Background: an optimization exercise with open tools, aiming at small area, a short achievable clock period and few clock cycles. Do not read the settings as production practice.
At most, simulation tests tie the RTL to the original design; equivalence was not proved.
The series may have gaps, and a smaller design here may also do less where the tests do not look.
Only the layout flow was run in runs 2 to 11; the RTL was not checked for function there.

==> run_1/final_congestion.png <==
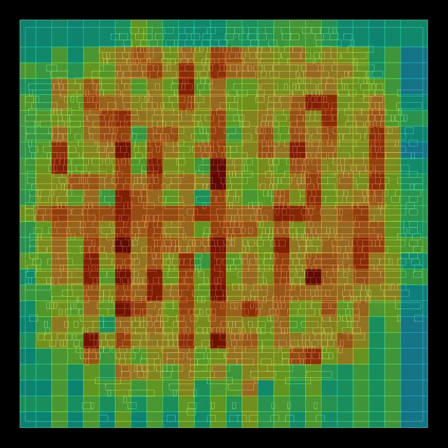
==> run_1/registers.png <==
Other sequential cells in the stronger grey, the rest of the logic in the fainter grey.
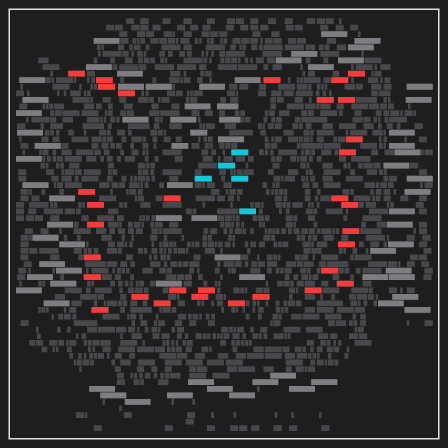
==> run_1/final_placement.png <==
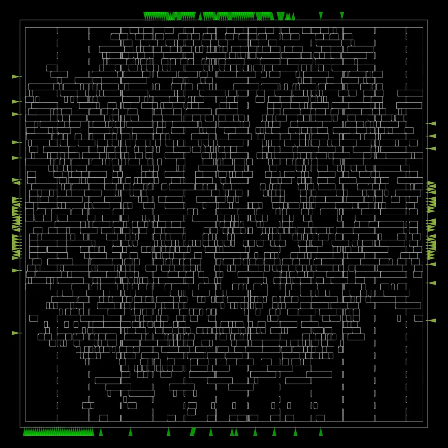
==> flow/design.v <==
module encrpytion        
    # (parameter k = 32)(
    input clk,               
    input rst,               
    input en,                
    input [k-1:0]a,          
    input [2*k-1:0]n,        
    input [k:0]e,            
    output [k-1:0]cipher,    
    output reg ready_flag    
    );
reg  [k-1:0] R;          
reg  [k-1:0] P;          
reg  [k-1:0] Ni;         
reg          bq;         
reg  [4:0]   cnt;        
reg  [4:0]   idx;        
reg          ebit;       
reg          sq;         
reg          run;        
assign cipher = R;
reg  [4:0] idx0;
integer i;
always @(*) begin
    idx0 = 5'd0;
    for (i = 1; i <= k; i = i + 1)
        if (e[i]) idx0 = i - 1;
end
wire [k+2:0] x  = {2'b00, P, 1'b0};
wire [k+2:0] y  = {3'b000, bq ? R : {k{1'b0}}};
wire [k+2:0] z1 = {3'b111, Ni};           
wire [k+2:0] z2 = {2'b11, Ni, 1'b1};      
wire [k+2:0] s1 = x ^ y ^ z1;
wire [k+2:0] c1 = (x & y) | (x & z1) | (y & z1);
wire [k+2:0] s2 = x ^ y ^ z2;
wire [k+2:0] c2 = (x & y) | (x & z2) | (y & z2);
wire [k+2:0] t0 = x + y;
wire [k+2:0] t1 = s1 + {c1[k+1:0], 1'b1};    
wire [k+2:0] t2 = s2 + {c2[k+1:0], 1'b1};    
wire [k-1:0] res = !t2[k+2] ? t2[k-1:0] : !t1[k+2] ? t1[k-1:0] : t0[k-1:0];
wire last   = (cnt == 5'd31);
wire domul  = sq & ebit;
wire finish = last & ~domul & (idx == 5'd0);
wire load   = en & ~run & ~ready_flag;
always @(posedge clk or posedge rst) begin
    if (rst) begin
        run <= 1'b0;
        ready_flag <= 1'b0;
    end else if (!en) begin
        run <= 1'b0;
        ready_flag <= 1'b0;
    end else if (load) begin
        run <= 1'b1;
    end else if (run && finish) begin
        run <= 1'b0;
        ready_flag <= 1'b1;
    end
end
always @(posedge clk) begin
    ebit <= e[idx];
    if (load) begin
        R   <= a;
        Ni  <= ~n[k-1:0];
        P   <= {k{1'b0}};
        bq  <= a[k-1];
        cnt <= 5'd30;
        idx <= idx0;
        sq  <= 1'b1;
    end else if (run) begin
        cnt <= cnt - 5'd1;
        if (last) begin
            R <= res;
            P <= {k{1'b0}};
            if (domul) begin
                sq <= 1'b0;
                bq <= a[k-1];
            end else begin
                sq  <= 1'b1;
                bq  <= res[k-1];
                idx <= idx - 5'd1;
            end
        end else begin
            P  <= res;
            bq <= sq ? R[cnt] : a[cnt];
        end
    end
end
endmodule
==> flow/run.sh <==
#!/bin/bash
# synth_recipe.tcl (not shown) runs the flow's synth.tcl, then flattens the netlist and writes it again
# the make line also repeats each setting of config.mk as NAME=value (left out here)
make -C /OpenROAD-flow-scripts/flow DESIGN_CONFIG=/design/flow/config.mk WORK_HOME=/design/flow/orfs CLKGATE_MAP_FILE= SYNTH_SCRIPT=/design/flow/synth_recipe.tcl finish
==> flow/config.mk <==
export PLATFORM = sky130hd
export DESIGN_NAME = encrpytion
export DESIGN_NICKNAME = encrpytion
export VERILOG_FILES = /design/flow/design.v
export SDC_FILE = /design/flow/constraint.sdc
export NUM_CORES = 4
export LEC_CHECK = 0
export CAP_MARGIN = 20
export CORE_MARGIN = 2
export CORE_UTILIZATION = 40
export PLACE_DENSITY = 0.6
export SLEW_MARGIN = 20
==> flow/constraint.sdc <==
create_clock -name core_clock -period 10.0 [get_ports {clk}]
set_input_delay 2.0000 -clock core_clock [delete_from_list [all_inputs] [get_ports {clk}]]
set_output_delay 2.0000 -clock core_clock [all_outputs]
set_load 0.01 [all_outputs]
==> run summary, run 1 <==
TritonCTS built the clock tree. Traced cell by cell, the critical path runs through buf_4, and2_1, fa_1, ha_1, and3_2, a21boi_0, o22ai_1, o21ai_1, or3_1, nand2_1, o31ai_4, buf_4, o21ai_0, mux2_2. STA puts the critical path data arrival time at 6.43 ns. The layout has 2869 filler cells. The core region is 29600 sq um. Main flop type after synthesis: edfxtp_1. The logs give 0 for the number of hold buffers added after CTS and 2 for the antenna diode instance count. The final count of pins violating max slew was 0; the fraction of the mapped netlist area in compound gates was 21.8%. The flop and latch count out of synthesis came out at 111. The run finished with no timing, DRC or antenna violations.

The sum of met3 wire segment lengths after detailed routing is 1910 microns. For the wire length the detailed router placed on met1, the log shows 17000 microns. The detailed router used layers up to and including met4.

The class of the worst hold path is reg2reg. After synthesis, the largest family of logic cells by area is compound AO/OA/AOI/OAI gates. CTS root buffer: clkbuf_16. The synthesized area divided by synthesized cell count is 9.39 sq um. In the final layout, clock buffers and inverters account for 2.18% of the cell area. Entering global routing, the biggest net connects 47 pins. The number of cells traversed by the worst register-to-register path was 14. The worst setup path is launched from a flip-flop. The critical path runs through a total of 14 cells. The slew at the pin with the worst max-slew slack was 1.04 ns; the via density per instance was 5.80. Summed over all layers, the global routing overflow is 0.

The largest registers in the layout are Ni: 32 flops, P: 32 flops, R: 32 flops. The share of the Yosys chip area taken by registers is 24.4%. The critical path is of the reg2reg type. The startpoint of the most critical register-to-register path is bq. In this run, placement finished with an instance count of 1767. Before antenna repair, the detailed router went through 5 iterations. Buffers placed on the I/O ports in this run total 132.

The most repeated library cell on the critical path is buf_4. Data on the critical path is required at its endpoint by 10.13 ns. After layout, the worst path uses 63.0% of the clock period. For this run, design rule violations remaining after detail routing come to 0.

The first global-routing pass estimated 57700 microns of wire. The number of DRC violations after detailed-routing iteration 0 is 746, and the number of different library cells in the post-synthesis netlist is 93. The fraction of area in multi-input gates is 61.2%. For the placer congestion estimate, the log shows 0.884. The number of ports placed on the die boundary came out at 165.

The worst relative slew slack is 30.9%. The maximum clock skew at final layout was 0.0119 ns; the net count after synthesis was 1577. STA classifies the critical path endpoint as a flip-flop. Setup repair after global routing left no endpoint under its margin. Along the worst path, the maximum fanout reaches 43. The mapped netlist covers 12000 sq um.

The top cell types in the final layout, fill and taps aside, are 132 x clkdlybuf4s50_1, 111 x a21oi_1, 101 x nand2_1. The via total after detailed routing came out at 10400. Summed over all nets, wire length on met2 after detailed routing comes to 17000 microns. The number of synthesized flops with an enable pin works out to 70.
Testbench counts for the RTL of run 1, summed over its fixed seeds: cycles 6,240.
Notes on final_congestion.png above:
GR Layer Usage met3: 3.19%
overall global routing resource usage: 23.9%
met1 routing resource usage after global routing: 33.8%
detailed-route wire length per cell: 20.7 microns

Notes on registers.png above:
Key: cnt = cyan [sequential cells 5, where centre]; P = red [sequential cells 32]
Another 74 sequential cells are not coloured.

Notes on final_placement.png above:
sequential cell count: 111
sequential fraction of total cell area: 20.9%

==> run 2: changes to the inputs <==
--- a/flow/design.v
+++ b/flow/design.v
@@ -42,22 +42,17 @@
 wire domul  = sq & ebit;
 wire finish = last & ~domul & (idx == 5'd0);
-wire load   = en & ~run & ~ready_flag;
+wire idle   = ~run & ~ready_flag;
 always @(posedge clk or posedge rst) begin
     if (rst) begin
         run <= 1'b0;
         ready_flag <= 1'b0;
-    end else if (!en) begin
-        run <= 1'b0;
-        ready_flag <= 1'b0;
-    end else if (load) begin
-        run <= 1'b1;
-    end else if (run && finish) begin
-        run <= 1'b0;
-        ready_flag <= 1'b1;
+    end else begin
+        run <= en & (idle | (run & ~finish));
+        ready_flag <= en & (ready_flag | (run & finish));
     end
 end
 always @(posedge clk) begin
     ebit <= e[idx];
-    if (load) begin
+    if (idle) begin
         R   <= a;
         Ni  <= ~n[k-1:0];
--- a/flow/config.mk
+++ b/flow/config.mk
@@ -8,5 +8,6 @@
 export CAP_MARGIN = 20
 export CORE_MARGIN = 2
-export CORE_UTILIZATION = 40
-export PLACE_DENSITY = 0.6
+export CORE_UTILIZATION = 55
+export PLACE_DENSITY = 0.7
+export SETUP_SLACK_MARGIN = 5
 export SLEW_MARGIN = 20
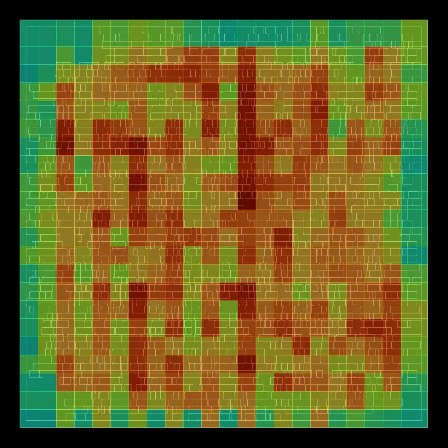
(run_2/final_congestion.png)
final core occ: 64.2%
global route hottest layer: met2

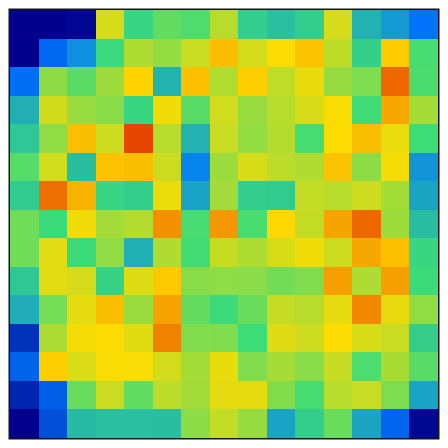
(run_2/density.png)
The die is cut into 15 by 15 equal tiles; dark blue is low, red is high, 0 to 100% covered.
The mean over all tiles is 59%. 2.7% of the tiles are nearly empty. 14% of the tiles are over 75% full.

==> run summary, run 2 <==
The flow ran to the end and the layout has no timing, DRC or antenna violations. The top cell types in the final layout, fill and taps aside, are 132 x clkdlybuf4s50_1, 112 x a21oi_1, 102 x nand2_1. In the final layout, multi-input gates take up 62.4% of the cell area. The number of ports placed on the die boundary is 165. The run gives 5.11 ns as the signal arrival time at the worst endpoint. TritonCTS built the clock tree. There are 111 flip-flops and latches. The CTS root buffer was clkbuf_16. Setup repair after global routing could not meet its margin everywhere. The fraction of the mapped netlist area in compound gates was 24.0%.

The main flop type after synthesis was edfxtp_1. The sum of met3 wire segment lengths after detailed routing was 3740 microns. Routed signal wires occupy layers up through met4. The number of global-route vias before repair is 11100. For the pin with the worst max-slew slack, the measured transition is 1.13 ns. The area of the mapped netlist is 12500 sq um, and the maximum clock insertion buffer count is 2.

The hold violation total from the final report came out at 0. The number of hold buffers added after CTS is 0. The routing usage on met3 came out at 5.26%. Wire length the detailed router placed on met1: 16600 microns. For this run, the number of standard cells in the final layout without fillers is 1780. The run gives 205 MHz as the fmax. The share of the Yosys chip area taken by registers is 23.4%. The worst relative slew slack is 24.5%. Sorting the synthesized cells by how often they occur yields 114 x a21oi_1, 102 x nand2_1, 100 x ha_1.

The number of cells traversed by the worst register-to-register path works out to 14. The tools report the initial antenna violation count as 0. In this run the most critical hold path is launched from P[30]. The multi-input combinational cells in the finished layout cover a total of 9020 sq um.

After detailed placement, the design holds a cell count of 1758. Class of the worst hold path: reg2reg. The remaining global-route overflow is 0.

Entering global routing, the biggest net connects 65 pins. The logs give 0 for the antenna diode instance count and 0 for the final count of pins violating max slew. Of all nets on the critical path, the largest fanout is 18.

The number of synthesized flops with an enable pin works out to 70. By area, the combinational part of the netlist is dominated by compound AO/OA/AOI/OAI gates. The run gives 5 as the first-pass iteration count of the detailed router.

Summing the areas of all xor and xnor instances in the mapped netlist gives 5.03% of the synthesized area. During placement, the flow inserted port buffers numbering 132.

After floorplanning, the core was sized to cover 22500 sq um. The synthesized area divided by synthesized cell count was 8.95 sq um. Destination of the critical timing path: R[31]. The first routing iteration left 1135 violations. Across every metal layer, demand over resource in global routing totals 32.5%. After detailed routing, the number of vias per cell comes to 6.52. After detailed routing, the average wire length per cell comes to 21.9 microns.

The cell depth of the worst setup path came out at 14. The sequential fraction of total cell area was 20.3%. Wire segments on met2 add up to 17300 microns in the final route.

The tools report the maximum level of the CTS H-tree as 3. Detailed routing inserted a total of 11600 vias. The tools report the post-CTS resize count as 3. In the final layout, non-clock buffers account for 10.1% of the cell area. The worst hold path was traced through 2 stages.

At the worst endpoint, the required time is 10.23 ns. The fraction of met2 tracks used by global routing is 51.5%. The first global-routing pass estimated 60900 microns of wire.

The run gives 5.12 ns as the reg-to-reg setup timing slack. The area share of fa/ha/maj cells after synthesis is 20.4%, and the maximum clock skew at final layout is 0.0112 ns. Sorting the synthesized cells by area gives the leading types as edfxtp_1 17%, fa_1 10%, ha_1 10%. Traced cell by cell, the critical path runs through buf_4, buf_6, and2_1, fa_1, ha_1, a21o_1, a21o_1, a21oi_1, nor2_1, nor2_1, buf_4, nand2_1, a311oi_1, mux2_2. Measured on the final layout, the clock distribution area share stands at 2.39%. The synthesized design contains 111 register bits.

The clock-pin slew of the registers on the worst-case setup and hold paths is 0.08 ns. By instance count, the leading cell after synthesis is a21oi_1. Type of destination of the critical path: a flip-flop. The largest registers in the layout are Ni: 32 flops, P: 32 flops, R: 32 flops. The tools report the startpoint of the most critical register-to-register path as bq. The worst setup path is launched from a flip-flop.

Among cell families on the critical path, the largest total delay comes from compound AO/OA/AOI/OAI gates. The tools report the net count after synthesis as 1697.

The run gives 0.529 ns as the final worst hold slack. Start-to-end type of the worst setup path: reg2reg. For this run, the post-layout net count is 1787. The number of setup buffers added after CTS is 4, and the period utilization is 48.8%.

The global-route track usage on met1 was 45.3%; the number of DRC violations after detailed routing was 0. The placer congestion estimate came out at 1.02. For the number of different library cells in the post-synthesis netlist, the log shows 84.

The initial utilization of the core area, before any placement, comes to 55.7%. The tools report the layout filler cell count as 1923.
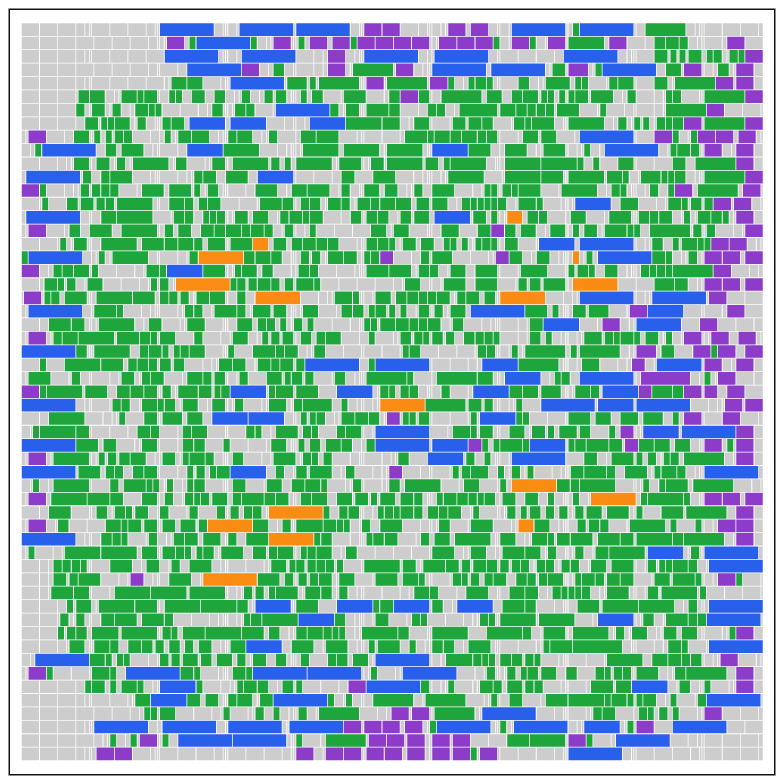
(run_2/cell_classes.png)
Fill, decap, tap and diode cells in grey.
Key: flip-flops = blue [cells 111, share of their area 21%]; all other logic = green [cells 1221, share of their area 66%]; clock drivers and dummy loads = orange [cells 16, share of their area 2.4%]; other buffers and delay cells = purple [cells 147, share of their area 10%]

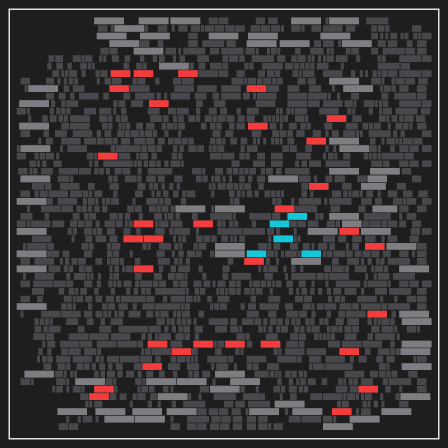
(run_2/registers.png)
Other sequential cells in the stronger grey, the rest of the logic in the fainter grey.
Key: cnt = cyan [sequential cells 5]; P = red [sequential cells 32]

==> run 3: changes to the inputs <==
==> flow/design.v (replaced) <==
module encrpytion        
    # (parameter k = 32)(
    input clk,               
    input rst,               
    input en,                
    input [k-1:0]a,          
    input [2*k-1:0]n,        
    input [k:0]e,            
    output reg [k-1:0]cipher,        
    output reg ready_flag            
    );
reg [2*k-1:0]   a1;          
reg [2*k-1:0]   n1;          
reg [2*k-1:0]   c;           
reg [2*k-1:0]   b;           
reg [2*k-1:0]   x;           
reg [2*k-1:0]   y;           
reg [k:0]       i;
reg [3:0]       p_state, n_state;
reg [1:0]       counter;
reg             update_flag;      
always @(posedge clk or posedge rst)	
begin
    if(rst) begin            
        ready_flag = 1'b0;
        c = 0;
        a1 = 0;
        n1 = 0;
        x = 0;
        y = 0;
        b = 0;
        i = 0;
        n_state <= 3'b000;
    end
    else if(en) begin
        if(update_flag) begin
            case(p_state)
                3'b000: begin			     
                        a1 = a;
                        n1 = n;
                        y = a1;	 
                        b = a1;
                        i = ((e-1)/2);
                        n_state <= 3'b001;
                        end
                3'b001: begin                
                            if(b > 0) begin
                                n_state <= 3'b011;
                            end
                            else begin   
                                if(i==0) begin
                                    n_state <= 3'b100;         
                                end
                                else begin
                                    i = i-1;
                                    n_state <= 3'b010;
                                end
                            end
                        end
                3'b010: begin	              
                        if(i==0) begin
                            a1=y;
                            b=c;
                            n_state <= 3'b001;
                        end
                        else begin
                            if(i == (((e-1)/2)-1)) begin
                                x=c;
                                a1=c;
                                b=c;
                                n_state <= 3'b001;
                            end
                            else begin
                                a1=x;
                                b=c;
                                n_state <= 3'b001;
                            end
                        end	
                        c = 0;
                        end
                3'b011: begin 			        
                        if((b & 1)!=0) begin				
                            c = c + a1;
                            if(c >= n1) begin
                                c = c - n1;
                            end 		
                        end
                        a1 = a1 << 1;
                        if(a1 >= n1) begin
                            a1 = a1 - n1;
                        end
                        b = b >> 1; 
                        n_state <= 3'b001;					
                        end	
                3'b100: begin                    
                        cipher = c;  
                        ready_flag = 1'b1;
                        end
                default: n_state <= 3'b000;
            endcase
        end
    end
    else begin           
        ready_flag = 1'b0;
        c = 0;
        a1 = 0;
        n1 = 0;
        x = 0;
        y = 0;
        b = 0;
        i = 0;
        n_state <= 3'b000;
    end
end
always @(posedge clk or posedge rst)
begin
	if(rst) begin
	   p_state <= 3'b000;
	   counter <= 0;
	   update_flag <= 1'b0;
	end
	else begin
        if(counter == 1) begin
            p_state <= n_state;
            counter <= 0;
            update_flag <= 1'b1;         
        end
        else begin
            counter <= counter + 1;
            update_flag <= 1'b0;         
        end
    end
end			
endmodule
--- a/flow/config.mk
+++ b/flow/config.mk
@@ -8,6 +8,5 @@
 export CAP_MARGIN = 20
 export CORE_MARGIN = 2
-export CORE_UTILIZATION = 55
-export PLACE_DENSITY = 0.7
-export SETUP_SLACK_MARGIN = 5
+export CORE_UTILIZATION = 40
+export PLACE_DENSITY = 0.6
 export SLEW_MARGIN = 20
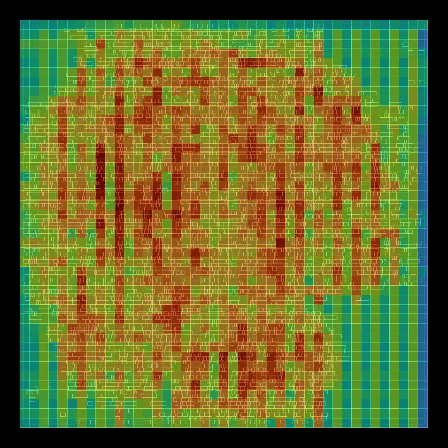
(run_3/final_congestion.png)
detailed-route wire length per cell: 22.4 microns
overall global routing resource usage: 26.4%
met1 routing resource usage after global routing: 37.1%
GR Layer Usage met3: 4.00%
global routing met2 resource utilization: 42.3%

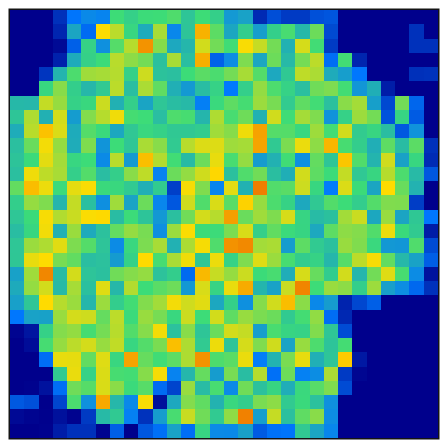
(run_3/density.png)
The die is cut into 30 by 30 equal tiles; dark blue is low, red is high, 0 to 100% covered.
3.4% of the tiles are over 75% full. The fullest tile reaches 86%. The mean over all tiles is 42%. The emptiest ninth of the die: lower right. 14% of the tiles are nearly empty.

==> run summary, run 3 <==
Once the clock tree was built, the setup fixing pass inserted 0 buffers. The signal arrival time at the worst endpoint came out at 8.57 ns. Data on the critical path is required at its endpoint by 10.47 ns. Summing the areas of all compound-gate instances in the mapped netlist gives 24.9% of the synthesized area. Leaving out fill and tap cells, the most frequent cells in the layout are 480 x nand2_1, 424 x a21oi_1, 394 x dfrtp_1.

The multi-input combinational cells in the finished layout cover a total of 21900 sq um. The flop and latch count out of synthesis is 427. For this run, the share of the core covered by cells in the final layout is 45.5%.

The area share of fa/ha/maj cells after synthesis was 7.25%. After clock tree synthesis, the flow added hold-fix buffers numbering 0. Headroom to the max-slew limit came out at 16.6%. Non-clock buffering takes up 5.22% of total cell area after layout. Across all register-to-register paths, the minimum setup slack is 2.07 ns. The maximum clock insertion buffer count is 3.

In this run the most critical hold path is launched from counter[0]. The flow ran to the end and the layout has no timing, DRC or antenna violations. Of the total synthesized cell area, the portion taken by XOR and XNOR cells is 6.42%. In this run the number of cells on the critical path is 17. TritonCTS built the clock tree. Detailed routing placed a total of 54300 microns of wire on met2.

The hold violation total from the final report was 0; the maximum number of pins on one net before global-route repair was 159. The sequential fraction of the synthesis area is 31.6%, and the wire length the detailed router placed on met1 is 55200 microns. The startpoint of the most critical register-to-register path was c[19]. In this run, synthesis inferred 32 flip-flops with an integrated enable. In the routed layout, each cell is associated on average with a via count of 5.98. The total placed cells including tap cells is 5264. The tools report the initial antenna violation count as 3. Largest delay contributor family on the critical path: simple AND/OR/NAND/NOR gates. The slew at the pin with the worst max-slew slack was 1.24 ns; the post-layout net count was 4505. By area the synthesized netlist is led by dfrtp_1 29%, ha_1 7.1%, mux2i_1 6.7%. The final count of pins violating max slew is 0.

The run gives 5363 as the number of cells in the finished layout apart from fillers. In the synthesized netlist the dominant register cell turns out to be dfrtp_1. Dividing the final minimum period by the clock period gives 80.9%. The critical path goes through clkdlybuf4s50_1, inv_1, ha_1, nor4b_2, nand4_1, xnor2_1, or4_4, or3_1, or4_1, o21ai_1, o221a_2, o211a_1, buf_4, nand4_4, buf_12, mux2i_1, nor2_1. The maximum level of the CTS H-tree is 2. Of all nets on the critical path, the largest fanout is 34. Clock-pin slew was measured on the worst setup and hold paths at 0.06 ns. The critical path in this run is classified as in2reg. For the final database, setup skew stands at 0.0403 ns.

For this run, the top clock speed supported by timing is 124 MHz. In this run the worst hold path is classified as reg2reg. The run gives 1.91 ns as the setup slack after layout. The fraction of final cell area spent on clock buffers and inverters in this run is 4.99%. Across the whole layout, multi-input logic makes up 56.7% of the cell area. The count of cells along the worst hold path came out at 1. STA classifies the critical path endpoint as a flip-flop. The run gives 40.4% as the initial core utilization. In this run the clock root is driven by a clkbuf_16. The tools report the area of the mapped netlist as 34300 sq um. The number of DRC violations after detailed-routing iteration 0 is 2710. Wire length of the first global-routing pass: 185000 microns. The total overflow left after global routing is 0. In the post-synthesis netlist, the cell with the most instances is nand2_1. The number of DRC violations after detailed routing was 0.

In this run the count of I/O pins placed on the die edge is 165. The busiest layer in global routing is met2. By area, the combinational part of the netlist is dominated by compound AO/OA/AOI/OAI gates. The number of global-route vias before repair is 30400.

Input and output buffers added on the ports amount to 164.
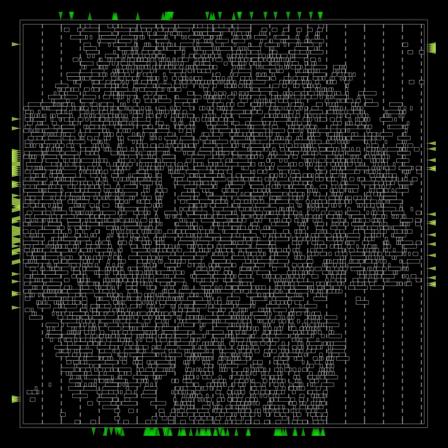
(run_3/final_placement.png)
placeable core region: 85000 sq um
sequential fraction of total cell area: 28.1%
sequential cell count: 427
number of filler cells placed in the layout: 8541
number of well taps: 1144

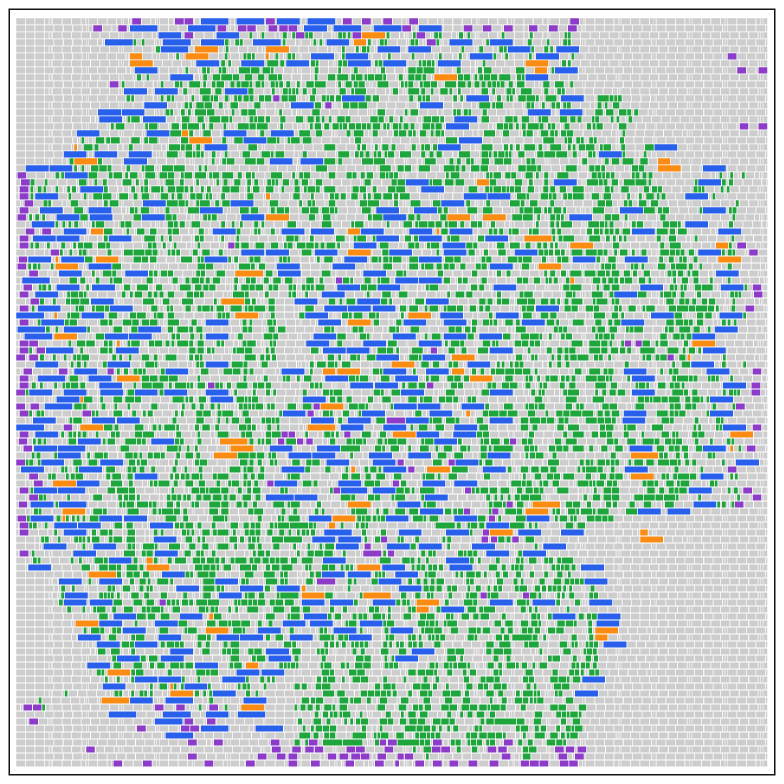
(run_3/cell_classes.png)
Fill, decap, tap and diode cells in grey.
Key: flip-flops = blue [cells 427, share of their area 29%]; all other logic = green [cells 3483, share of their area 60%]; clock drivers and dummy loads = orange [cells 98, share of their area 5.2%]; other buffers and delay cells = purple [cells 210, share of their area 5.4%]

--- run 4 (changed files replaced; the others as in run 3) ---
==> flow/design.v <==
module encrpytion        
    # (parameter k = 32)(
    input clk,               
    input rst,               
    input en,                
    input [k-1:0]a,          
    input [2*k-1:0]n,        
    input [k:0]e,            
    output [k-1:0]cipher,    
    output reg ready_flag    
    );
localparam KS = 2;                   
localparam W  = 35;                  
localparam NW = (33 + KS - 1) / KS;  
localparam D  = NW * KS;             
localparam JW = 5;                   
localparam ST_MUL  = 3'd0;           
localparam ST_CONV = 3'd1;           
localparam ST_NORM = 3'd2;           
localparam ST_FIX  = 3'd3;           
localparam ST_UNA  = 3'd4;           
localparam ST_UNB  = 3'd5;           
reg  [W-1:0]  S, C;       
reg  [32:0]   R;          
reg  [31:0]   N;          
reg  [4:0]    sh;         
reg  [KS-1:0] dq;         
reg           first;      
reg           lastc;      
reg  [JW-1:0] j;          
reg  [4:0]    idx;        
reg           ebit;       
reg           sq;         
reg  [2:0]    st;
reg           run;
assign cipher = R[31:0];
reg  [4:0] idx0;
integer i;
always @(*) begin
    idx0 = 5'd0;
    for (i = 1; i <= k; i = i + 1)
        if (e[i]) idx0 = i - 1;
end
wire [W-1:0] Y  = {{(W-33){R[32]}}, R};
wire [W-1:0] Nx = {{(W-32){1'b0}}, N};
wire [W-1:0] N2 = {{(W-33){1'b0}}, N, 1'b0};
wire [7:0] H1 = {4'd0, N[31:28]};
wire [7:0] H3 = {4'd0, N[31:28]} + {3'd0, N[31:27]};
reg [W-1:0] vs [0:KS];
reg [W-1:0] vc [0:KS];
reg [W-1:0] z, s1, c1, z2;
reg [7:0]   u2;
reg         neg, nz, qp, qn, q2;
integer     t;
always @(*) begin
    vs[0] = S;
    vc[0] = C;
    for (t = 0; t < KS; t = t + 1) begin
        nz  = dq[KS-1-t];
        neg = first & (t == 0) & nz;        
        z   = nz ? (Y ^ {W{neg}}) : {W{1'b0}};
        s1  = {vs[t][W-2:0], 1'b0} ^ {vc[t][W-2:0], 1'b0} ^ z;
        c1  = {(({vs[t][W-3:0], 1'b0} & {vc[t][W-3:0], 1'b0}) |
                ({vs[t][W-3:0], 1'b0} & z[W-2:0]) |
                ({vc[t][W-3:0], 1'b0} & z[W-2:0])), neg};
        u2  = {s1[W-1:28] + c1[W-1:28], 1'b0} + 8'd2;
        qp  = !u2[7] && (u2 >= H1);
        q2  = (!u2[7] && (u2 >= H3)) || (u2[7] && ((-u2) > H3));
        qn  = u2[7] && ((-u2) > H1);
        z2  = (qp | qn) ? ((q2 ? N2 : Nx) ^ {W{qp}}) : {W{1'b0}};
        vs[t+1] = s1 ^ c1 ^ z2;
        vc[t+1] = {((s1[W-2:0] & c1[W-2:0]) | (s1[W-2:0] & z2[W-2:0]) |
                    (c1[W-2:0] & z2[W-2:0])), qp};
    end
end
wire        cpa_conv = (st == ST_CONV);
wire [32:0] opA = cpa_conv ? S[32:0] : R;
wire [32:0] opB = cpa_conv ? C[32:0] : ((st == ST_FIX) ? {1'b0, N} : ~{1'b0, N});
wire [32:0] sum = opA + opB + {32'd0, st == ST_UNB};
wire [D-1:0] Xs = {{(D-33){R[32]}}, R};
wire [D-1:0] Xn = {{(D-33){sum[32]}}, sum};
wire [D-1:0] Xa = {{(D-32){1'b0}}, a};
wire [KS-1:0] wsq  = Xs[KS*j +: KS];
wire [KS-1:0] wmul = Xa[KS*j +: KS];
wire idle   = ~run & ~ready_flag;
wire domul  = sq & ebit;
wire conv_done = ~domul & (idx == 5'd0);
wire fin    = ((st == ST_FIX) | (st == ST_UNB)) & (sh == 5'd0);
always @(posedge clk or posedge rst) begin
    if (rst) begin
        run <= 1'b0;
        ready_flag <= 1'b0;
    end else begin
        run <= en & (idle | (run & ~fin));
        ready_flag <= en & (ready_flag | (run & fin));
    end
end
always @(posedge clk) begin
    ebit <= e[idx];
    if (idle) begin
        R     <= {1'b0, a};
        N     <= n[31:0];
        sh    <= 5'd0;
        idx   <= idx0;
        sq    <= 1'b1;
        S     <= {W{1'b0}};
        C     <= {W{1'b0}};
        dq    <= Xa[D-1 -: KS];
        first <= 1'b1;
        lastc <= 1'b0;
        j     <= NW - 2;
        st    <= n[31] ? ST_MUL : ST_NORM;
    end else if (run) begin
        case (st)
        ST_NORM: begin
            N  <= {N[30:0], 1'b0};
            sh <= sh + 5'd1;
            if (N[30]) st <= ST_MUL;
        end
        ST_MUL: begin
            S     <= vs[KS];
            C     <= vc[KS];
            first <= 1'b0;
            dq    <= sq ? wsq : wmul;
            lastc <= (j == 0);
            j     <= j - 1'b1;
            if (lastc) st <= ST_CONV;
        end
        ST_CONV: begin
            R     <= sum;
            S     <= {W{1'b0}};
            C     <= {W{1'b0}};
            first <= 1'b1;
            lastc <= 1'b0;
            j     <= NW - 2;
            if (domul) begin
                sq <= 1'b0;
                dq <= Xa[D-1 -: KS];
                st <= ST_MUL;
            end else if (idx == 5'd0) begin
                st <= ST_FIX;
            end else begin
                sq  <= 1'b1;
                idx <= idx - 5'd1;
                dq  <= Xn[D-1 -: KS];
                st  <= ST_MUL;
            end
        end
        ST_FIX: begin
            if (R[32]) R <= sum;
            st <= ST_UNA;
        end
        ST_UNA: begin
            N  <= {1'b0, N[31:1]};
            sh <= sh - 5'd1;
            st <= ST_UNB;
        end
        ST_UNB: begin
            if (!sum[32]) R <= sum;
            st <= ST_UNA;
        end
        default: st <= ST_MUL;
        endcase
    end
end
endmodule
==> flow/config.mk <==
export PLATFORM = sky130hd
export DESIGN_NAME = encrpytion
export DESIGN_NICKNAME = encrpytion
export VERILOG_FILES = /design/flow/design.v
export SDC_FILE = /design/flow/constraint.sdc
export NUM_CORES = 4
export LEC_CHECK = 0
export CAP_MARGIN = 20
export CORE_MARGIN = 2
export CORE_UTILIZATION = 55
export PLACE_DENSITY = 0.7
export SETUP_SLACK_MARGIN = 5
export SLEW_MARGIN = 20
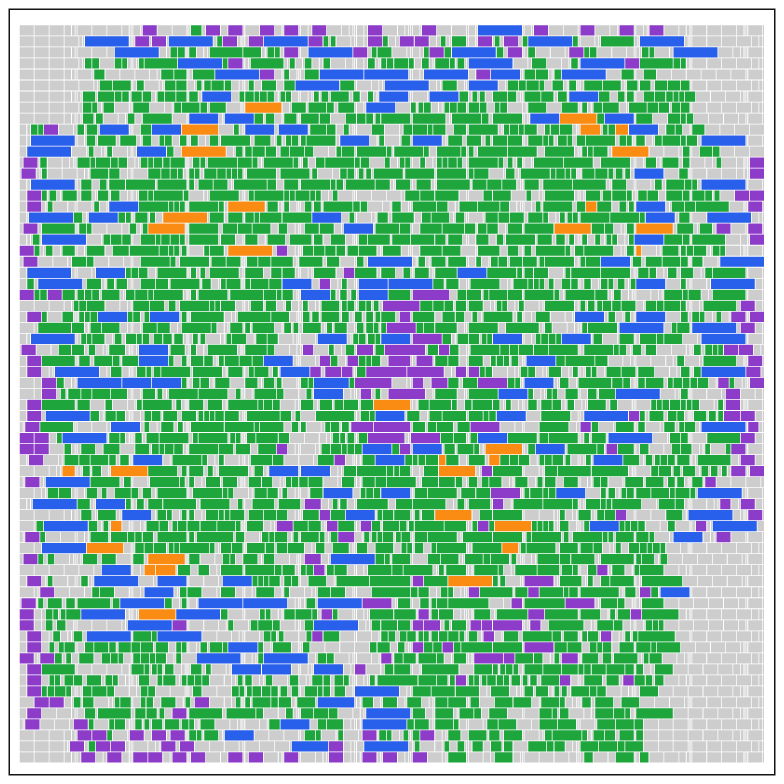
(run_4/cell_classes.png)
Fill, decap, tap and diode cells in grey.
Key: other buffers and delay cells = purple [cells 224, share of their area 11%]; clock drivers and dummy loads = orange [cells 32, share of their area 2.9%]; all other logic = green [cells 1867, share of their area 69%]; flip-flops = blue [cells 159, share of their area 18%]

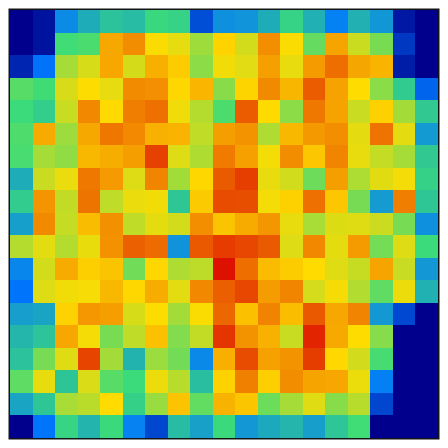
(run_4/density.png)
The die is cut into 19 by 19 equal tiles; dark blue is low, red is high, 0 to 100% covered.
The fullest tile reaches 98%. The mean over all tiles is 63%. 38% of the tiles are over 75% full. 5.0% of the tiles are nearly empty.

==> run summary, run 4 <==
Counting the fill cells in the layout gives 2641. The largest registers in the layout are C: 34 flops, S: 34 flops, R: 33 flops. The number of different library cells in the post-synthesis netlist is 88. The run gives 2 as the maximum clock insertion buffer count. The maximum number of pins on one net before global-route repair was 97; the critical-path maximum fanout was 8. The first global-routing pass estimated 89200 microns of wire.

At the worst endpoint, the required time is 10.31 ns. The flop and latch count out of synthesis was 159. The quantity of I/O buffers inserted on ports was 132.

The first routing iteration left 1408 violations. The core region is 33500 sq um. In this run the most used layer during global routing was met2.

Setup repair after global routing could not meet its margin everywhere. In this run the number of cells on the critical path is 45. The number of ports placed on the die boundary came out at 165. The area share of fa/ha/maj cells after synthesis is 20.4%. In the routed design, unresolved DRC markers number 0.

The flow ran to the end and the layout has no timing, DRC or antenna violations. In this run the critical register-to-register path is launched from R[28]. Summing all multi-input logic gate instances after layout gives 14500 sq um. Including well taps, the total number of placed cells is 2655. For the initial antenna violation count, the log shows 0.

The worst hold path was traced through 2 stages. The class of the worst hold path is reg2reg. The synthesized design contains 72 enable-type register cells. Sum of met3 wire segment lengths after detailed routing: 5180 microns. The library cells used most frequently in the layout, excluding fill and tap cells, are 221 x inv_1, 158 x a21oi_1, 132 x nor2_1, 132 x clkdlybuf4s50_1, 128 x nand2_1. The setup path with the least slack is of type reg2reg. Once the clock tree was built, the resizer swapped 24 gates to a different size. Data arrives at the worst endpoint at 10.14 ns. The worst hold path begins at C[0]. Across all setup checks in the final design, the least slack found is 0.173 ns. After Yosys synthesis, XOR and XNOR cells account for 4.34% of the synthesized area. The tap cell count came out at 448. Period utilization: 98.3%.

Destination of the critical timing path: S[2]. The via density per instance was 6.25; the first-pass iteration count of the detailed router was 12. At the end of routability-driven placement, the weighted congestion stood at 0.900. In this run the cell area of the synthesized design comes to 18800 sq um. Via total after detailed routing: 17100.

For the pin with the worst max-slew slack, the measured transition is 1.06 ns. The reg-to-reg setup timing slack is 0.17 ns, and the fraction of the mapped netlist area in compound gates is 19.2%. The largest delay contributor family on the critical path was adder cells.

The library cell with the highest instance count after synthesis was inv_1. The final worst hold slack came out at 0.464 ns. The detailed router put a total of 24400 microns of wire on met1.

By area, the combinational part of the netlist is dominated by adder cells. The net count of the finished layout is 2627. The highest layer touched by signal routing is met4.

Counting every net in the synthesized netlist gives 2551.
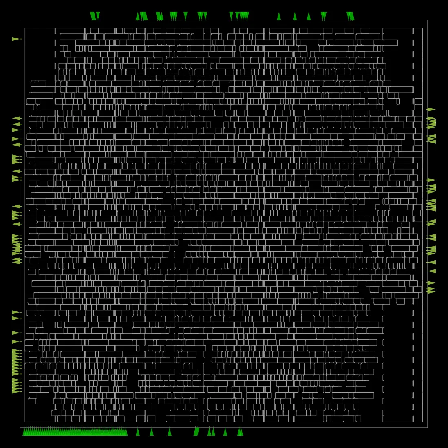
(run_4/final_placement.png)
sequential fraction of total cell area: 17.1%
sequential cell count: 159
final core occ: 68.2%
Row Count: 67
fin cells: 2730

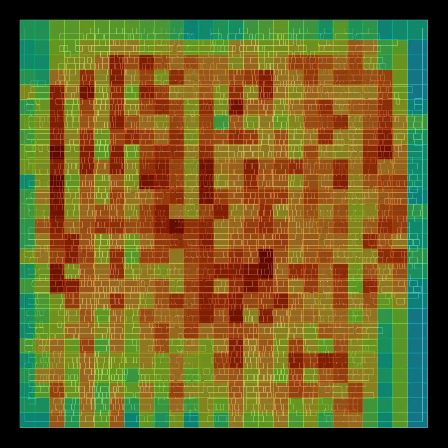
(run_4/final_congestion.png)
detailed-route wire length per cell: 21.5 microns
overall global routing resource usage: 31.6%
GR Layer Usage met3: 5.96%
global routing met2 resource utilization: 51.7%
met1 routing resource usage after global routing: 42.3%

==> run 5: changes to the inputs <==
--- a/flow/design.v
+++ b/flow/design.v
@@ -10,5 +10,5 @@
     output reg ready_flag    
     );
-localparam KS = 2;                   
+localparam KS = 1;                   
 localparam W  = 35;                  
 localparam NW = (33 + KS - 1) / KS;  
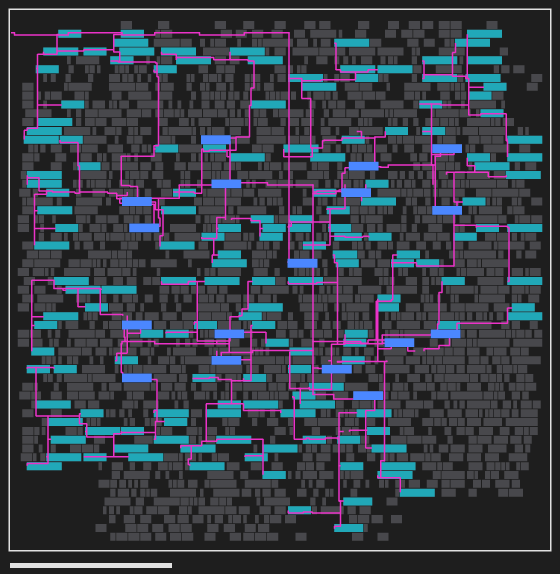
(run_5/clock_map.png)
Scale bar: 50 microns.
Key: flip-flops = cyan [count 158]; cells driving clock nets = blue [count 17]; clock wires = magenta [length 2410 microns]
Position of the flops: spread over the die.

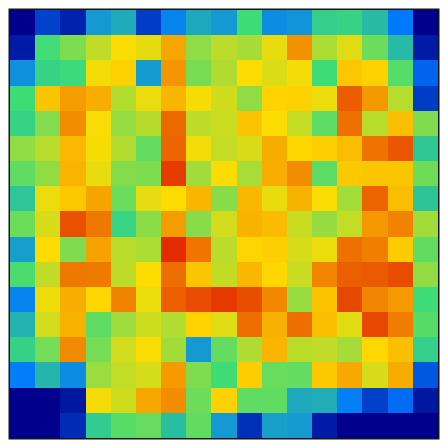
(run_5/density.png)
The die is cut into 17 by 17 equal tiles; dark blue is low, red is high, 0 to 100% covered.
3.5% of the tiles are nearly empty. The mean over all tiles is 62%. The fullest tile reaches 95%. 34% of the tiles are over 75% full.

==> run summary, run 5 <==
The number of cells traversed by the worst register-to-register path is 27. Across all hold checks on the routed design, the worst slack comes to 0.462 ns. The fraction of cell area in non-clock buffers was 12.2%. The clock passes through at most 2 buffers. Dividing the detail-routed via count by the number of cells gives 6.28. Clock skew on the completed layout was measured at 0.0168 ns. The detailed router put a total of 17800 microns of wire on met1. Critical-path maximum fanout: 6. In the routed design, unresolved DRC markers number 0. For this floorplan the total number of well-tap instances is 335. In the final routed layout, each cell accounts on average for 21.3 microns. The required time of the worst setup path is 10.38 ns. The core region is 26000 sq um. The via total after detailed routing is 13100. Across all register-to-register paths, the minimum setup slack is 4.35 ns. In the final layout, clock buffers and inverters account for 3.17% of the cell area.

For met1 alone, demand over resource in global routing was 40.0%. Counting flops and latches in the post-synthesis netlist gives 158. In the post-synthesis netlist, the biggest area contributors are edfxtp_1 15%, dfxtp_1 12%, fa_1 9.5%. Global routing used 53.0% of the available met2 tracks. After detailed routing, no signal wire sits above met4. The worst relative slew slack is 17.9%. The critical path runs through a total of 27 cells.

The tools report the final count of pins violating max slew as 0. Wire segments on met2 add up to 21900 microns in the final route. After the last flow step, the layout net total stands at 2000. For this run, the detailed router's first-pass iteration total came to 5. Post-CTS timing repair inserted 38 buffers for setup.

The largest delay contributor family on the critical path was adder cells. CTS root buffer: clkbuf_16. After filler insertion, the fill cell instance count of the layout stands at 2140.

In this run, post-CTS hold repair placed 0 buffers. The number of synthesized flops with an enable pin is 72.

The worst setup path is launched from a flip-flop. The logs give 0 for the remaining global-route overflow and 1225 for the number of DRC violations after detailed-routing iteration 0. The overall global routing resource usage was 30.8%; the maximum level of the CTS H-tree was 4.

The cell area that synthesis handed to floorplanning was 14500 sq um. Including well taps, the total number of placed cells is 1988.

Once the clock tree was built, the resizer swapped 64 gates to a different size. Fmax: 177 MHz. The most repeated library cell on the critical path is o21a_1. The largest registers in the layout are C: 34 flops, S: 34 flops, R: 33 flops. Routability-driven placement finished with a final weighted congestion of 0.886.

Global routing used 4.33% of the available met3 tracks. The footprint of the multi-input gates was 10200 sq um. Main flop type after synthesis: dfxtp_1. Fraction of area in multi-input gates: 57.7%. Setup repair after global routing could not meet its margin everywhere.

TritonCTS built the clock tree. The setup path with the least slack is of type reg2reg. The min-delay analysis places its worst path in the category reg2reg.

The worst register-to-register path begins at R[28]. Synthesized area divided by synthesized cell count: 8.89 sq um.

For this design the top-level I/O count stands at 165. The busiest layer in global routing is met2. The initial utilization of the core area, before any placement, comes to 55.9%. The run gives 0 as the antenna diode instance count.

Port buffering added 132 buffers. The period utilization is 56.5%. Counting instances in the post-synthesis netlist gives the leading cell types as 163 x nand2_1, 140 x a21oi_1, 118 x nor2_1.

Clock-pin slew was measured on the worst setup and hold paths at 0.07 ns. The run finished with no timing, DRC or antenna violations. The run gives 83 as the number of different library cells in the post-synthesis netlist. The wire length of the first global-routing pass came out at 68000 microns. In the layout the commonest cells are 161 x nand2_1, 137 x a21oi_1, 132 x clkdlybuf4s50_1.

The most common cell in the synthesized netlist is nand2_1. The floorplan has 59 rows. In this run the worst setup path terminates at S[32].

The initial antenna violation count is 0. The tools report the utilization of the core after routing as 67.7%. Number of global-route vias before repair: 12700.
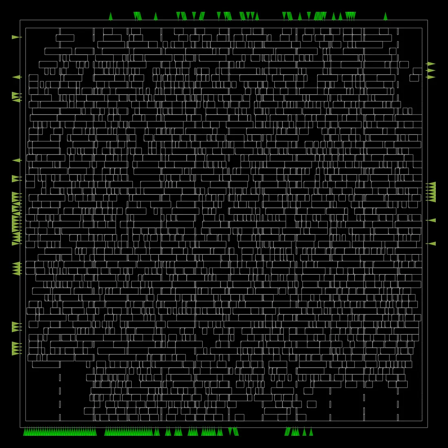
(run_5/final_placement.png)
sequential cell count: 158
sequential fraction of total cell area: 22.2%
fin cells: 2079

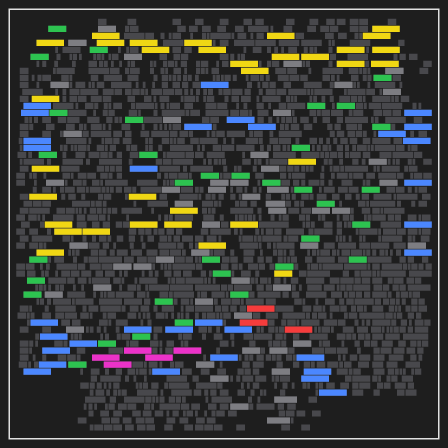
(run_5/registers.png)
Other sequential cells in the stronger grey, the rest of the logic in the fainter grey.
Key: idx = magenta [sequential cells 5]; st = red [sequential cells 3]; R = yellow [sequential cells 33]; N = blue [sequential cells 32, where spread over the die]; C = green [sequential cells 34]

==> run 6: a larger rewrite; changed files in full <==
==> flow/design.v <==
module encrpytion        
    # (parameter k = 32)(
    input clk,               
    input rst,               
    input en,                
    input [k-1:0]a,          
    input [2*k-1:0]n,        
    input [k:0]e,            
    output [k-1:0]cipher,    
    output reg ready_flag    
    );
localparam KS = 2;                   
localparam W  = 35;                  
localparam NW = 32 / KS;             
localparam JW = 5;                   
localparam ST_MUL  = 3'd0;           
localparam ST_CONV = 3'd1;           
localparam ST_NORM = 3'd2;           
localparam ST_FIX  = 3'd3;           
localparam ST_UNA  = 3'd4;           
localparam ST_UNB  = 3'd5;           
reg  [W-1:0]  S, C;       
reg  [32:0]   R;          
reg  [31:0]   N;          
reg  [4:0]    sh;         
reg  [KS-1:0] dq;         
reg           lastc;      
reg  [JW-1:0] j;          
reg  [4:0]    idx;        
reg           ebit;       
reg           sq;         
reg  [2:0]    st;
reg           run;
assign cipher = R[31:0];
reg  [4:0] idx0;
integer i;
always @(*) begin
    idx0 = 5'd0;
    for (i = 1; i <= k; i = i + 1)
        if (e[i]) idx0 = i - 1;
end
wire [W-1:0] Y  = {{(W-33){R[32]}}, R};
wire [W-1:0] Nx = {{(W-32){1'b0}}, N};
wire [W-1:0] N2 = {{(W-33){1'b0}}, N, 1'b0};
reg [27:0] thr;
always @(*) begin
    case (N[30:27])
        4'd0: thr = {7'd125, 7'd117, 7'd5, 7'd13};
        4'd1: thr = {7'd125, 7'd116, 7'd5, 7'd13};
        4'd2: thr = {7'd124, 7'd115, 7'd5, 7'd14};
        4'd3: thr = {7'd124, 7'd115, 7'd5, 7'd15};
        4'd4: thr = {7'd124, 7'd114, 7'd6, 7'd16};
        4'd5: thr = {7'd124, 7'd113, 7'd6, 7'd16};
        4'd6: thr = {7'd123, 7'd112, 7'd6, 7'd17};
        4'd7: thr = {7'd123, 7'd112, 7'd6, 7'd18};
        4'd8: thr = {7'd123, 7'd111, 7'd7, 7'd19};
        4'd9: thr = {7'd123, 7'd110, 7'd7, 7'd19};
        4'd10: thr = {7'd122, 7'd109, 7'd7, 7'd20};
        4'd11: thr = {7'd122, 7'd109, 7'd7, 7'd21};
        4'd12: thr = {7'd122, 7'd108, 7'd8, 7'd22};
        4'd13: thr = {7'd122, 7'd107, 7'd8, 7'd22};
        4'd14: thr = {7'd121, 7'd106, 7'd8, 7'd23};
        4'd15: thr = {7'd121, 7'd106, 7'd8, 7'd24};
        default: thr = 28'd0;
    endcase
end
wire [6:0] nA1 = thr[27:21], nA3 = thr[20:14], nB1 = thr[13:7], nB3 = thr[6:0];
function ge7;    
    input [6:0] x, y, nt;
    reg [6:0] ps, pc;
    reg [6:0] r;
    begin
        ps = x ^ y ^ nt;
        pc = {((x[5:0] & y[5:0]) | (x[5:0] & nt[5:0]) | (y[5:0] & nt[5:0])), 1'b0};
        r  = ps + pc;
        ge7 = ~r[6];
    end
endfunction
reg [W-1:0] vs [0:KS];
reg [W-1:0] vc [0:KS];
reg [W-1:0] z, s1, c1, z2;
reg         nz, qp, qn, q2;
integer     t;
always @(*) begin
    vs[0] = S;
    vc[0] = C;
    for (t = 0; t < KS; t = t + 1) begin
        nz  = dq[KS-1-t];
        z   = nz ? Y : {W{1'b0}};
        s1  = {vs[t][W-2:0], 1'b0} ^ {vc[t][W-2:0], 1'b0} ^ z;
        c1  = {(({vs[t][W-3:0], 1'b0} & {vc[t][W-3:0], 1'b0}) |
                ({vs[t][W-3:0], 1'b0} & z[W-2:0]) |
                ({vc[t][W-3:0], 1'b0} & z[W-2:0])), 1'b0};
        qp  = ge7(s1[34:28], c1[34:28], nA1);
        q2  = ge7(s1[34:28], c1[34:28], nA3) | ~ge7(s1[34:28], c1[34:28], nB3);
        qn  = ~ge7(s1[34:28], c1[34:28], nB1);
        z2  = (qp | qn) ? ((q2 ? N2 : Nx) ^ {W{qp}}) : {W{1'b0}};
        vs[t+1] = s1 ^ c1 ^ z2;
        vc[t+1] = {((s1[W-2:0] & c1[W-2:0]) | (s1[W-2:0] & z2[W-2:0]) |
                    (c1[W-2:0] & z2[W-2:0])), qp};
    end
end
wire        cpa_conv = (st == ST_CONV);
wire [32:0] opA = cpa_conv ? S[32:0] : R;
wire [32:0] opB = cpa_conv ? C[32:0] : ((st == ST_FIX) ? {1'b0, N} : ~{1'b0, N});
wire [32:0] sum = opA + opB + {32'd0, st == ST_UNB};
wire [KS-1:0] wsq  = R[KS*j +: KS];
wire [KS-1:0] wmul = a[KS*j +: KS];
wire idle   = ~run & ~ready_flag;
wire domul  = sq & ebit;
wire conv_done = ~domul & (idx == 5'd0);
wire fin    = ((st == ST_FIX) | (st == ST_UNB)) & (sh == 5'd0);
always @(posedge clk or posedge rst) begin
    if (rst) begin
        run <= 1'b0;
        ready_flag <= 1'b0;
    end else begin
        run <= en & (idle | (run & ~fin));
        ready_flag <= en & (ready_flag | (run & fin));
    end
end
always @(posedge clk) begin
    ebit <= e[idx];
    if (idle) begin
        R     <= {1'b0, a};
        N     <= n[31:0];
        sh    <= 5'd0;
        idx   <= idx0;
        sq    <= 1'b1;
        S     <= {W{1'b0}};
        C     <= {W{1'b0}};
        dq    <= a[31 -: KS];
        lastc <= 1'b0;
        j     <= NW - 2;
        st    <= n[31] ? ST_MUL : ST_NORM;
    end else if (run) begin
        case (st)
        ST_NORM: begin
            N  <= {N[30:0], 1'b0};
            sh <= sh + 5'd1;
            if (N[30]) st <= ST_MUL;
        end
        ST_MUL: begin
            S     <= vs[KS];
            C     <= vc[KS];
            dq    <= sq ? wsq : wmul;
            lastc <= (j == 0);
            j     <= j - 1'b1;
            if (lastc) st <= ST_CONV;
        end
        ST_CONV: begin
            R     <= sum;
            S     <= {W{1'b0}};
            C     <= {W{1'b0}};
            lastc <= 1'b0;
            j     <= NW - 2;
            if (domul) begin
                sq <= 1'b0;
                dq <= a[31 -: KS];
                st <= ST_MUL;
            end else if (idx == 5'd0) begin
                st <= ST_FIX;
            end else begin
                sq  <= 1'b1;
                idx <= idx - 5'd1;
                dq  <= sum[31 -: KS];
                S   <= {{(W-33){~sum[32]}}, ~sum} & {W{sum[32]}};
                C   <= {{(W-1){1'b0}}, sum[32]};
                st  <= ST_MUL;
            end
        end
        ST_FIX: begin
            if (R[32]) R <= sum;
            st <= ST_UNA;
        end
        ST_UNA: begin
            N  <= {1'b0, N[31:1]};
            sh <= sh - 5'd1;
            st <= ST_UNB;
        end
        ST_UNB: begin
            if (!sum[32]) R <= sum;
            st <= ST_UNA;
        end
        default: st <= ST_MUL;
        endcase
    end
end
endmodule
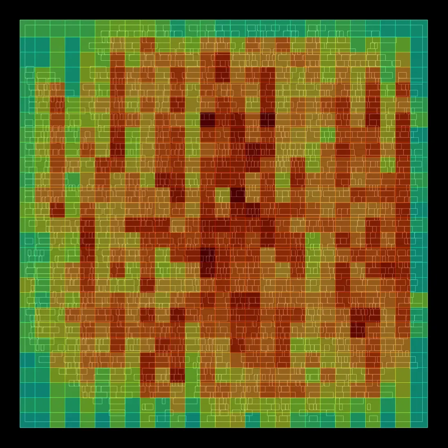
(run_6/final_congestion.png)
met1 routing resource usage after global routing: 42.9%
detailed-route wire length per cell: 23.0 microns
GR Layer Usage met3: 5.95%
global routing met2 resource utilization: 54.7%
overall global routing resource usage: 33.3%

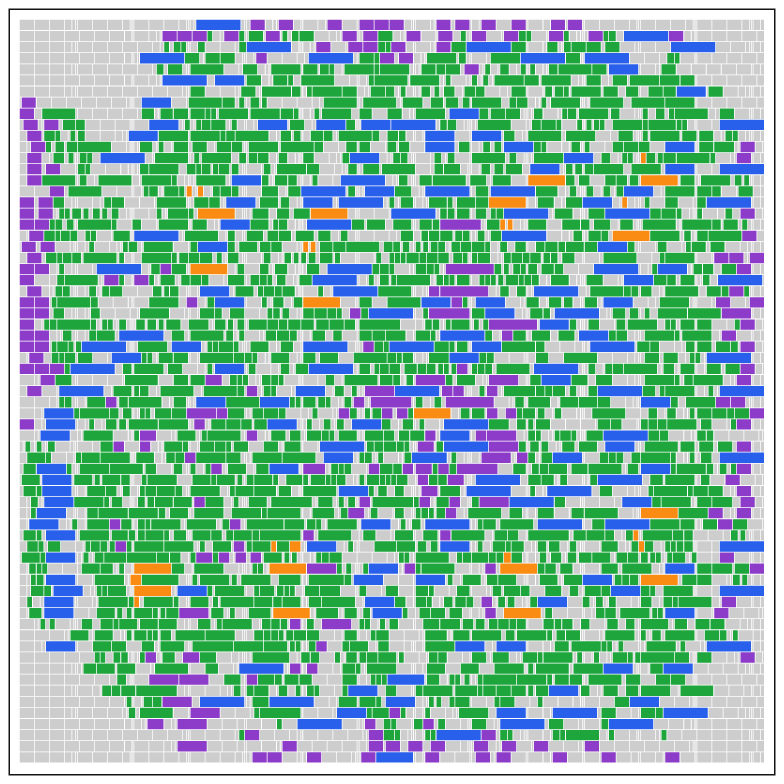
(run_6/cell_classes.png)
Fill, decap, tap and diode cells in grey.
placeable core region: 33300 sq um
sequential fraction of total cell area: 19.5%
final core occ: 65.8%
final non-filler cell area: 21900 sq um

==> run summary, run 6 <==
The largest registers in the layout are C: 34 flops, S: 34 flops, R: 33 flops. The number of cells traversed by the worst register-to-register path was 38; the detailed route wirelength on metal2 was 27100 microns. Counting distinct cell types in the post-synthesis netlist gives 76. STA classifies the critical path startpoint as a flip-flop. Each instance of the synthesized netlist takes up on average 9.45 sq um. Destination of the critical timing path: S[1]. In this run the worst hold path is classified as reg2reg. Once detailed placement completed, the half-perimeter wirelength came to 37300 microns.

The global routing stage identified its most utilized layer as met2. Start-to-end type of the worst setup path: reg2reg. In the layout the commonest cells are 210 x inv_1, 145 x a21oi_1, 141 x mux2i_1.

Once the floorplan was initialized, standard cells occupied 55.5% of the core. The number of DRC violations after detailed-routing iteration 0 was 1525. The logs give 0 for the final count of pins violating max slew and 0.476 ns for the final worst hold slack.

At the worst endpoint, the arrival time is 9.08 ns. The slew at the pin with the worst max-slew slack was 1.16 ns; the number of standard-cell rows in the floorplan was 67. Entering global routing, the biggest net connects 77 pins. The post-CTS resize count came out at 91. The largest family of logic cells by synthesized area was adder cells. The hold violation total from the final report is 0. In this run, placement finished with an instance count of 2395.

inv_1 is the most common cell in the netlist. Counting instances in the post-synthesis netlist gives the leading cell types as 218 x inv_1, 158 x mux2i_1, 157 x fa_1. The number of clock buffers added by TritonCTS is 17. The startpoint of the lowest-slack hold path was S[33]. After detailed routing, the number of vias per cell comes to 6.22. Parity-gate share of the synthesized area counting xor and xnor cells: 3.09%. Once the clock tree was built, the setup fixing pass inserted 51 buffers. Fraction of the mapped netlist area in compound gates: 15.0%. The tools report the initial antenna violation count as 0. Non-clock buffering takes up 11.5% of total cell area after layout.

The fraction of area in multi-input gates is 60.5%. For hold timing, the worst endpoint is S[33]. Clock tree cell share of total cell area: 2.24%.

The worst pin sits at a relative slew slack of 22.4%. Along the worst hold path, the cell count comes to 2.

STA puts the critical path data required time at 10.31 ns. Setup repair after global routing could not meet its margin everywhere. The longest clock path from root to sink contains 2 buffers. Startpoint of the most critical register-to-register path: dq[1]. For this run the aggregate overflow at the end of global routing stands at 0. TritonCTS built the clock tree.

Once routing completed, OpenROAD measured the worst setup slack at 1.24 ns. After clock tree synthesis, the clock-pin slew on the worst setup and hold paths is 0.07 ns. After detailed routing, the number of remaining DRC violations is 0. Derived from the worst setup path, the maximum achievable clock frequency is 114 MHz.

Flop and latch count out of synthesis: 175. The critical-path maximum fanout works out to 7. Yosys attributes the largest share of cell area to fa_1 17%, edfxtp_1 12%, dfxtp_1 11%. The most used flip-flop cell after synthesis is dfxtp_1. Summed over all nets, wire length on met3 after detailed routing comes to 4860 microns. Quantity of I/O buffers inserted on ports: 132. Counting flops with a built-in enable in the synthesized netlist gives 74. In this run the count of I/O pins placed on the die edge is 165. Setup slack on the worst reg-to-reg path comes out at 1.24 ns.

0 antenna diodes ended up in the layout. At the end of the flow, the number of nets in the layout was 2420. During tapcell insertion the tool placed 448 well taps. Clock buffers in the final layout number 21.

The type of destination of the critical path is a flip-flop. The wire length of the first global-routing pass was 90500 microns. The run finished with no timing, DRC or antenna violations.

On the final layout, the worst clock skew is 0.0127 ns. In this run the number of cells on the critical path is 38. The run gives 23.0% as the sequential fraction of the synthesis area.

The number of nets in the synthesized netlist is 2335. The congestion estimate from routability-driven global placement came to 0.871. The tools report the wire length the detailed router placed on met1 as 22500 microns. For the number of global-route vias before repair, the log shows 15900. The final critical path takes up 87.6% of the cycle. After detailed routing, no signal wire sits above met4.

Area of the mapped netlist: 18500 sq um. Sequential cells placed in the final layout were counted as 175. The tools report the CTS root buffer as clkbuf_16. Maximum level of the CTS H-tree: 4.
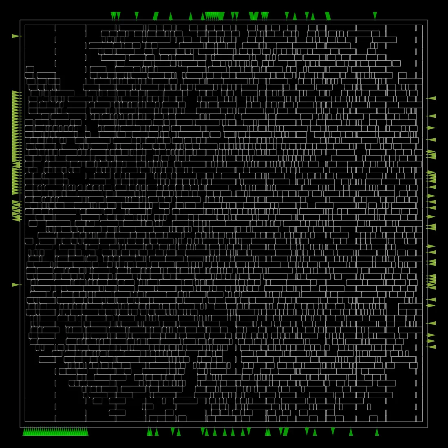
(run_6/final_placement.png)
fin cells: 2500
number of filler cells placed in the layout: 2716

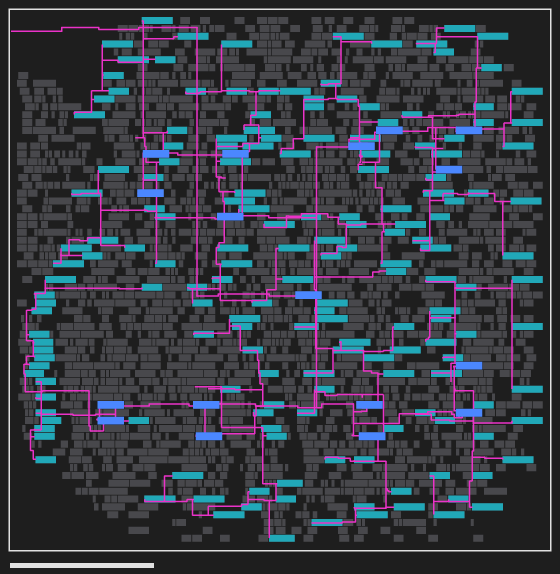
(run_6/clock_map.png)
Scale bar: 50 microns.
Key: cells driving clock nets = blue [count 17]; flip-flops = cyan [count 175]; clock wires = magenta [length 2810 microns]
Position of the flops: spread over the die. There are 18 routed clock nets.

==> run 7: changes to the inputs <==
--- a/flow/design.v
+++ b/flow/design.v
@@ -10,5 +10,5 @@
     output reg ready_flag    
     );
-localparam KS = 2;                   
+localparam KS = 1;                   
 localparam W  = 35;                  
 localparam NW = 32 / KS;             
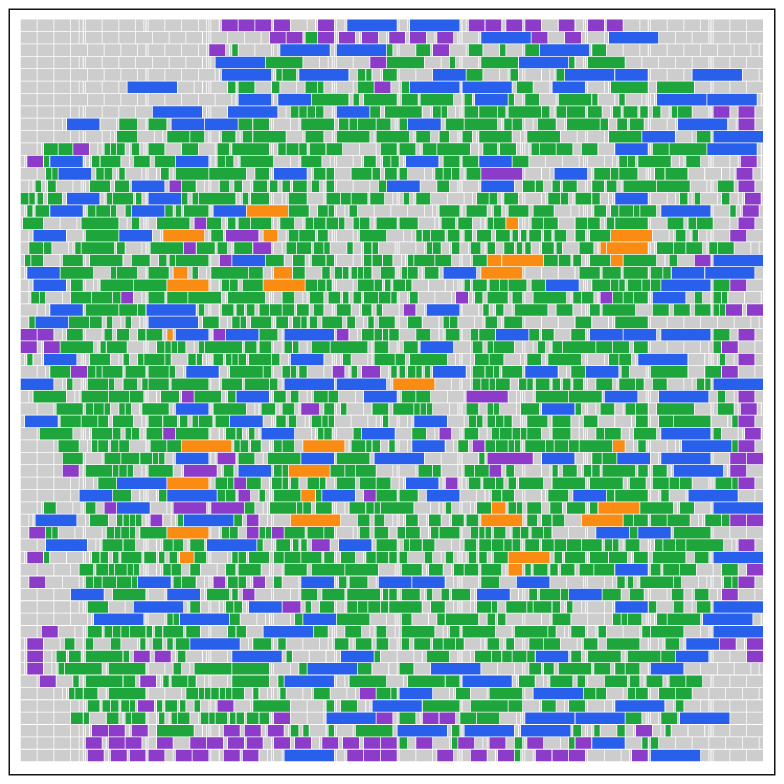
(run_7/cell_classes.png)
Fill, decap, tap and diode cells in grey.
final non-filler cell area: 17200 sq um
sequential fraction of total cell area: 24.6%
placeable core region: 26700 sq um
Row Count: 60
final core occ: 64.4%

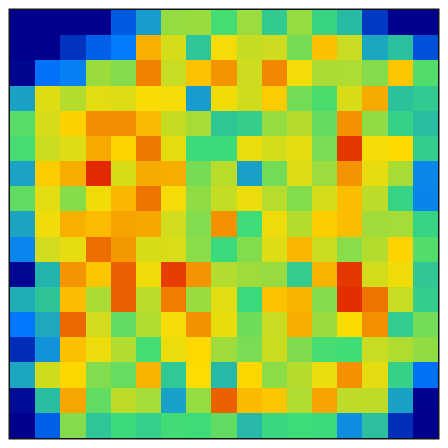
(run_7/density.png)
The die is cut into 17 by 17 equal tiles; dark blue is low, red is high, 0 to 100% covered.
The emptiest ninth of the die: upper left. The mean over all tiles is 59%. 24% of the tiles are over 75% full. The fullest tile reaches 95%. 4.5% of the tiles are nearly empty.

==> run summary, run 7 <==
The flow ran to the end and the layout has no timing, DRC or antenna violations. The maximum level of the CTS H-tree came out at 4. Leaving out fill and tap cells, the most frequent cells in the layout are 132 x clkdlybuf4s50_1, 100 x nand2_1, 100 x o21ai_0.

The largest family of logic cells by synthesized area is compound AO/OA/AOI/OAI gates. The parity-gate share of the synthesized area counting xor and xnor cells was 2.76%. The flop and latch count out of synthesis was 174; the number of clock buffers in the layout was 19.

After detailed routing, the average wire length per cell comes to 22.5 microns. The routed design uses 20600 microns of met2 wire. The worst pin sits at a relative slew slack of 25.1%.

The worst register-to-register path begins at dq. The sequential fraction of the synthesis area is 28.6%. The number of synthesized flops with an enable pin is 73, and the sum of met3 wire segment lengths after detailed routing is 3560 microns.

TritonCTS built the clock tree. The clock network takes up 3.42% of total cell area after layout. Routability-driven placement finished with a final weighted congestion of 0.895.

For the worst setup path, the data required time is 10.33 ns. The fraction of cell area in non-clock buffers was 10.2%; the number of cells traversed by the worst register-to-register path was 18. The overall global routing resource usage is 31.0%.

Detailed placement ended at an HPWL of 29200 microns. The routing usage on met3 is 6.14%, and the initial antenna violation count is 1. met2 is the most crowded layer. The number of placed instances, taps included, is 1891. STA classifies the critical path endpoint as a flip-flop. The fraction of the mapped netlist area in compound gates was 20.6%; the count of cells along the worst hold path was 2. Largest delay contributor family on the critical path: adder cells. The global-route track usage on met1 came out at 41.3%. The repair_antennas step left the layout with diodes totalling 0.

Multi-input gates account for 58.1% of the area. The logs give 4.99 ns for the reg-to-reg setup timing slack and 165 for the number of ports placed on the die boundary.

The tools report the post-CTS resize count as 16. The number of DRC violations after detailed routing was 0; the synthesized area divided by synthesized cell count was 9.68 sq um.

The highest routed metal layer was met5. The logs give 0 for the hold violation total from the final report and 14800 sq um for the area of the mapped netlist. The tools report the number of setup buffers added after CTS as 11. In this run the worst hold path is classified as reg2reg. The clock arrives with 0.0177 ns of skew.

The maximum clock insertion buffer count was 2; the final worst hold slack was 0.462 ns. By area the synthesized netlist is led by edfxtp_1 15%, dfxtp_1 13%, fa_1 11%. The slew at the pin with the worst max-slew slack works out to 1.12 ns. The area share of fa/ha/maj cells after synthesis came out at 16.5%.

In the finished design the tool counted flip-flops and latches totalling 174. The multi-input combinational cells in the finished layout cover a total of 9980 sq um. Counting every net in the synthesized netlist gives 1806. The flow inserted 341 tap cells. The final count of pins violating max slew is 0.

Quantity of I/O buffers inserted on ports: 132. The wire length the detailed router placed on met1 was 18100 microns. For hold timing, the worst endpoint is S[33]. The number of buffers added by the clock tree synthesis step is 17, and the number of different library cells in the post-synthesis netlist is 74. The logs give 12400 for the number of global-route vias before repair and 1212 for the number of DRC violations after detailed-routing iteration 0. The cell depth of the worst setup path was 18; the period utilization was 50.1%.

The clock-pin slew of the registers on the worst-case setup and hold paths is 0.07 ns. The tools report the CTS root buffer as clkbuf_16. Ranked by instance count, the synthesized netlist is headed by 102 x nand2_1, 102 x o21ai_0, 101 x a21oi_1.

Across all setup checks in the final design, the least slack found is 4.99 ns. The start-to-end type of the worst setup path was reg2reg. Along the worst path, the maximum fanout reaches 7. The tools report the post-layout net count as 1870.
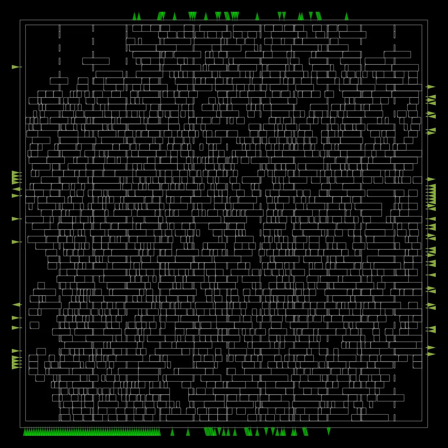
(run_7/final_placement.png)
number of filler cells placed in the layout: 2189
fin cells: 1945

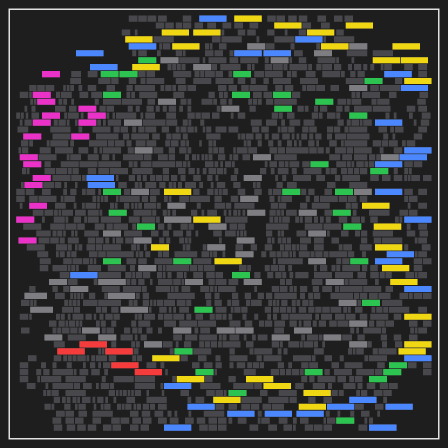
(run_7/registers.png)
Other sequential cells in the stronger grey, the rest of the logic in the fainter grey.
sequential cell area: 4220 sq um

--- run 8: outline of the changes from run 7 ---
flow/design.v: 189 -> 438 lines; modules unchanged: 0
  encrpytion: edited, 189 -> 438 lines
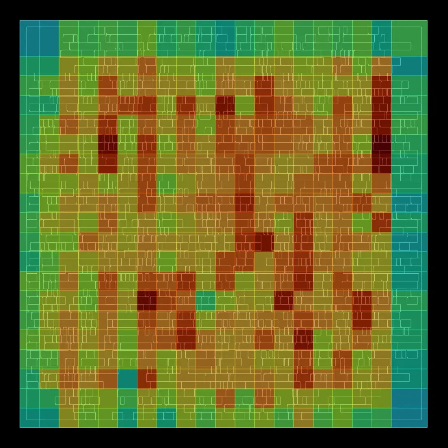
(run_8/final_congestion.png)
GR Layer Usage met3: 5.43%
final core occ: 67.0%
detailed-route wire length per cell: 18.9 microns

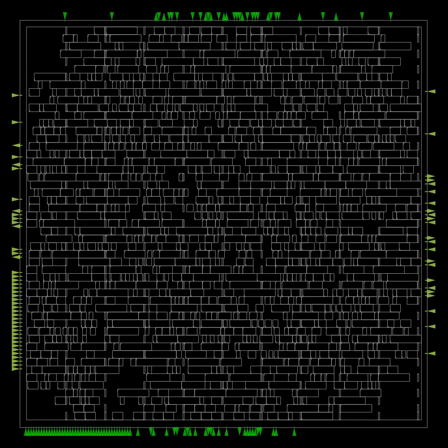
(run_8/final_placement.png)
placeable core region: 19300 sq um
sequential fraction of total cell area: 23.0%
fin cells: 1539

==> run summary, run 8 <==
The run finished with no timing, DRC or antenna violations. The sum of met3 wire segment lengths after detailed routing is 1700 microns, and the quantity of I/O buffers inserted on ports is 132. The number of buffers added by the clock tree synthesis step is 17.

Data on the critical path is required at its endpoint by 10.37 ns. In this run the most used layer during global routing was met2. The summed area of non-filler cells in the final layout is 13000 sq um, and the initial core utilization is 55.5%. The fraction of area in multi-input gates works out to 53.4%. In the post-route analysis, the smallest setup slack over all paths is 5.26 ns. The synthesized netlist devotes 21.6% of its cell area to adder and majority cells. In the final layout, the registers with the most flip-flops are P: 33 flops, Ni: 32 flops, R: 32 flops. The fmax is 211 MHz. The clock tree synthesis step divided the H-tree into 4 levels. For the sequential fraction of the synthesis area, the log shows 27.7%. The flow inserted 265 tap cells. The fraction of cell area in non-clock buffers is 11.1%. The final critical path takes up 47.4% of the cycle. At the worst endpoint, the arrival time is 5.10 ns.

The startpoint type of the worst setup path was a flip-flop. In this run, synthesis inferred 70 flip-flops with an integrated enable. Count of cells along the worst hold path: 2. In the final layout, the multi-input gates occupy 6920 sq um.

The type of destination of the critical path is a flip-flop. The wire length the detailed router placed on met1 came out at 13100 microns. Clock tree synthesis selected as its root buffer the cell clkbuf_16.

The destination of the critical timing path was P[24]. The number of cells on the worst reg-to-reg path is 17. The maximum clock insertion buffer count is 2. Detailed placement finished with a half-perimeter wire length of 21000 microns. The number of DRC violations after detailed-routing iteration 0 was 616; the flop and latch count out of synthesis was 113.

Number of standard-cell rows in the floorplan: 51. The critical path in this run is classified as reg2reg. 0 antenna diodes ended up in the layout. The final count of pins violating max slew was 0. Across all hold checks on the routed design, the worst slack comes to 0.542 ns. The number of gates resized after CTS was 5. The number of DRC violations after detailed routing is 0, and the number of hold buffers added after CTS is 0. 165 I/O pins were placed. Across all register-to-register paths, the minimum setup slack is 5.26 ns. The critical-path maximum fanout is 37, and the number of clock buffers in the layout is 21.

The total placed cells including tap cells was 1506.
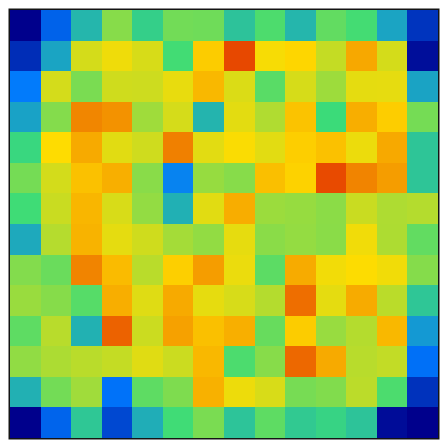
(run_8/density.png)
The die is cut into 14 by 14 equal tiles; dark blue is low, red is high, 0 to 100% covered.
The fullest tile reaches 92%. 22% of the tiles are over 75% full. The mean over all tiles is 61%. 1.5% of the tiles are nearly empty.

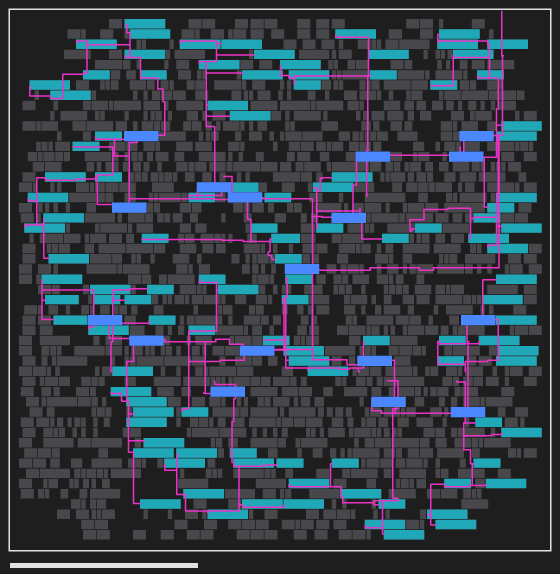
(run_8/clock_map.png)
Scale bar: 50 microns.
maximum clock skew at final layout: 0.0113 ns
source-to-sink clock delay at the later pin of the worst-skew pair: 0.42 ns

--- run 9: outline of the changes from run 8 ---
flow/design.v: 438 -> 460 lines; modules unchanged: 0
  encrpytion: edited, 438 -> 460 lines
--- a/flow/config.mk
+++ b/flow/config.mk
@@ -6,4 +6,5 @@
 export NUM_CORES = 4
 export LEC_CHECK = 0
+export ABC_AREA = 1
 export CAP_MARGIN = 20
 export CORE_MARGIN = 2
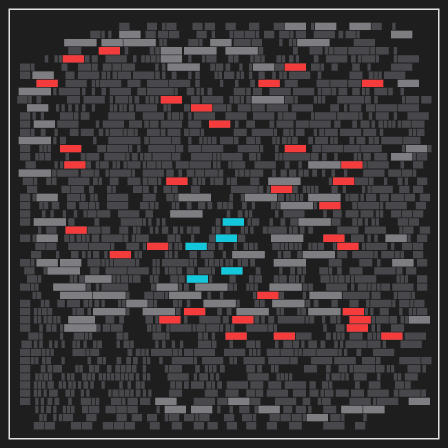
(run_9/registers.png)
Other sequential cells in the stronger grey, the rest of the logic in the fainter grey.
Key: cnt = cyan [sequential cells 5, where centre]; P = red [sequential cells 32]
Another 74 sequential cells are not coloured.

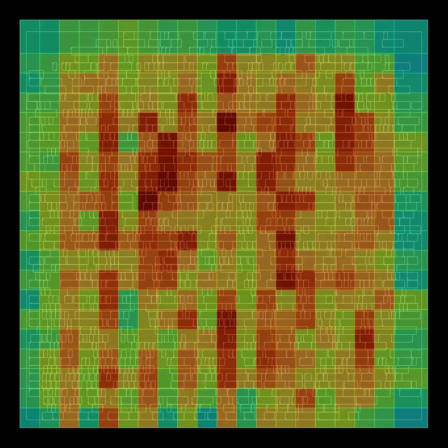
(run_9/final_congestion.png)
final core occ: 67.3%
overall global routing resource usage: 28.9%
global routing met2 resource utilization: 49.6%
met1 routing resource usage after global routing: 38.0%

==> run summary, run 9 <==
At the pin with the least slew margin, the transition time is 0.772 ns. The run gives 0 as the final count of pins violating max slew. In this run the worst setup path terminates at R[30]. The tools report the number of DRC violations after detailed-routing iteration 0 as 591.

In the final routed layout, each cell accounts on average for 17.1 microns. The sum of met3 wire segment lengths after detailed routing was 2170 microns; the sequential fraction of total cell area was 20.6%. For this configuration, the core starts out at a cell density of 56.3%. In this run the clock root is driven by a clkbuf_16.

After synthesis, the largest family of logic cells by area is adder cells. The run gives 9 as the number of clock buffers in the layout. The library cell with the highest instance count after synthesis is nand2_1. The worst setup path is of the reg2reg kind. During placement, the flow inserted port buffers numbering 132.

The flow ran to the end and the layout has no timing, DRC or antenna violations. The first-pass iteration count of the detailed router was 5. The clock tree synthesis step divided the H-tree into 3 levels.

For the number of hold buffers added after CTS, the log shows 0. The largest delay contributor family on the critical path is simple AND/OR/NAND/NOR gates. The run gives 0 as the number of DRC violations after detailed routing. The reg-to-reg setup timing slack was 5.25 ns. The tools report the number of global-route vias before repair as 9159. The worst path meets setup with 5.25 ns of slack. The detailed router put a total of 12000 microns of wire on met1. For met3 alone, demand over resource in global routing was 5.03%. The synthesized area divided by synthesized cell count was 8.25 sq um. Counting the buffers created by CTS gives 9.

Setup repair after global routing could not meet its margin everywhere. The highest routed metal layer is met4. Parity-gate share of the synthesized area counting xor and xnor cells: 3.80%. Synthesis inferred 111 register bits. Detailed routing inserted a total of 9209 vias. Busiest layer in global routing: met2. TritonCTS built the clock tree.

In the final layout, the registers with the most flip-flops are Ni: 32 flops, P: 32 flops, R: 32 flops. The critical-path maximum fanout was 10; the cell depth of the worst setup path was 28. For the worst setup path, the data required time is 10.10 ns. The worst hold path begins at cnt[3]. The run gives 2 as the maximum clock insertion buffer count.

The run gives 2610 sq um as the storage element area. Measured in cells, the most critical reg-to-reg path has a length of 28. For this run the aggregate overflow at the end of global routing stands at 0. The number of nets in the synthesized netlist is 1622. The run gives 46 as the number of different library cells in the post-synthesis netlist.
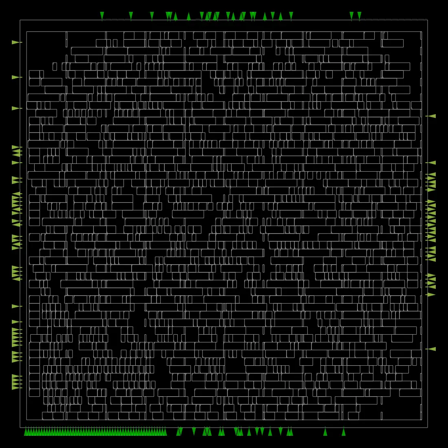
(run_9/final_placement.png)
sequential cell count: 111
number of well taps: 260
placeable core region: 18800 sq um
number of filler cells placed in the layout: 1632

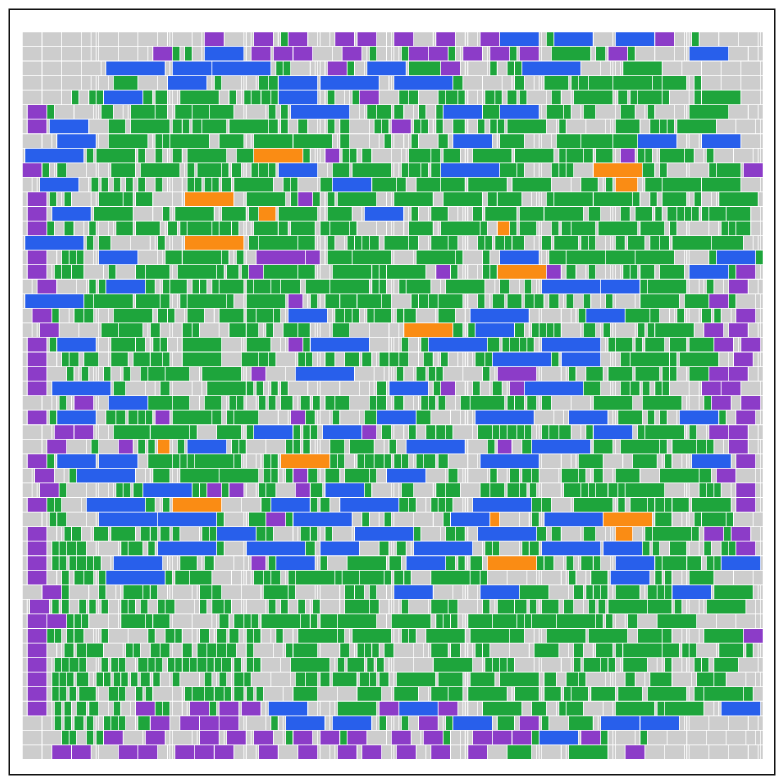
(run_9/cell_classes.png)
Fill, decap, tap and diode cells in grey.
Key: all other logic = green [cells 1137, share of their area 64%]; clock drivers and dummy loads = orange [cells 16, share of their area 2.4%]; flip-flops = blue [cells 111, share of their area 21%]; other buffers and delay cells = purple [cells 156, share of their area 12%]

--- run 10: outline of the changes from run 9 ---
flow/design.v: 460 -> 622 lines; modules unchanged: 0
  encrpytion: edited, 460 -> 622 lines
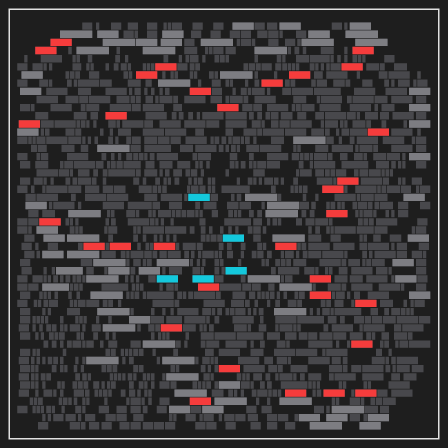
(run_10/registers.png)
Other sequential cells in the stronger grey, the rest of the logic in the fainter grey.
Key: cnt = cyan [sequential cells 5, where centre]; P = red [sequential cells 32, where spread over the die]

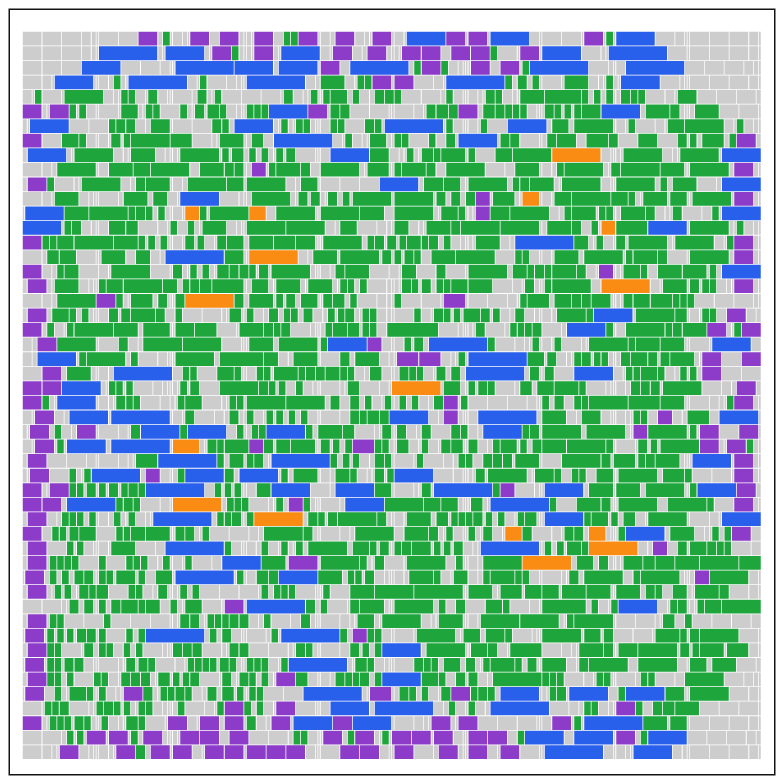
(run_10/cell_classes.png)
Fill, decap, tap and diode cells in grey.
Key: flip-flops = blue [cells 111, share of their area 21%]; clock drivers and dummy loads = orange [cells 16, share of their area 2.3%]; other buffers and delay cells = purple [cells 154, share of their area 12%]; all other logic = green [cells 1106, share of their area 64%]

==> run summary, run 10 <==
Number of synthesized flops with an enable pin: 38. The largest registers in the layout are Ni: 32 flops, P: 32 flops, R: 32 flops. The run finished with no timing, DRC or antenna violations. Global routing consumed, on the met2 layer, 48.5% of the routing resources. Summing the areas of all compound-gate instances in the mapped netlist gives 14.1% of the synthesized area. In the post-route analysis, the smallest setup slack over all paths is 5.16 ns. The initial core utilization is 56.4%, and the maximum clock skew at final layout is 0.00847 ns. At the pin with the least slew margin, the transition time is 0.976 ns. STA puts the critical path data arrival time at 4.93 ns. For the via total after detailed routing, the log shows 9054. On the final layout, the worst hold slack is 0.524 ns. The required time of the worst setup path was 10.09 ns. Among cell families on the critical path, the largest total delay comes from compound AO/OA/AOI/OAI gates. The run gives 4.29% as the routing usage on met3. Following the worst setup path forward leads to its endpoint at bq.

Clock-pin slew was measured on the worst setup and hold paths at 0.08 ns. The tools report the number of global-route vias before repair as 9071. The initialized floorplan defines 50 standard-cell rows. Dividing the synthesized area by the synthesized cell count gives 8.45 sq um.

The first TritonRoute pass finished after 5 iterations. In this run, post-CTS repair resized a total of 4 instances. By area the synthesized netlist is led by fa_1 21%, dfxtp_1 13%, ha_1 11%. After detailed routing, the wire length on met1 is 12600 microns. The sequential fraction of total cell area came out at 20.6%. Number of cells traversed by the worst register-to-register path: 26.

The area of the mapped netlist was 10600 sq um. STA classifies the critical path startpoint as a flip-flop. The net count after synthesis is 1590. The overall global routing resource usage is 29.4%.

The most used flip-flop cell after synthesis is dfxtp_1. In this run, distinct cell masters in the synthesized netlist total 50. Setup repair after global routing could not meet its margin everywhere.

Of the total synthesized cell area, the portion taken by full adders, half adders and majority gates is 32.0%. Maximum level of the CTS H-tree: 3. The footprint of the multi-input gates came out at 7380 sq um. The most common cell in the synthesized netlist is nand2_1. Summed over all nets, the half-perimeter wirelength after detailed placement is 21900 microns. The number of hold buffers added after CTS is 0, and the wire length of the first global-routing pass is 46100 microns. The count of cells along the worst hold path is 1, and the parity-gate share of the synthesized area counting xor and xnor cells is 3.81%. In the final design database the tool counted 1719 nets. In the final layout, flip-flops and latches occupy 2610 sq um. The hold violation total from the final report was 0.

The finished layout holds 1621 standard cells, fillers aside. The run gives 10 as the number of clock buffers in the layout. After detailed routing, the met2 layer carries 13600 microns of wire. Period utilization: 48.4%.

For this run the aggregate overflow at the end of global routing stands at 0. The sum of met3 wire segment lengths after detailed routing is 1930 microns. The worst relative slew slack was 34.8%. The tools report the startpoint of the lowest-slack hold path as cnt[4]. The fraction of cell area in non-clock buffers works out to 11.9%. The number of clock buffers added by TritonCTS is 9.

The highest metal layer carrying signal wires in the routed design is met4. Sorting the synthesized cells by how often they occur yields 227 x nand2_1, 149 x inv_1, 118 x nor2_1. The quantity of I/O buffers inserted on ports came out at 132.

Class of the worst hold path: reg2reg. Sequential elements use 24.7% of the synthesized area. Once layout is done, the placed cells without fillers occupy 12700 sq um. The number of ports placed on the die boundary was 165. TritonCTS built the clock tree. Based on the critical path, the design can be clocked at up to 207 MHz. The maximum number of pins on one net before global-route repair is 67.

The final count of pins violating max slew was 0. The via density per instance is 5.59. The congestion estimate from routability-driven global placement came to 0.915. The number of DRC violations after detailed routing is 0, and the fraction of area in multi-input gates is 58.3%. The run gives 1590 as the total placed cells including tap cells.

In the layout the commonest cells are 226 x nand2_1, 145 x inv_1, 132 x clkdlybuf4s50_1. Synthesis inferred 111 register bits.
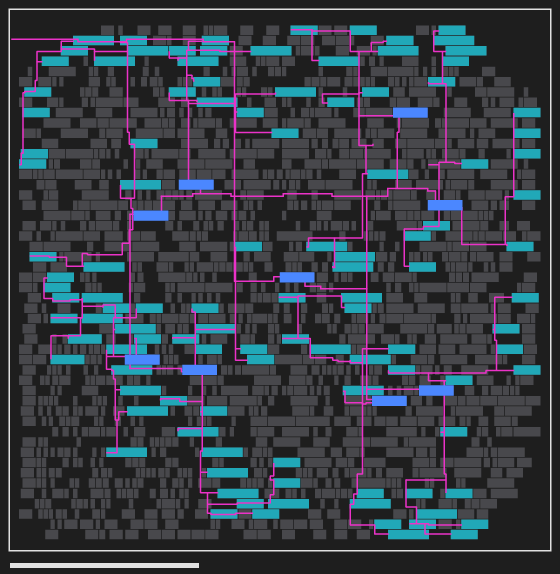
(run_10/clock_map.png)
Scale bar: 50 microns.
Key: flip-flops = cyan [count 111]; cells driving clock nets = blue [count 9]; clock wires = magenta [length 1640 microns]
Position of the flops: spread over the die.

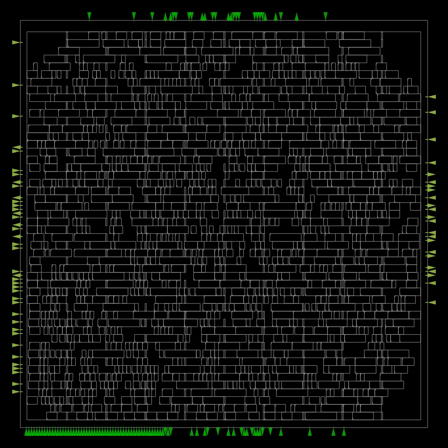
(run_10/final_placement.png)
placeable core region: 18800 sq um
number of well taps: 234
final core occ: 67.5%

## Run 11: large edit since run 10, in outline
flow/design.v: 622 -> 977 lines; modules unchanged: 0
  encrpytion: edited, 622 -> 977 lines
--- a/flow/config.mk
+++ b/flow/config.mk
@@ -6,5 +6,4 @@
 export NUM_CORES = 4
 export LEC_CHECK = 0
-export ABC_AREA = 1
 export CAP_MARGIN = 20
 export CORE_MARGIN = 2
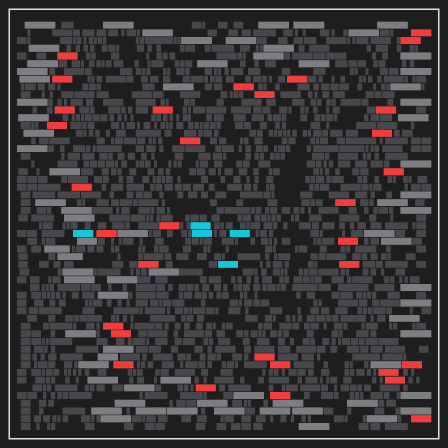
(run_11/registers.png)
Other sequential cells in the stronger grey, the rest of the logic in the fainter grey.
sequential fraction of total cell area: 21.2%

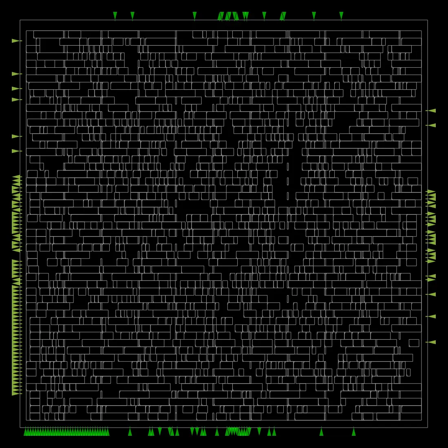
(run_11/final_placement.png)
final core occ: 65.7%
placeable core region: 21100 sq um
number of filler cells placed in the layout: 1778
fin cells: 1691
number of well taps: 275

==> run summary, run 11 <==
The run finished with no timing, DRC or antenna violations. The type of destination of the critical path is a flip-flop. At the worst endpoint, the arrival time is 5.09 ns.

The average instance in the mapped netlist occupies 9.17 sq um. The number of setup buffers added after CTS was 6.

The setup slack after layout came out at 5.14 ns. In this run the critical register-to-register path is launched from bq. Summing every instance area after synthesis gives 11900 sq um.

The run gives 16600 microns as the detailed route wirelength on metal2. The post-CTS resize count came out at 9. After routing the design area is 13900 sq um.

After the last flow step, the layout net total stands at 1707. The startpoint identified for the worst hold timing path is P[21]. There are 111 flip-flops and latches.

The number of ports placed on the die boundary is 165, and the clock tree cell share of total cell area is 2.35%. The maximum clock skew at final layout came out at 0.00920 ns. The most repeated library cell on the critical path is buf_4. The worst relative slew slack is 36.4%.

The worst setup path is launched from a flip-flop. Across all hold checks on the routed design, the worst slack comes to 0.542 ns. Yosys attributes the largest share of cell area to edfxtp_1 18%, fa_1 11%, ha_1 10%. Half-perimeter wire length of the detailed placement result: 28100 microns. For hold timing, the worst endpoint is P[21]. The total placed cells including tap cells came out at 1669. The main flop type after synthesis was edfxtp_1. The largest delay contributor family on the critical path was compound AO/OA/AOI/OAI gates. The maximum number of pins on one net before global-route repair is 43, and the number of global-route vias before repair is 10700. The footprint of the multi-input gates was 8530 sq um; the wire length of the first global-routing pass was 57400 microns. Via density per instance: 6.33.

The run gives 0.37 ns as the clock insertion delay at the later pin of the skew report. The flop and latch count out of synthesis is 111. Ranked by instance count, the synthesized netlist is headed by 122 x nand2_1, 118 x a21oi_1, 99 x ha_1. The number of different library cells in the post-synthesis netlist is 77, and the first-pass iteration count of the detailed router is 5. The fraction of cell area in non-clock buffers was 10.5%; the storage element area was 2930 sq um.

The busiest layer in global routing is met2. Summing the areas of all xor and xnor instances in the mapped netlist gives 5.32% of the synthesized area. Number of buffers added by the clock tree synthesis step: 9. The required time of the worst setup path is 10.24 ns. After global routing the overflow that remains totals 0. In this run the worst path has a maximum fanout of 32. For the sum of met3 wire segment lengths after detailed routing, the log shows 2790 microns.
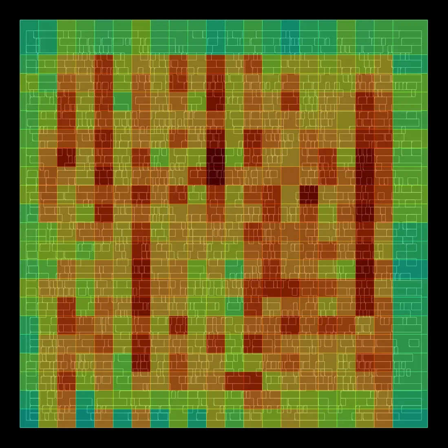
(run_11/final_congestion.png)
overall global routing resource usage: 33.0%
met1 routing resource usage after global routing: 44.8%
global routing met2 resource utilization: 53.7%
GR Layer Usage met3: 5.36%

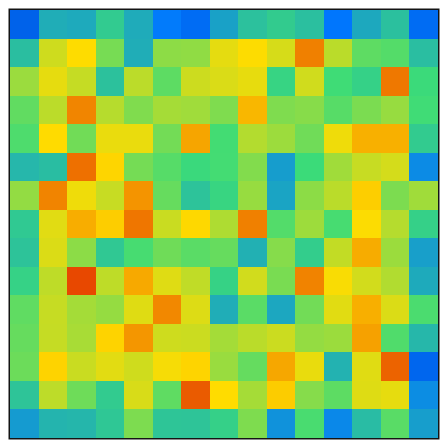
(run_11/density.png)
The die is cut into 15 by 15 equal tiles; dark blue is low, red is high, 0 to 100% covered.
15% of the tiles are over 75% full. The mean over all tiles is 59%. The fullest tile reaches 92%.


==> screenshots <==
Cells coloured by class.
Fill, decap, tap and diode cells in grey.
Plate I
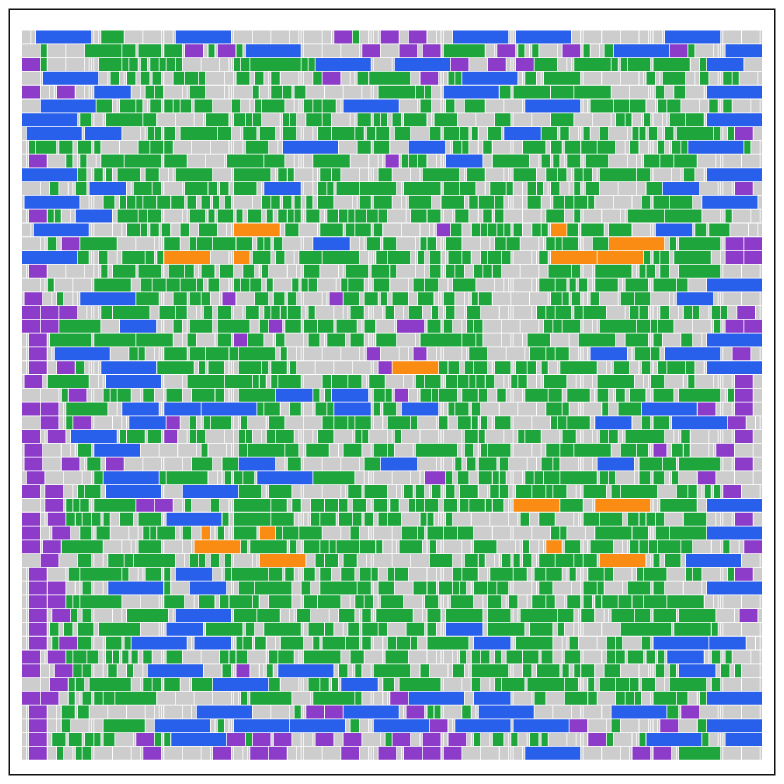
Plate II
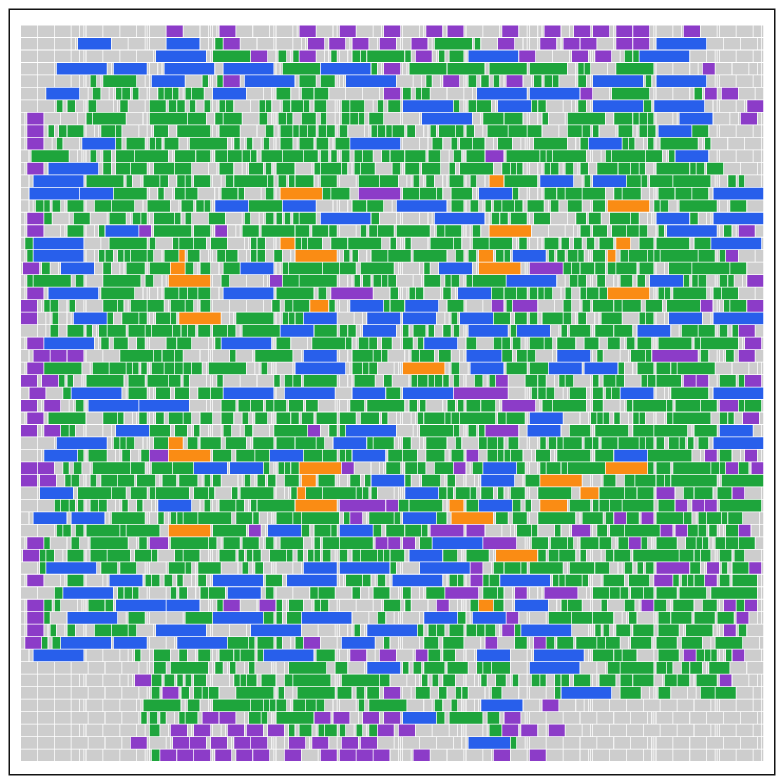
Plate III
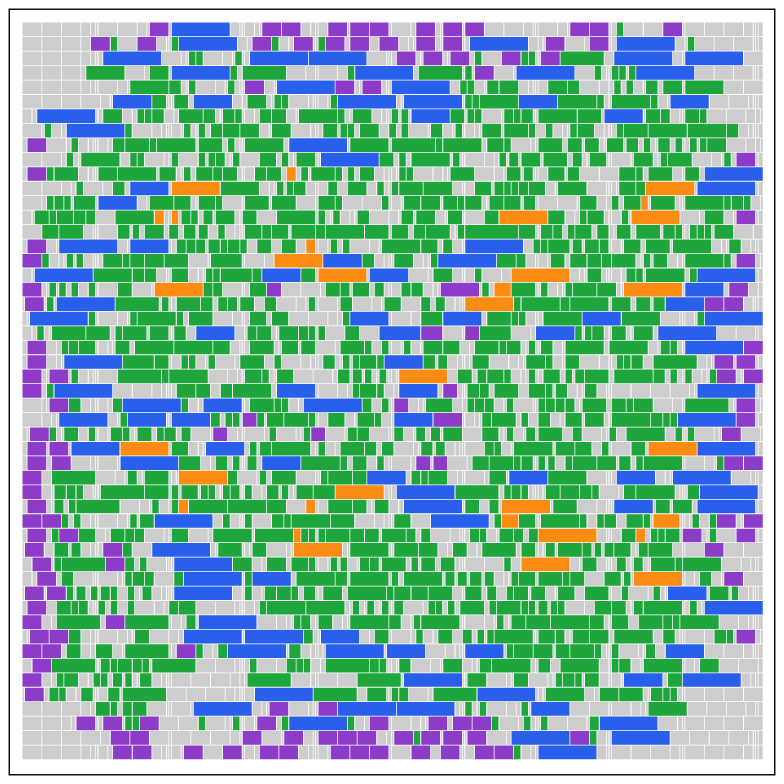
Plate IV
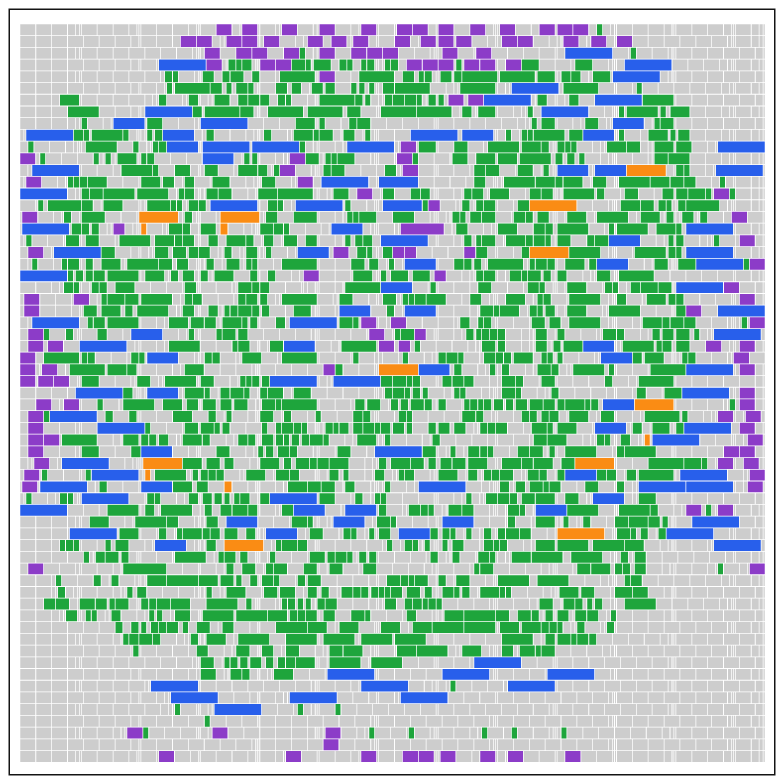
Of these, most sequential cells: Plate II
Of these, most cells: Plate II
Plate IV is run 1.
Plate II is run 5.
Plate III is run 8.
Plate I is run 11.

Key to Plate IV:
Key: other buffers and delay cells = purple [cells 142, share of their area 10%]; clock drivers and dummy loads = orange [cells 16, share of their area 2.3%]; all other logic = green [cells 1124, share of their area 66%]; flip-flops = blue [cells 111, share of their area 22%]


==> layout pictures side by side <==
Cell density map.
panel A
The die is cut into 18 by 18 equal tiles; dark blue is low, red is high, 0 to 100% covered.
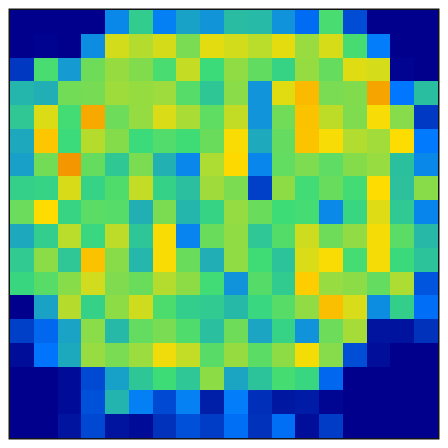
panel B
The die is cut into 14 by 14 equal tiles; dark blue is low, red is high, 0 to 100% covered.
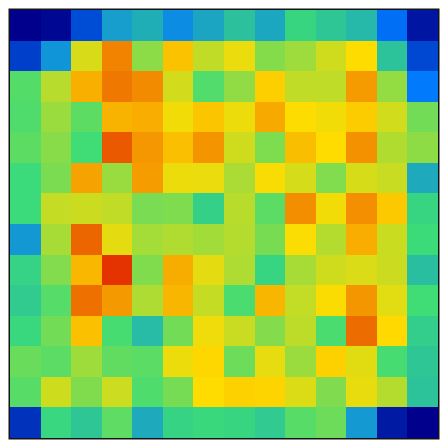
panel C
The die is cut into 14 by 14 equal tiles; dark blue is low, red is high, 0 to 100% covered.
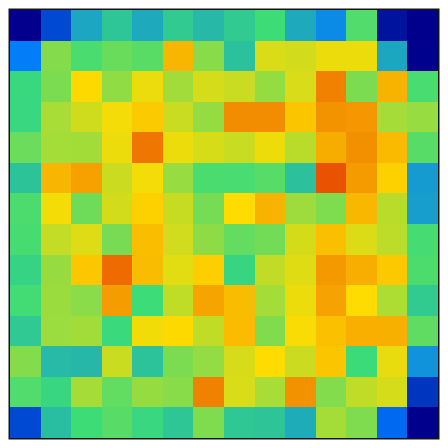
panel D
The die is cut into 19 by 19 equal tiles; dark blue is low, red is high, 0 to 100% covered.
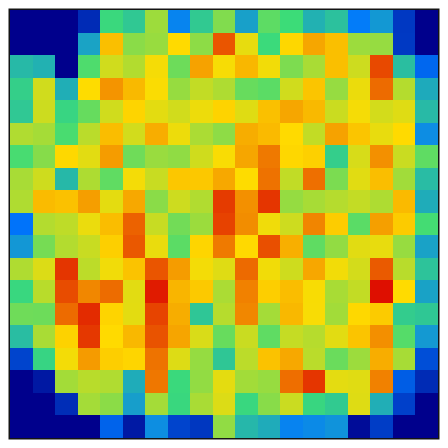
Of these, lowest utilization: panel A
| from | picture |
|---|---|
| run 1 | panel A |
| run 10 | panel C |
| run 6 | panel D |
| run 9 | panel B |

Key to panel B:
21% of the tiles are over 75% full. The mean over all tiles is 61%. The fullest tile reaches 94%. 1.5% of the tiles are nearly empty.

-- re-timing with driven ports --
Ports are ideal in the flow. The routed layouts listed here were re-timed in OpenROAD. Step 1 (the two cells are an assumption about what drives the block):
set clk [get_ports {clk}]
set_driving_cell -lib_cell sky130_fd_sc_hd__clkbuf_16 $clk
set_driving_cell -lib_cell sky130_fd_sc_hd__buf_2 [delete_from_list [all_inputs] $clk]
Step 2 moves the port delays by t, midway between the first and last clock arrival at a register: inputs arrive t later, outputs are due t later. That takes back most of the time a late clock gives input paths. Three values: ideal, step 1, step 2; two values: the first two.
| run | shift t [ns] | setup slack, ns | worst data-port slew with drivers (ns) | cell pins on the clock port's net |
|---|---|---|---|---|
| run 1 | 0.418 | 3.701 / 3.701 / 3.701 | 0.09 | 1 |
| run 2 | 0.407 | 5.124 / 5.124 / 5.124 | 0.06 | 1 |
| run 3 | 0.685 | 1.907 / 1.950 / 1.265 | 0.07 | 1 |
| run 4 | 0.512 | 0.173 / 0.173 / 0.173 | 0.05 | 1 |
| run 5 | 0.492 | 4.347 / 4.347 / 4.347 | 0.05 | 1 |
| run 6 | 0.508 | 1.236 / 1.236 / 1.236 | 0.04 | 1 |
| run 7 | 0.486 | 4.994 / 4.994 / 4.994 | 0.05 | 1 |
| run 8 | 0.467 | 5.263 / 5.263 / 5.263 | 0.05 | 1 |
| run 9 | 0.411 | 5.251 / 5.251 / 5.251 | 0.05 | 1 |
| run 10 | 0.410 | 5.163 / 5.163 / 5.163 | 0.04 | 1 |
| run 11 | 0.412 | 5.145 / 5.145 / 5.145 | 0.07 | 1 |
After both steps every run listed still meets setup and hold. For run 3, which loses most, drivers alone change the setup slack by +0.043 ns; drivers and shift together by -0.642 ns.
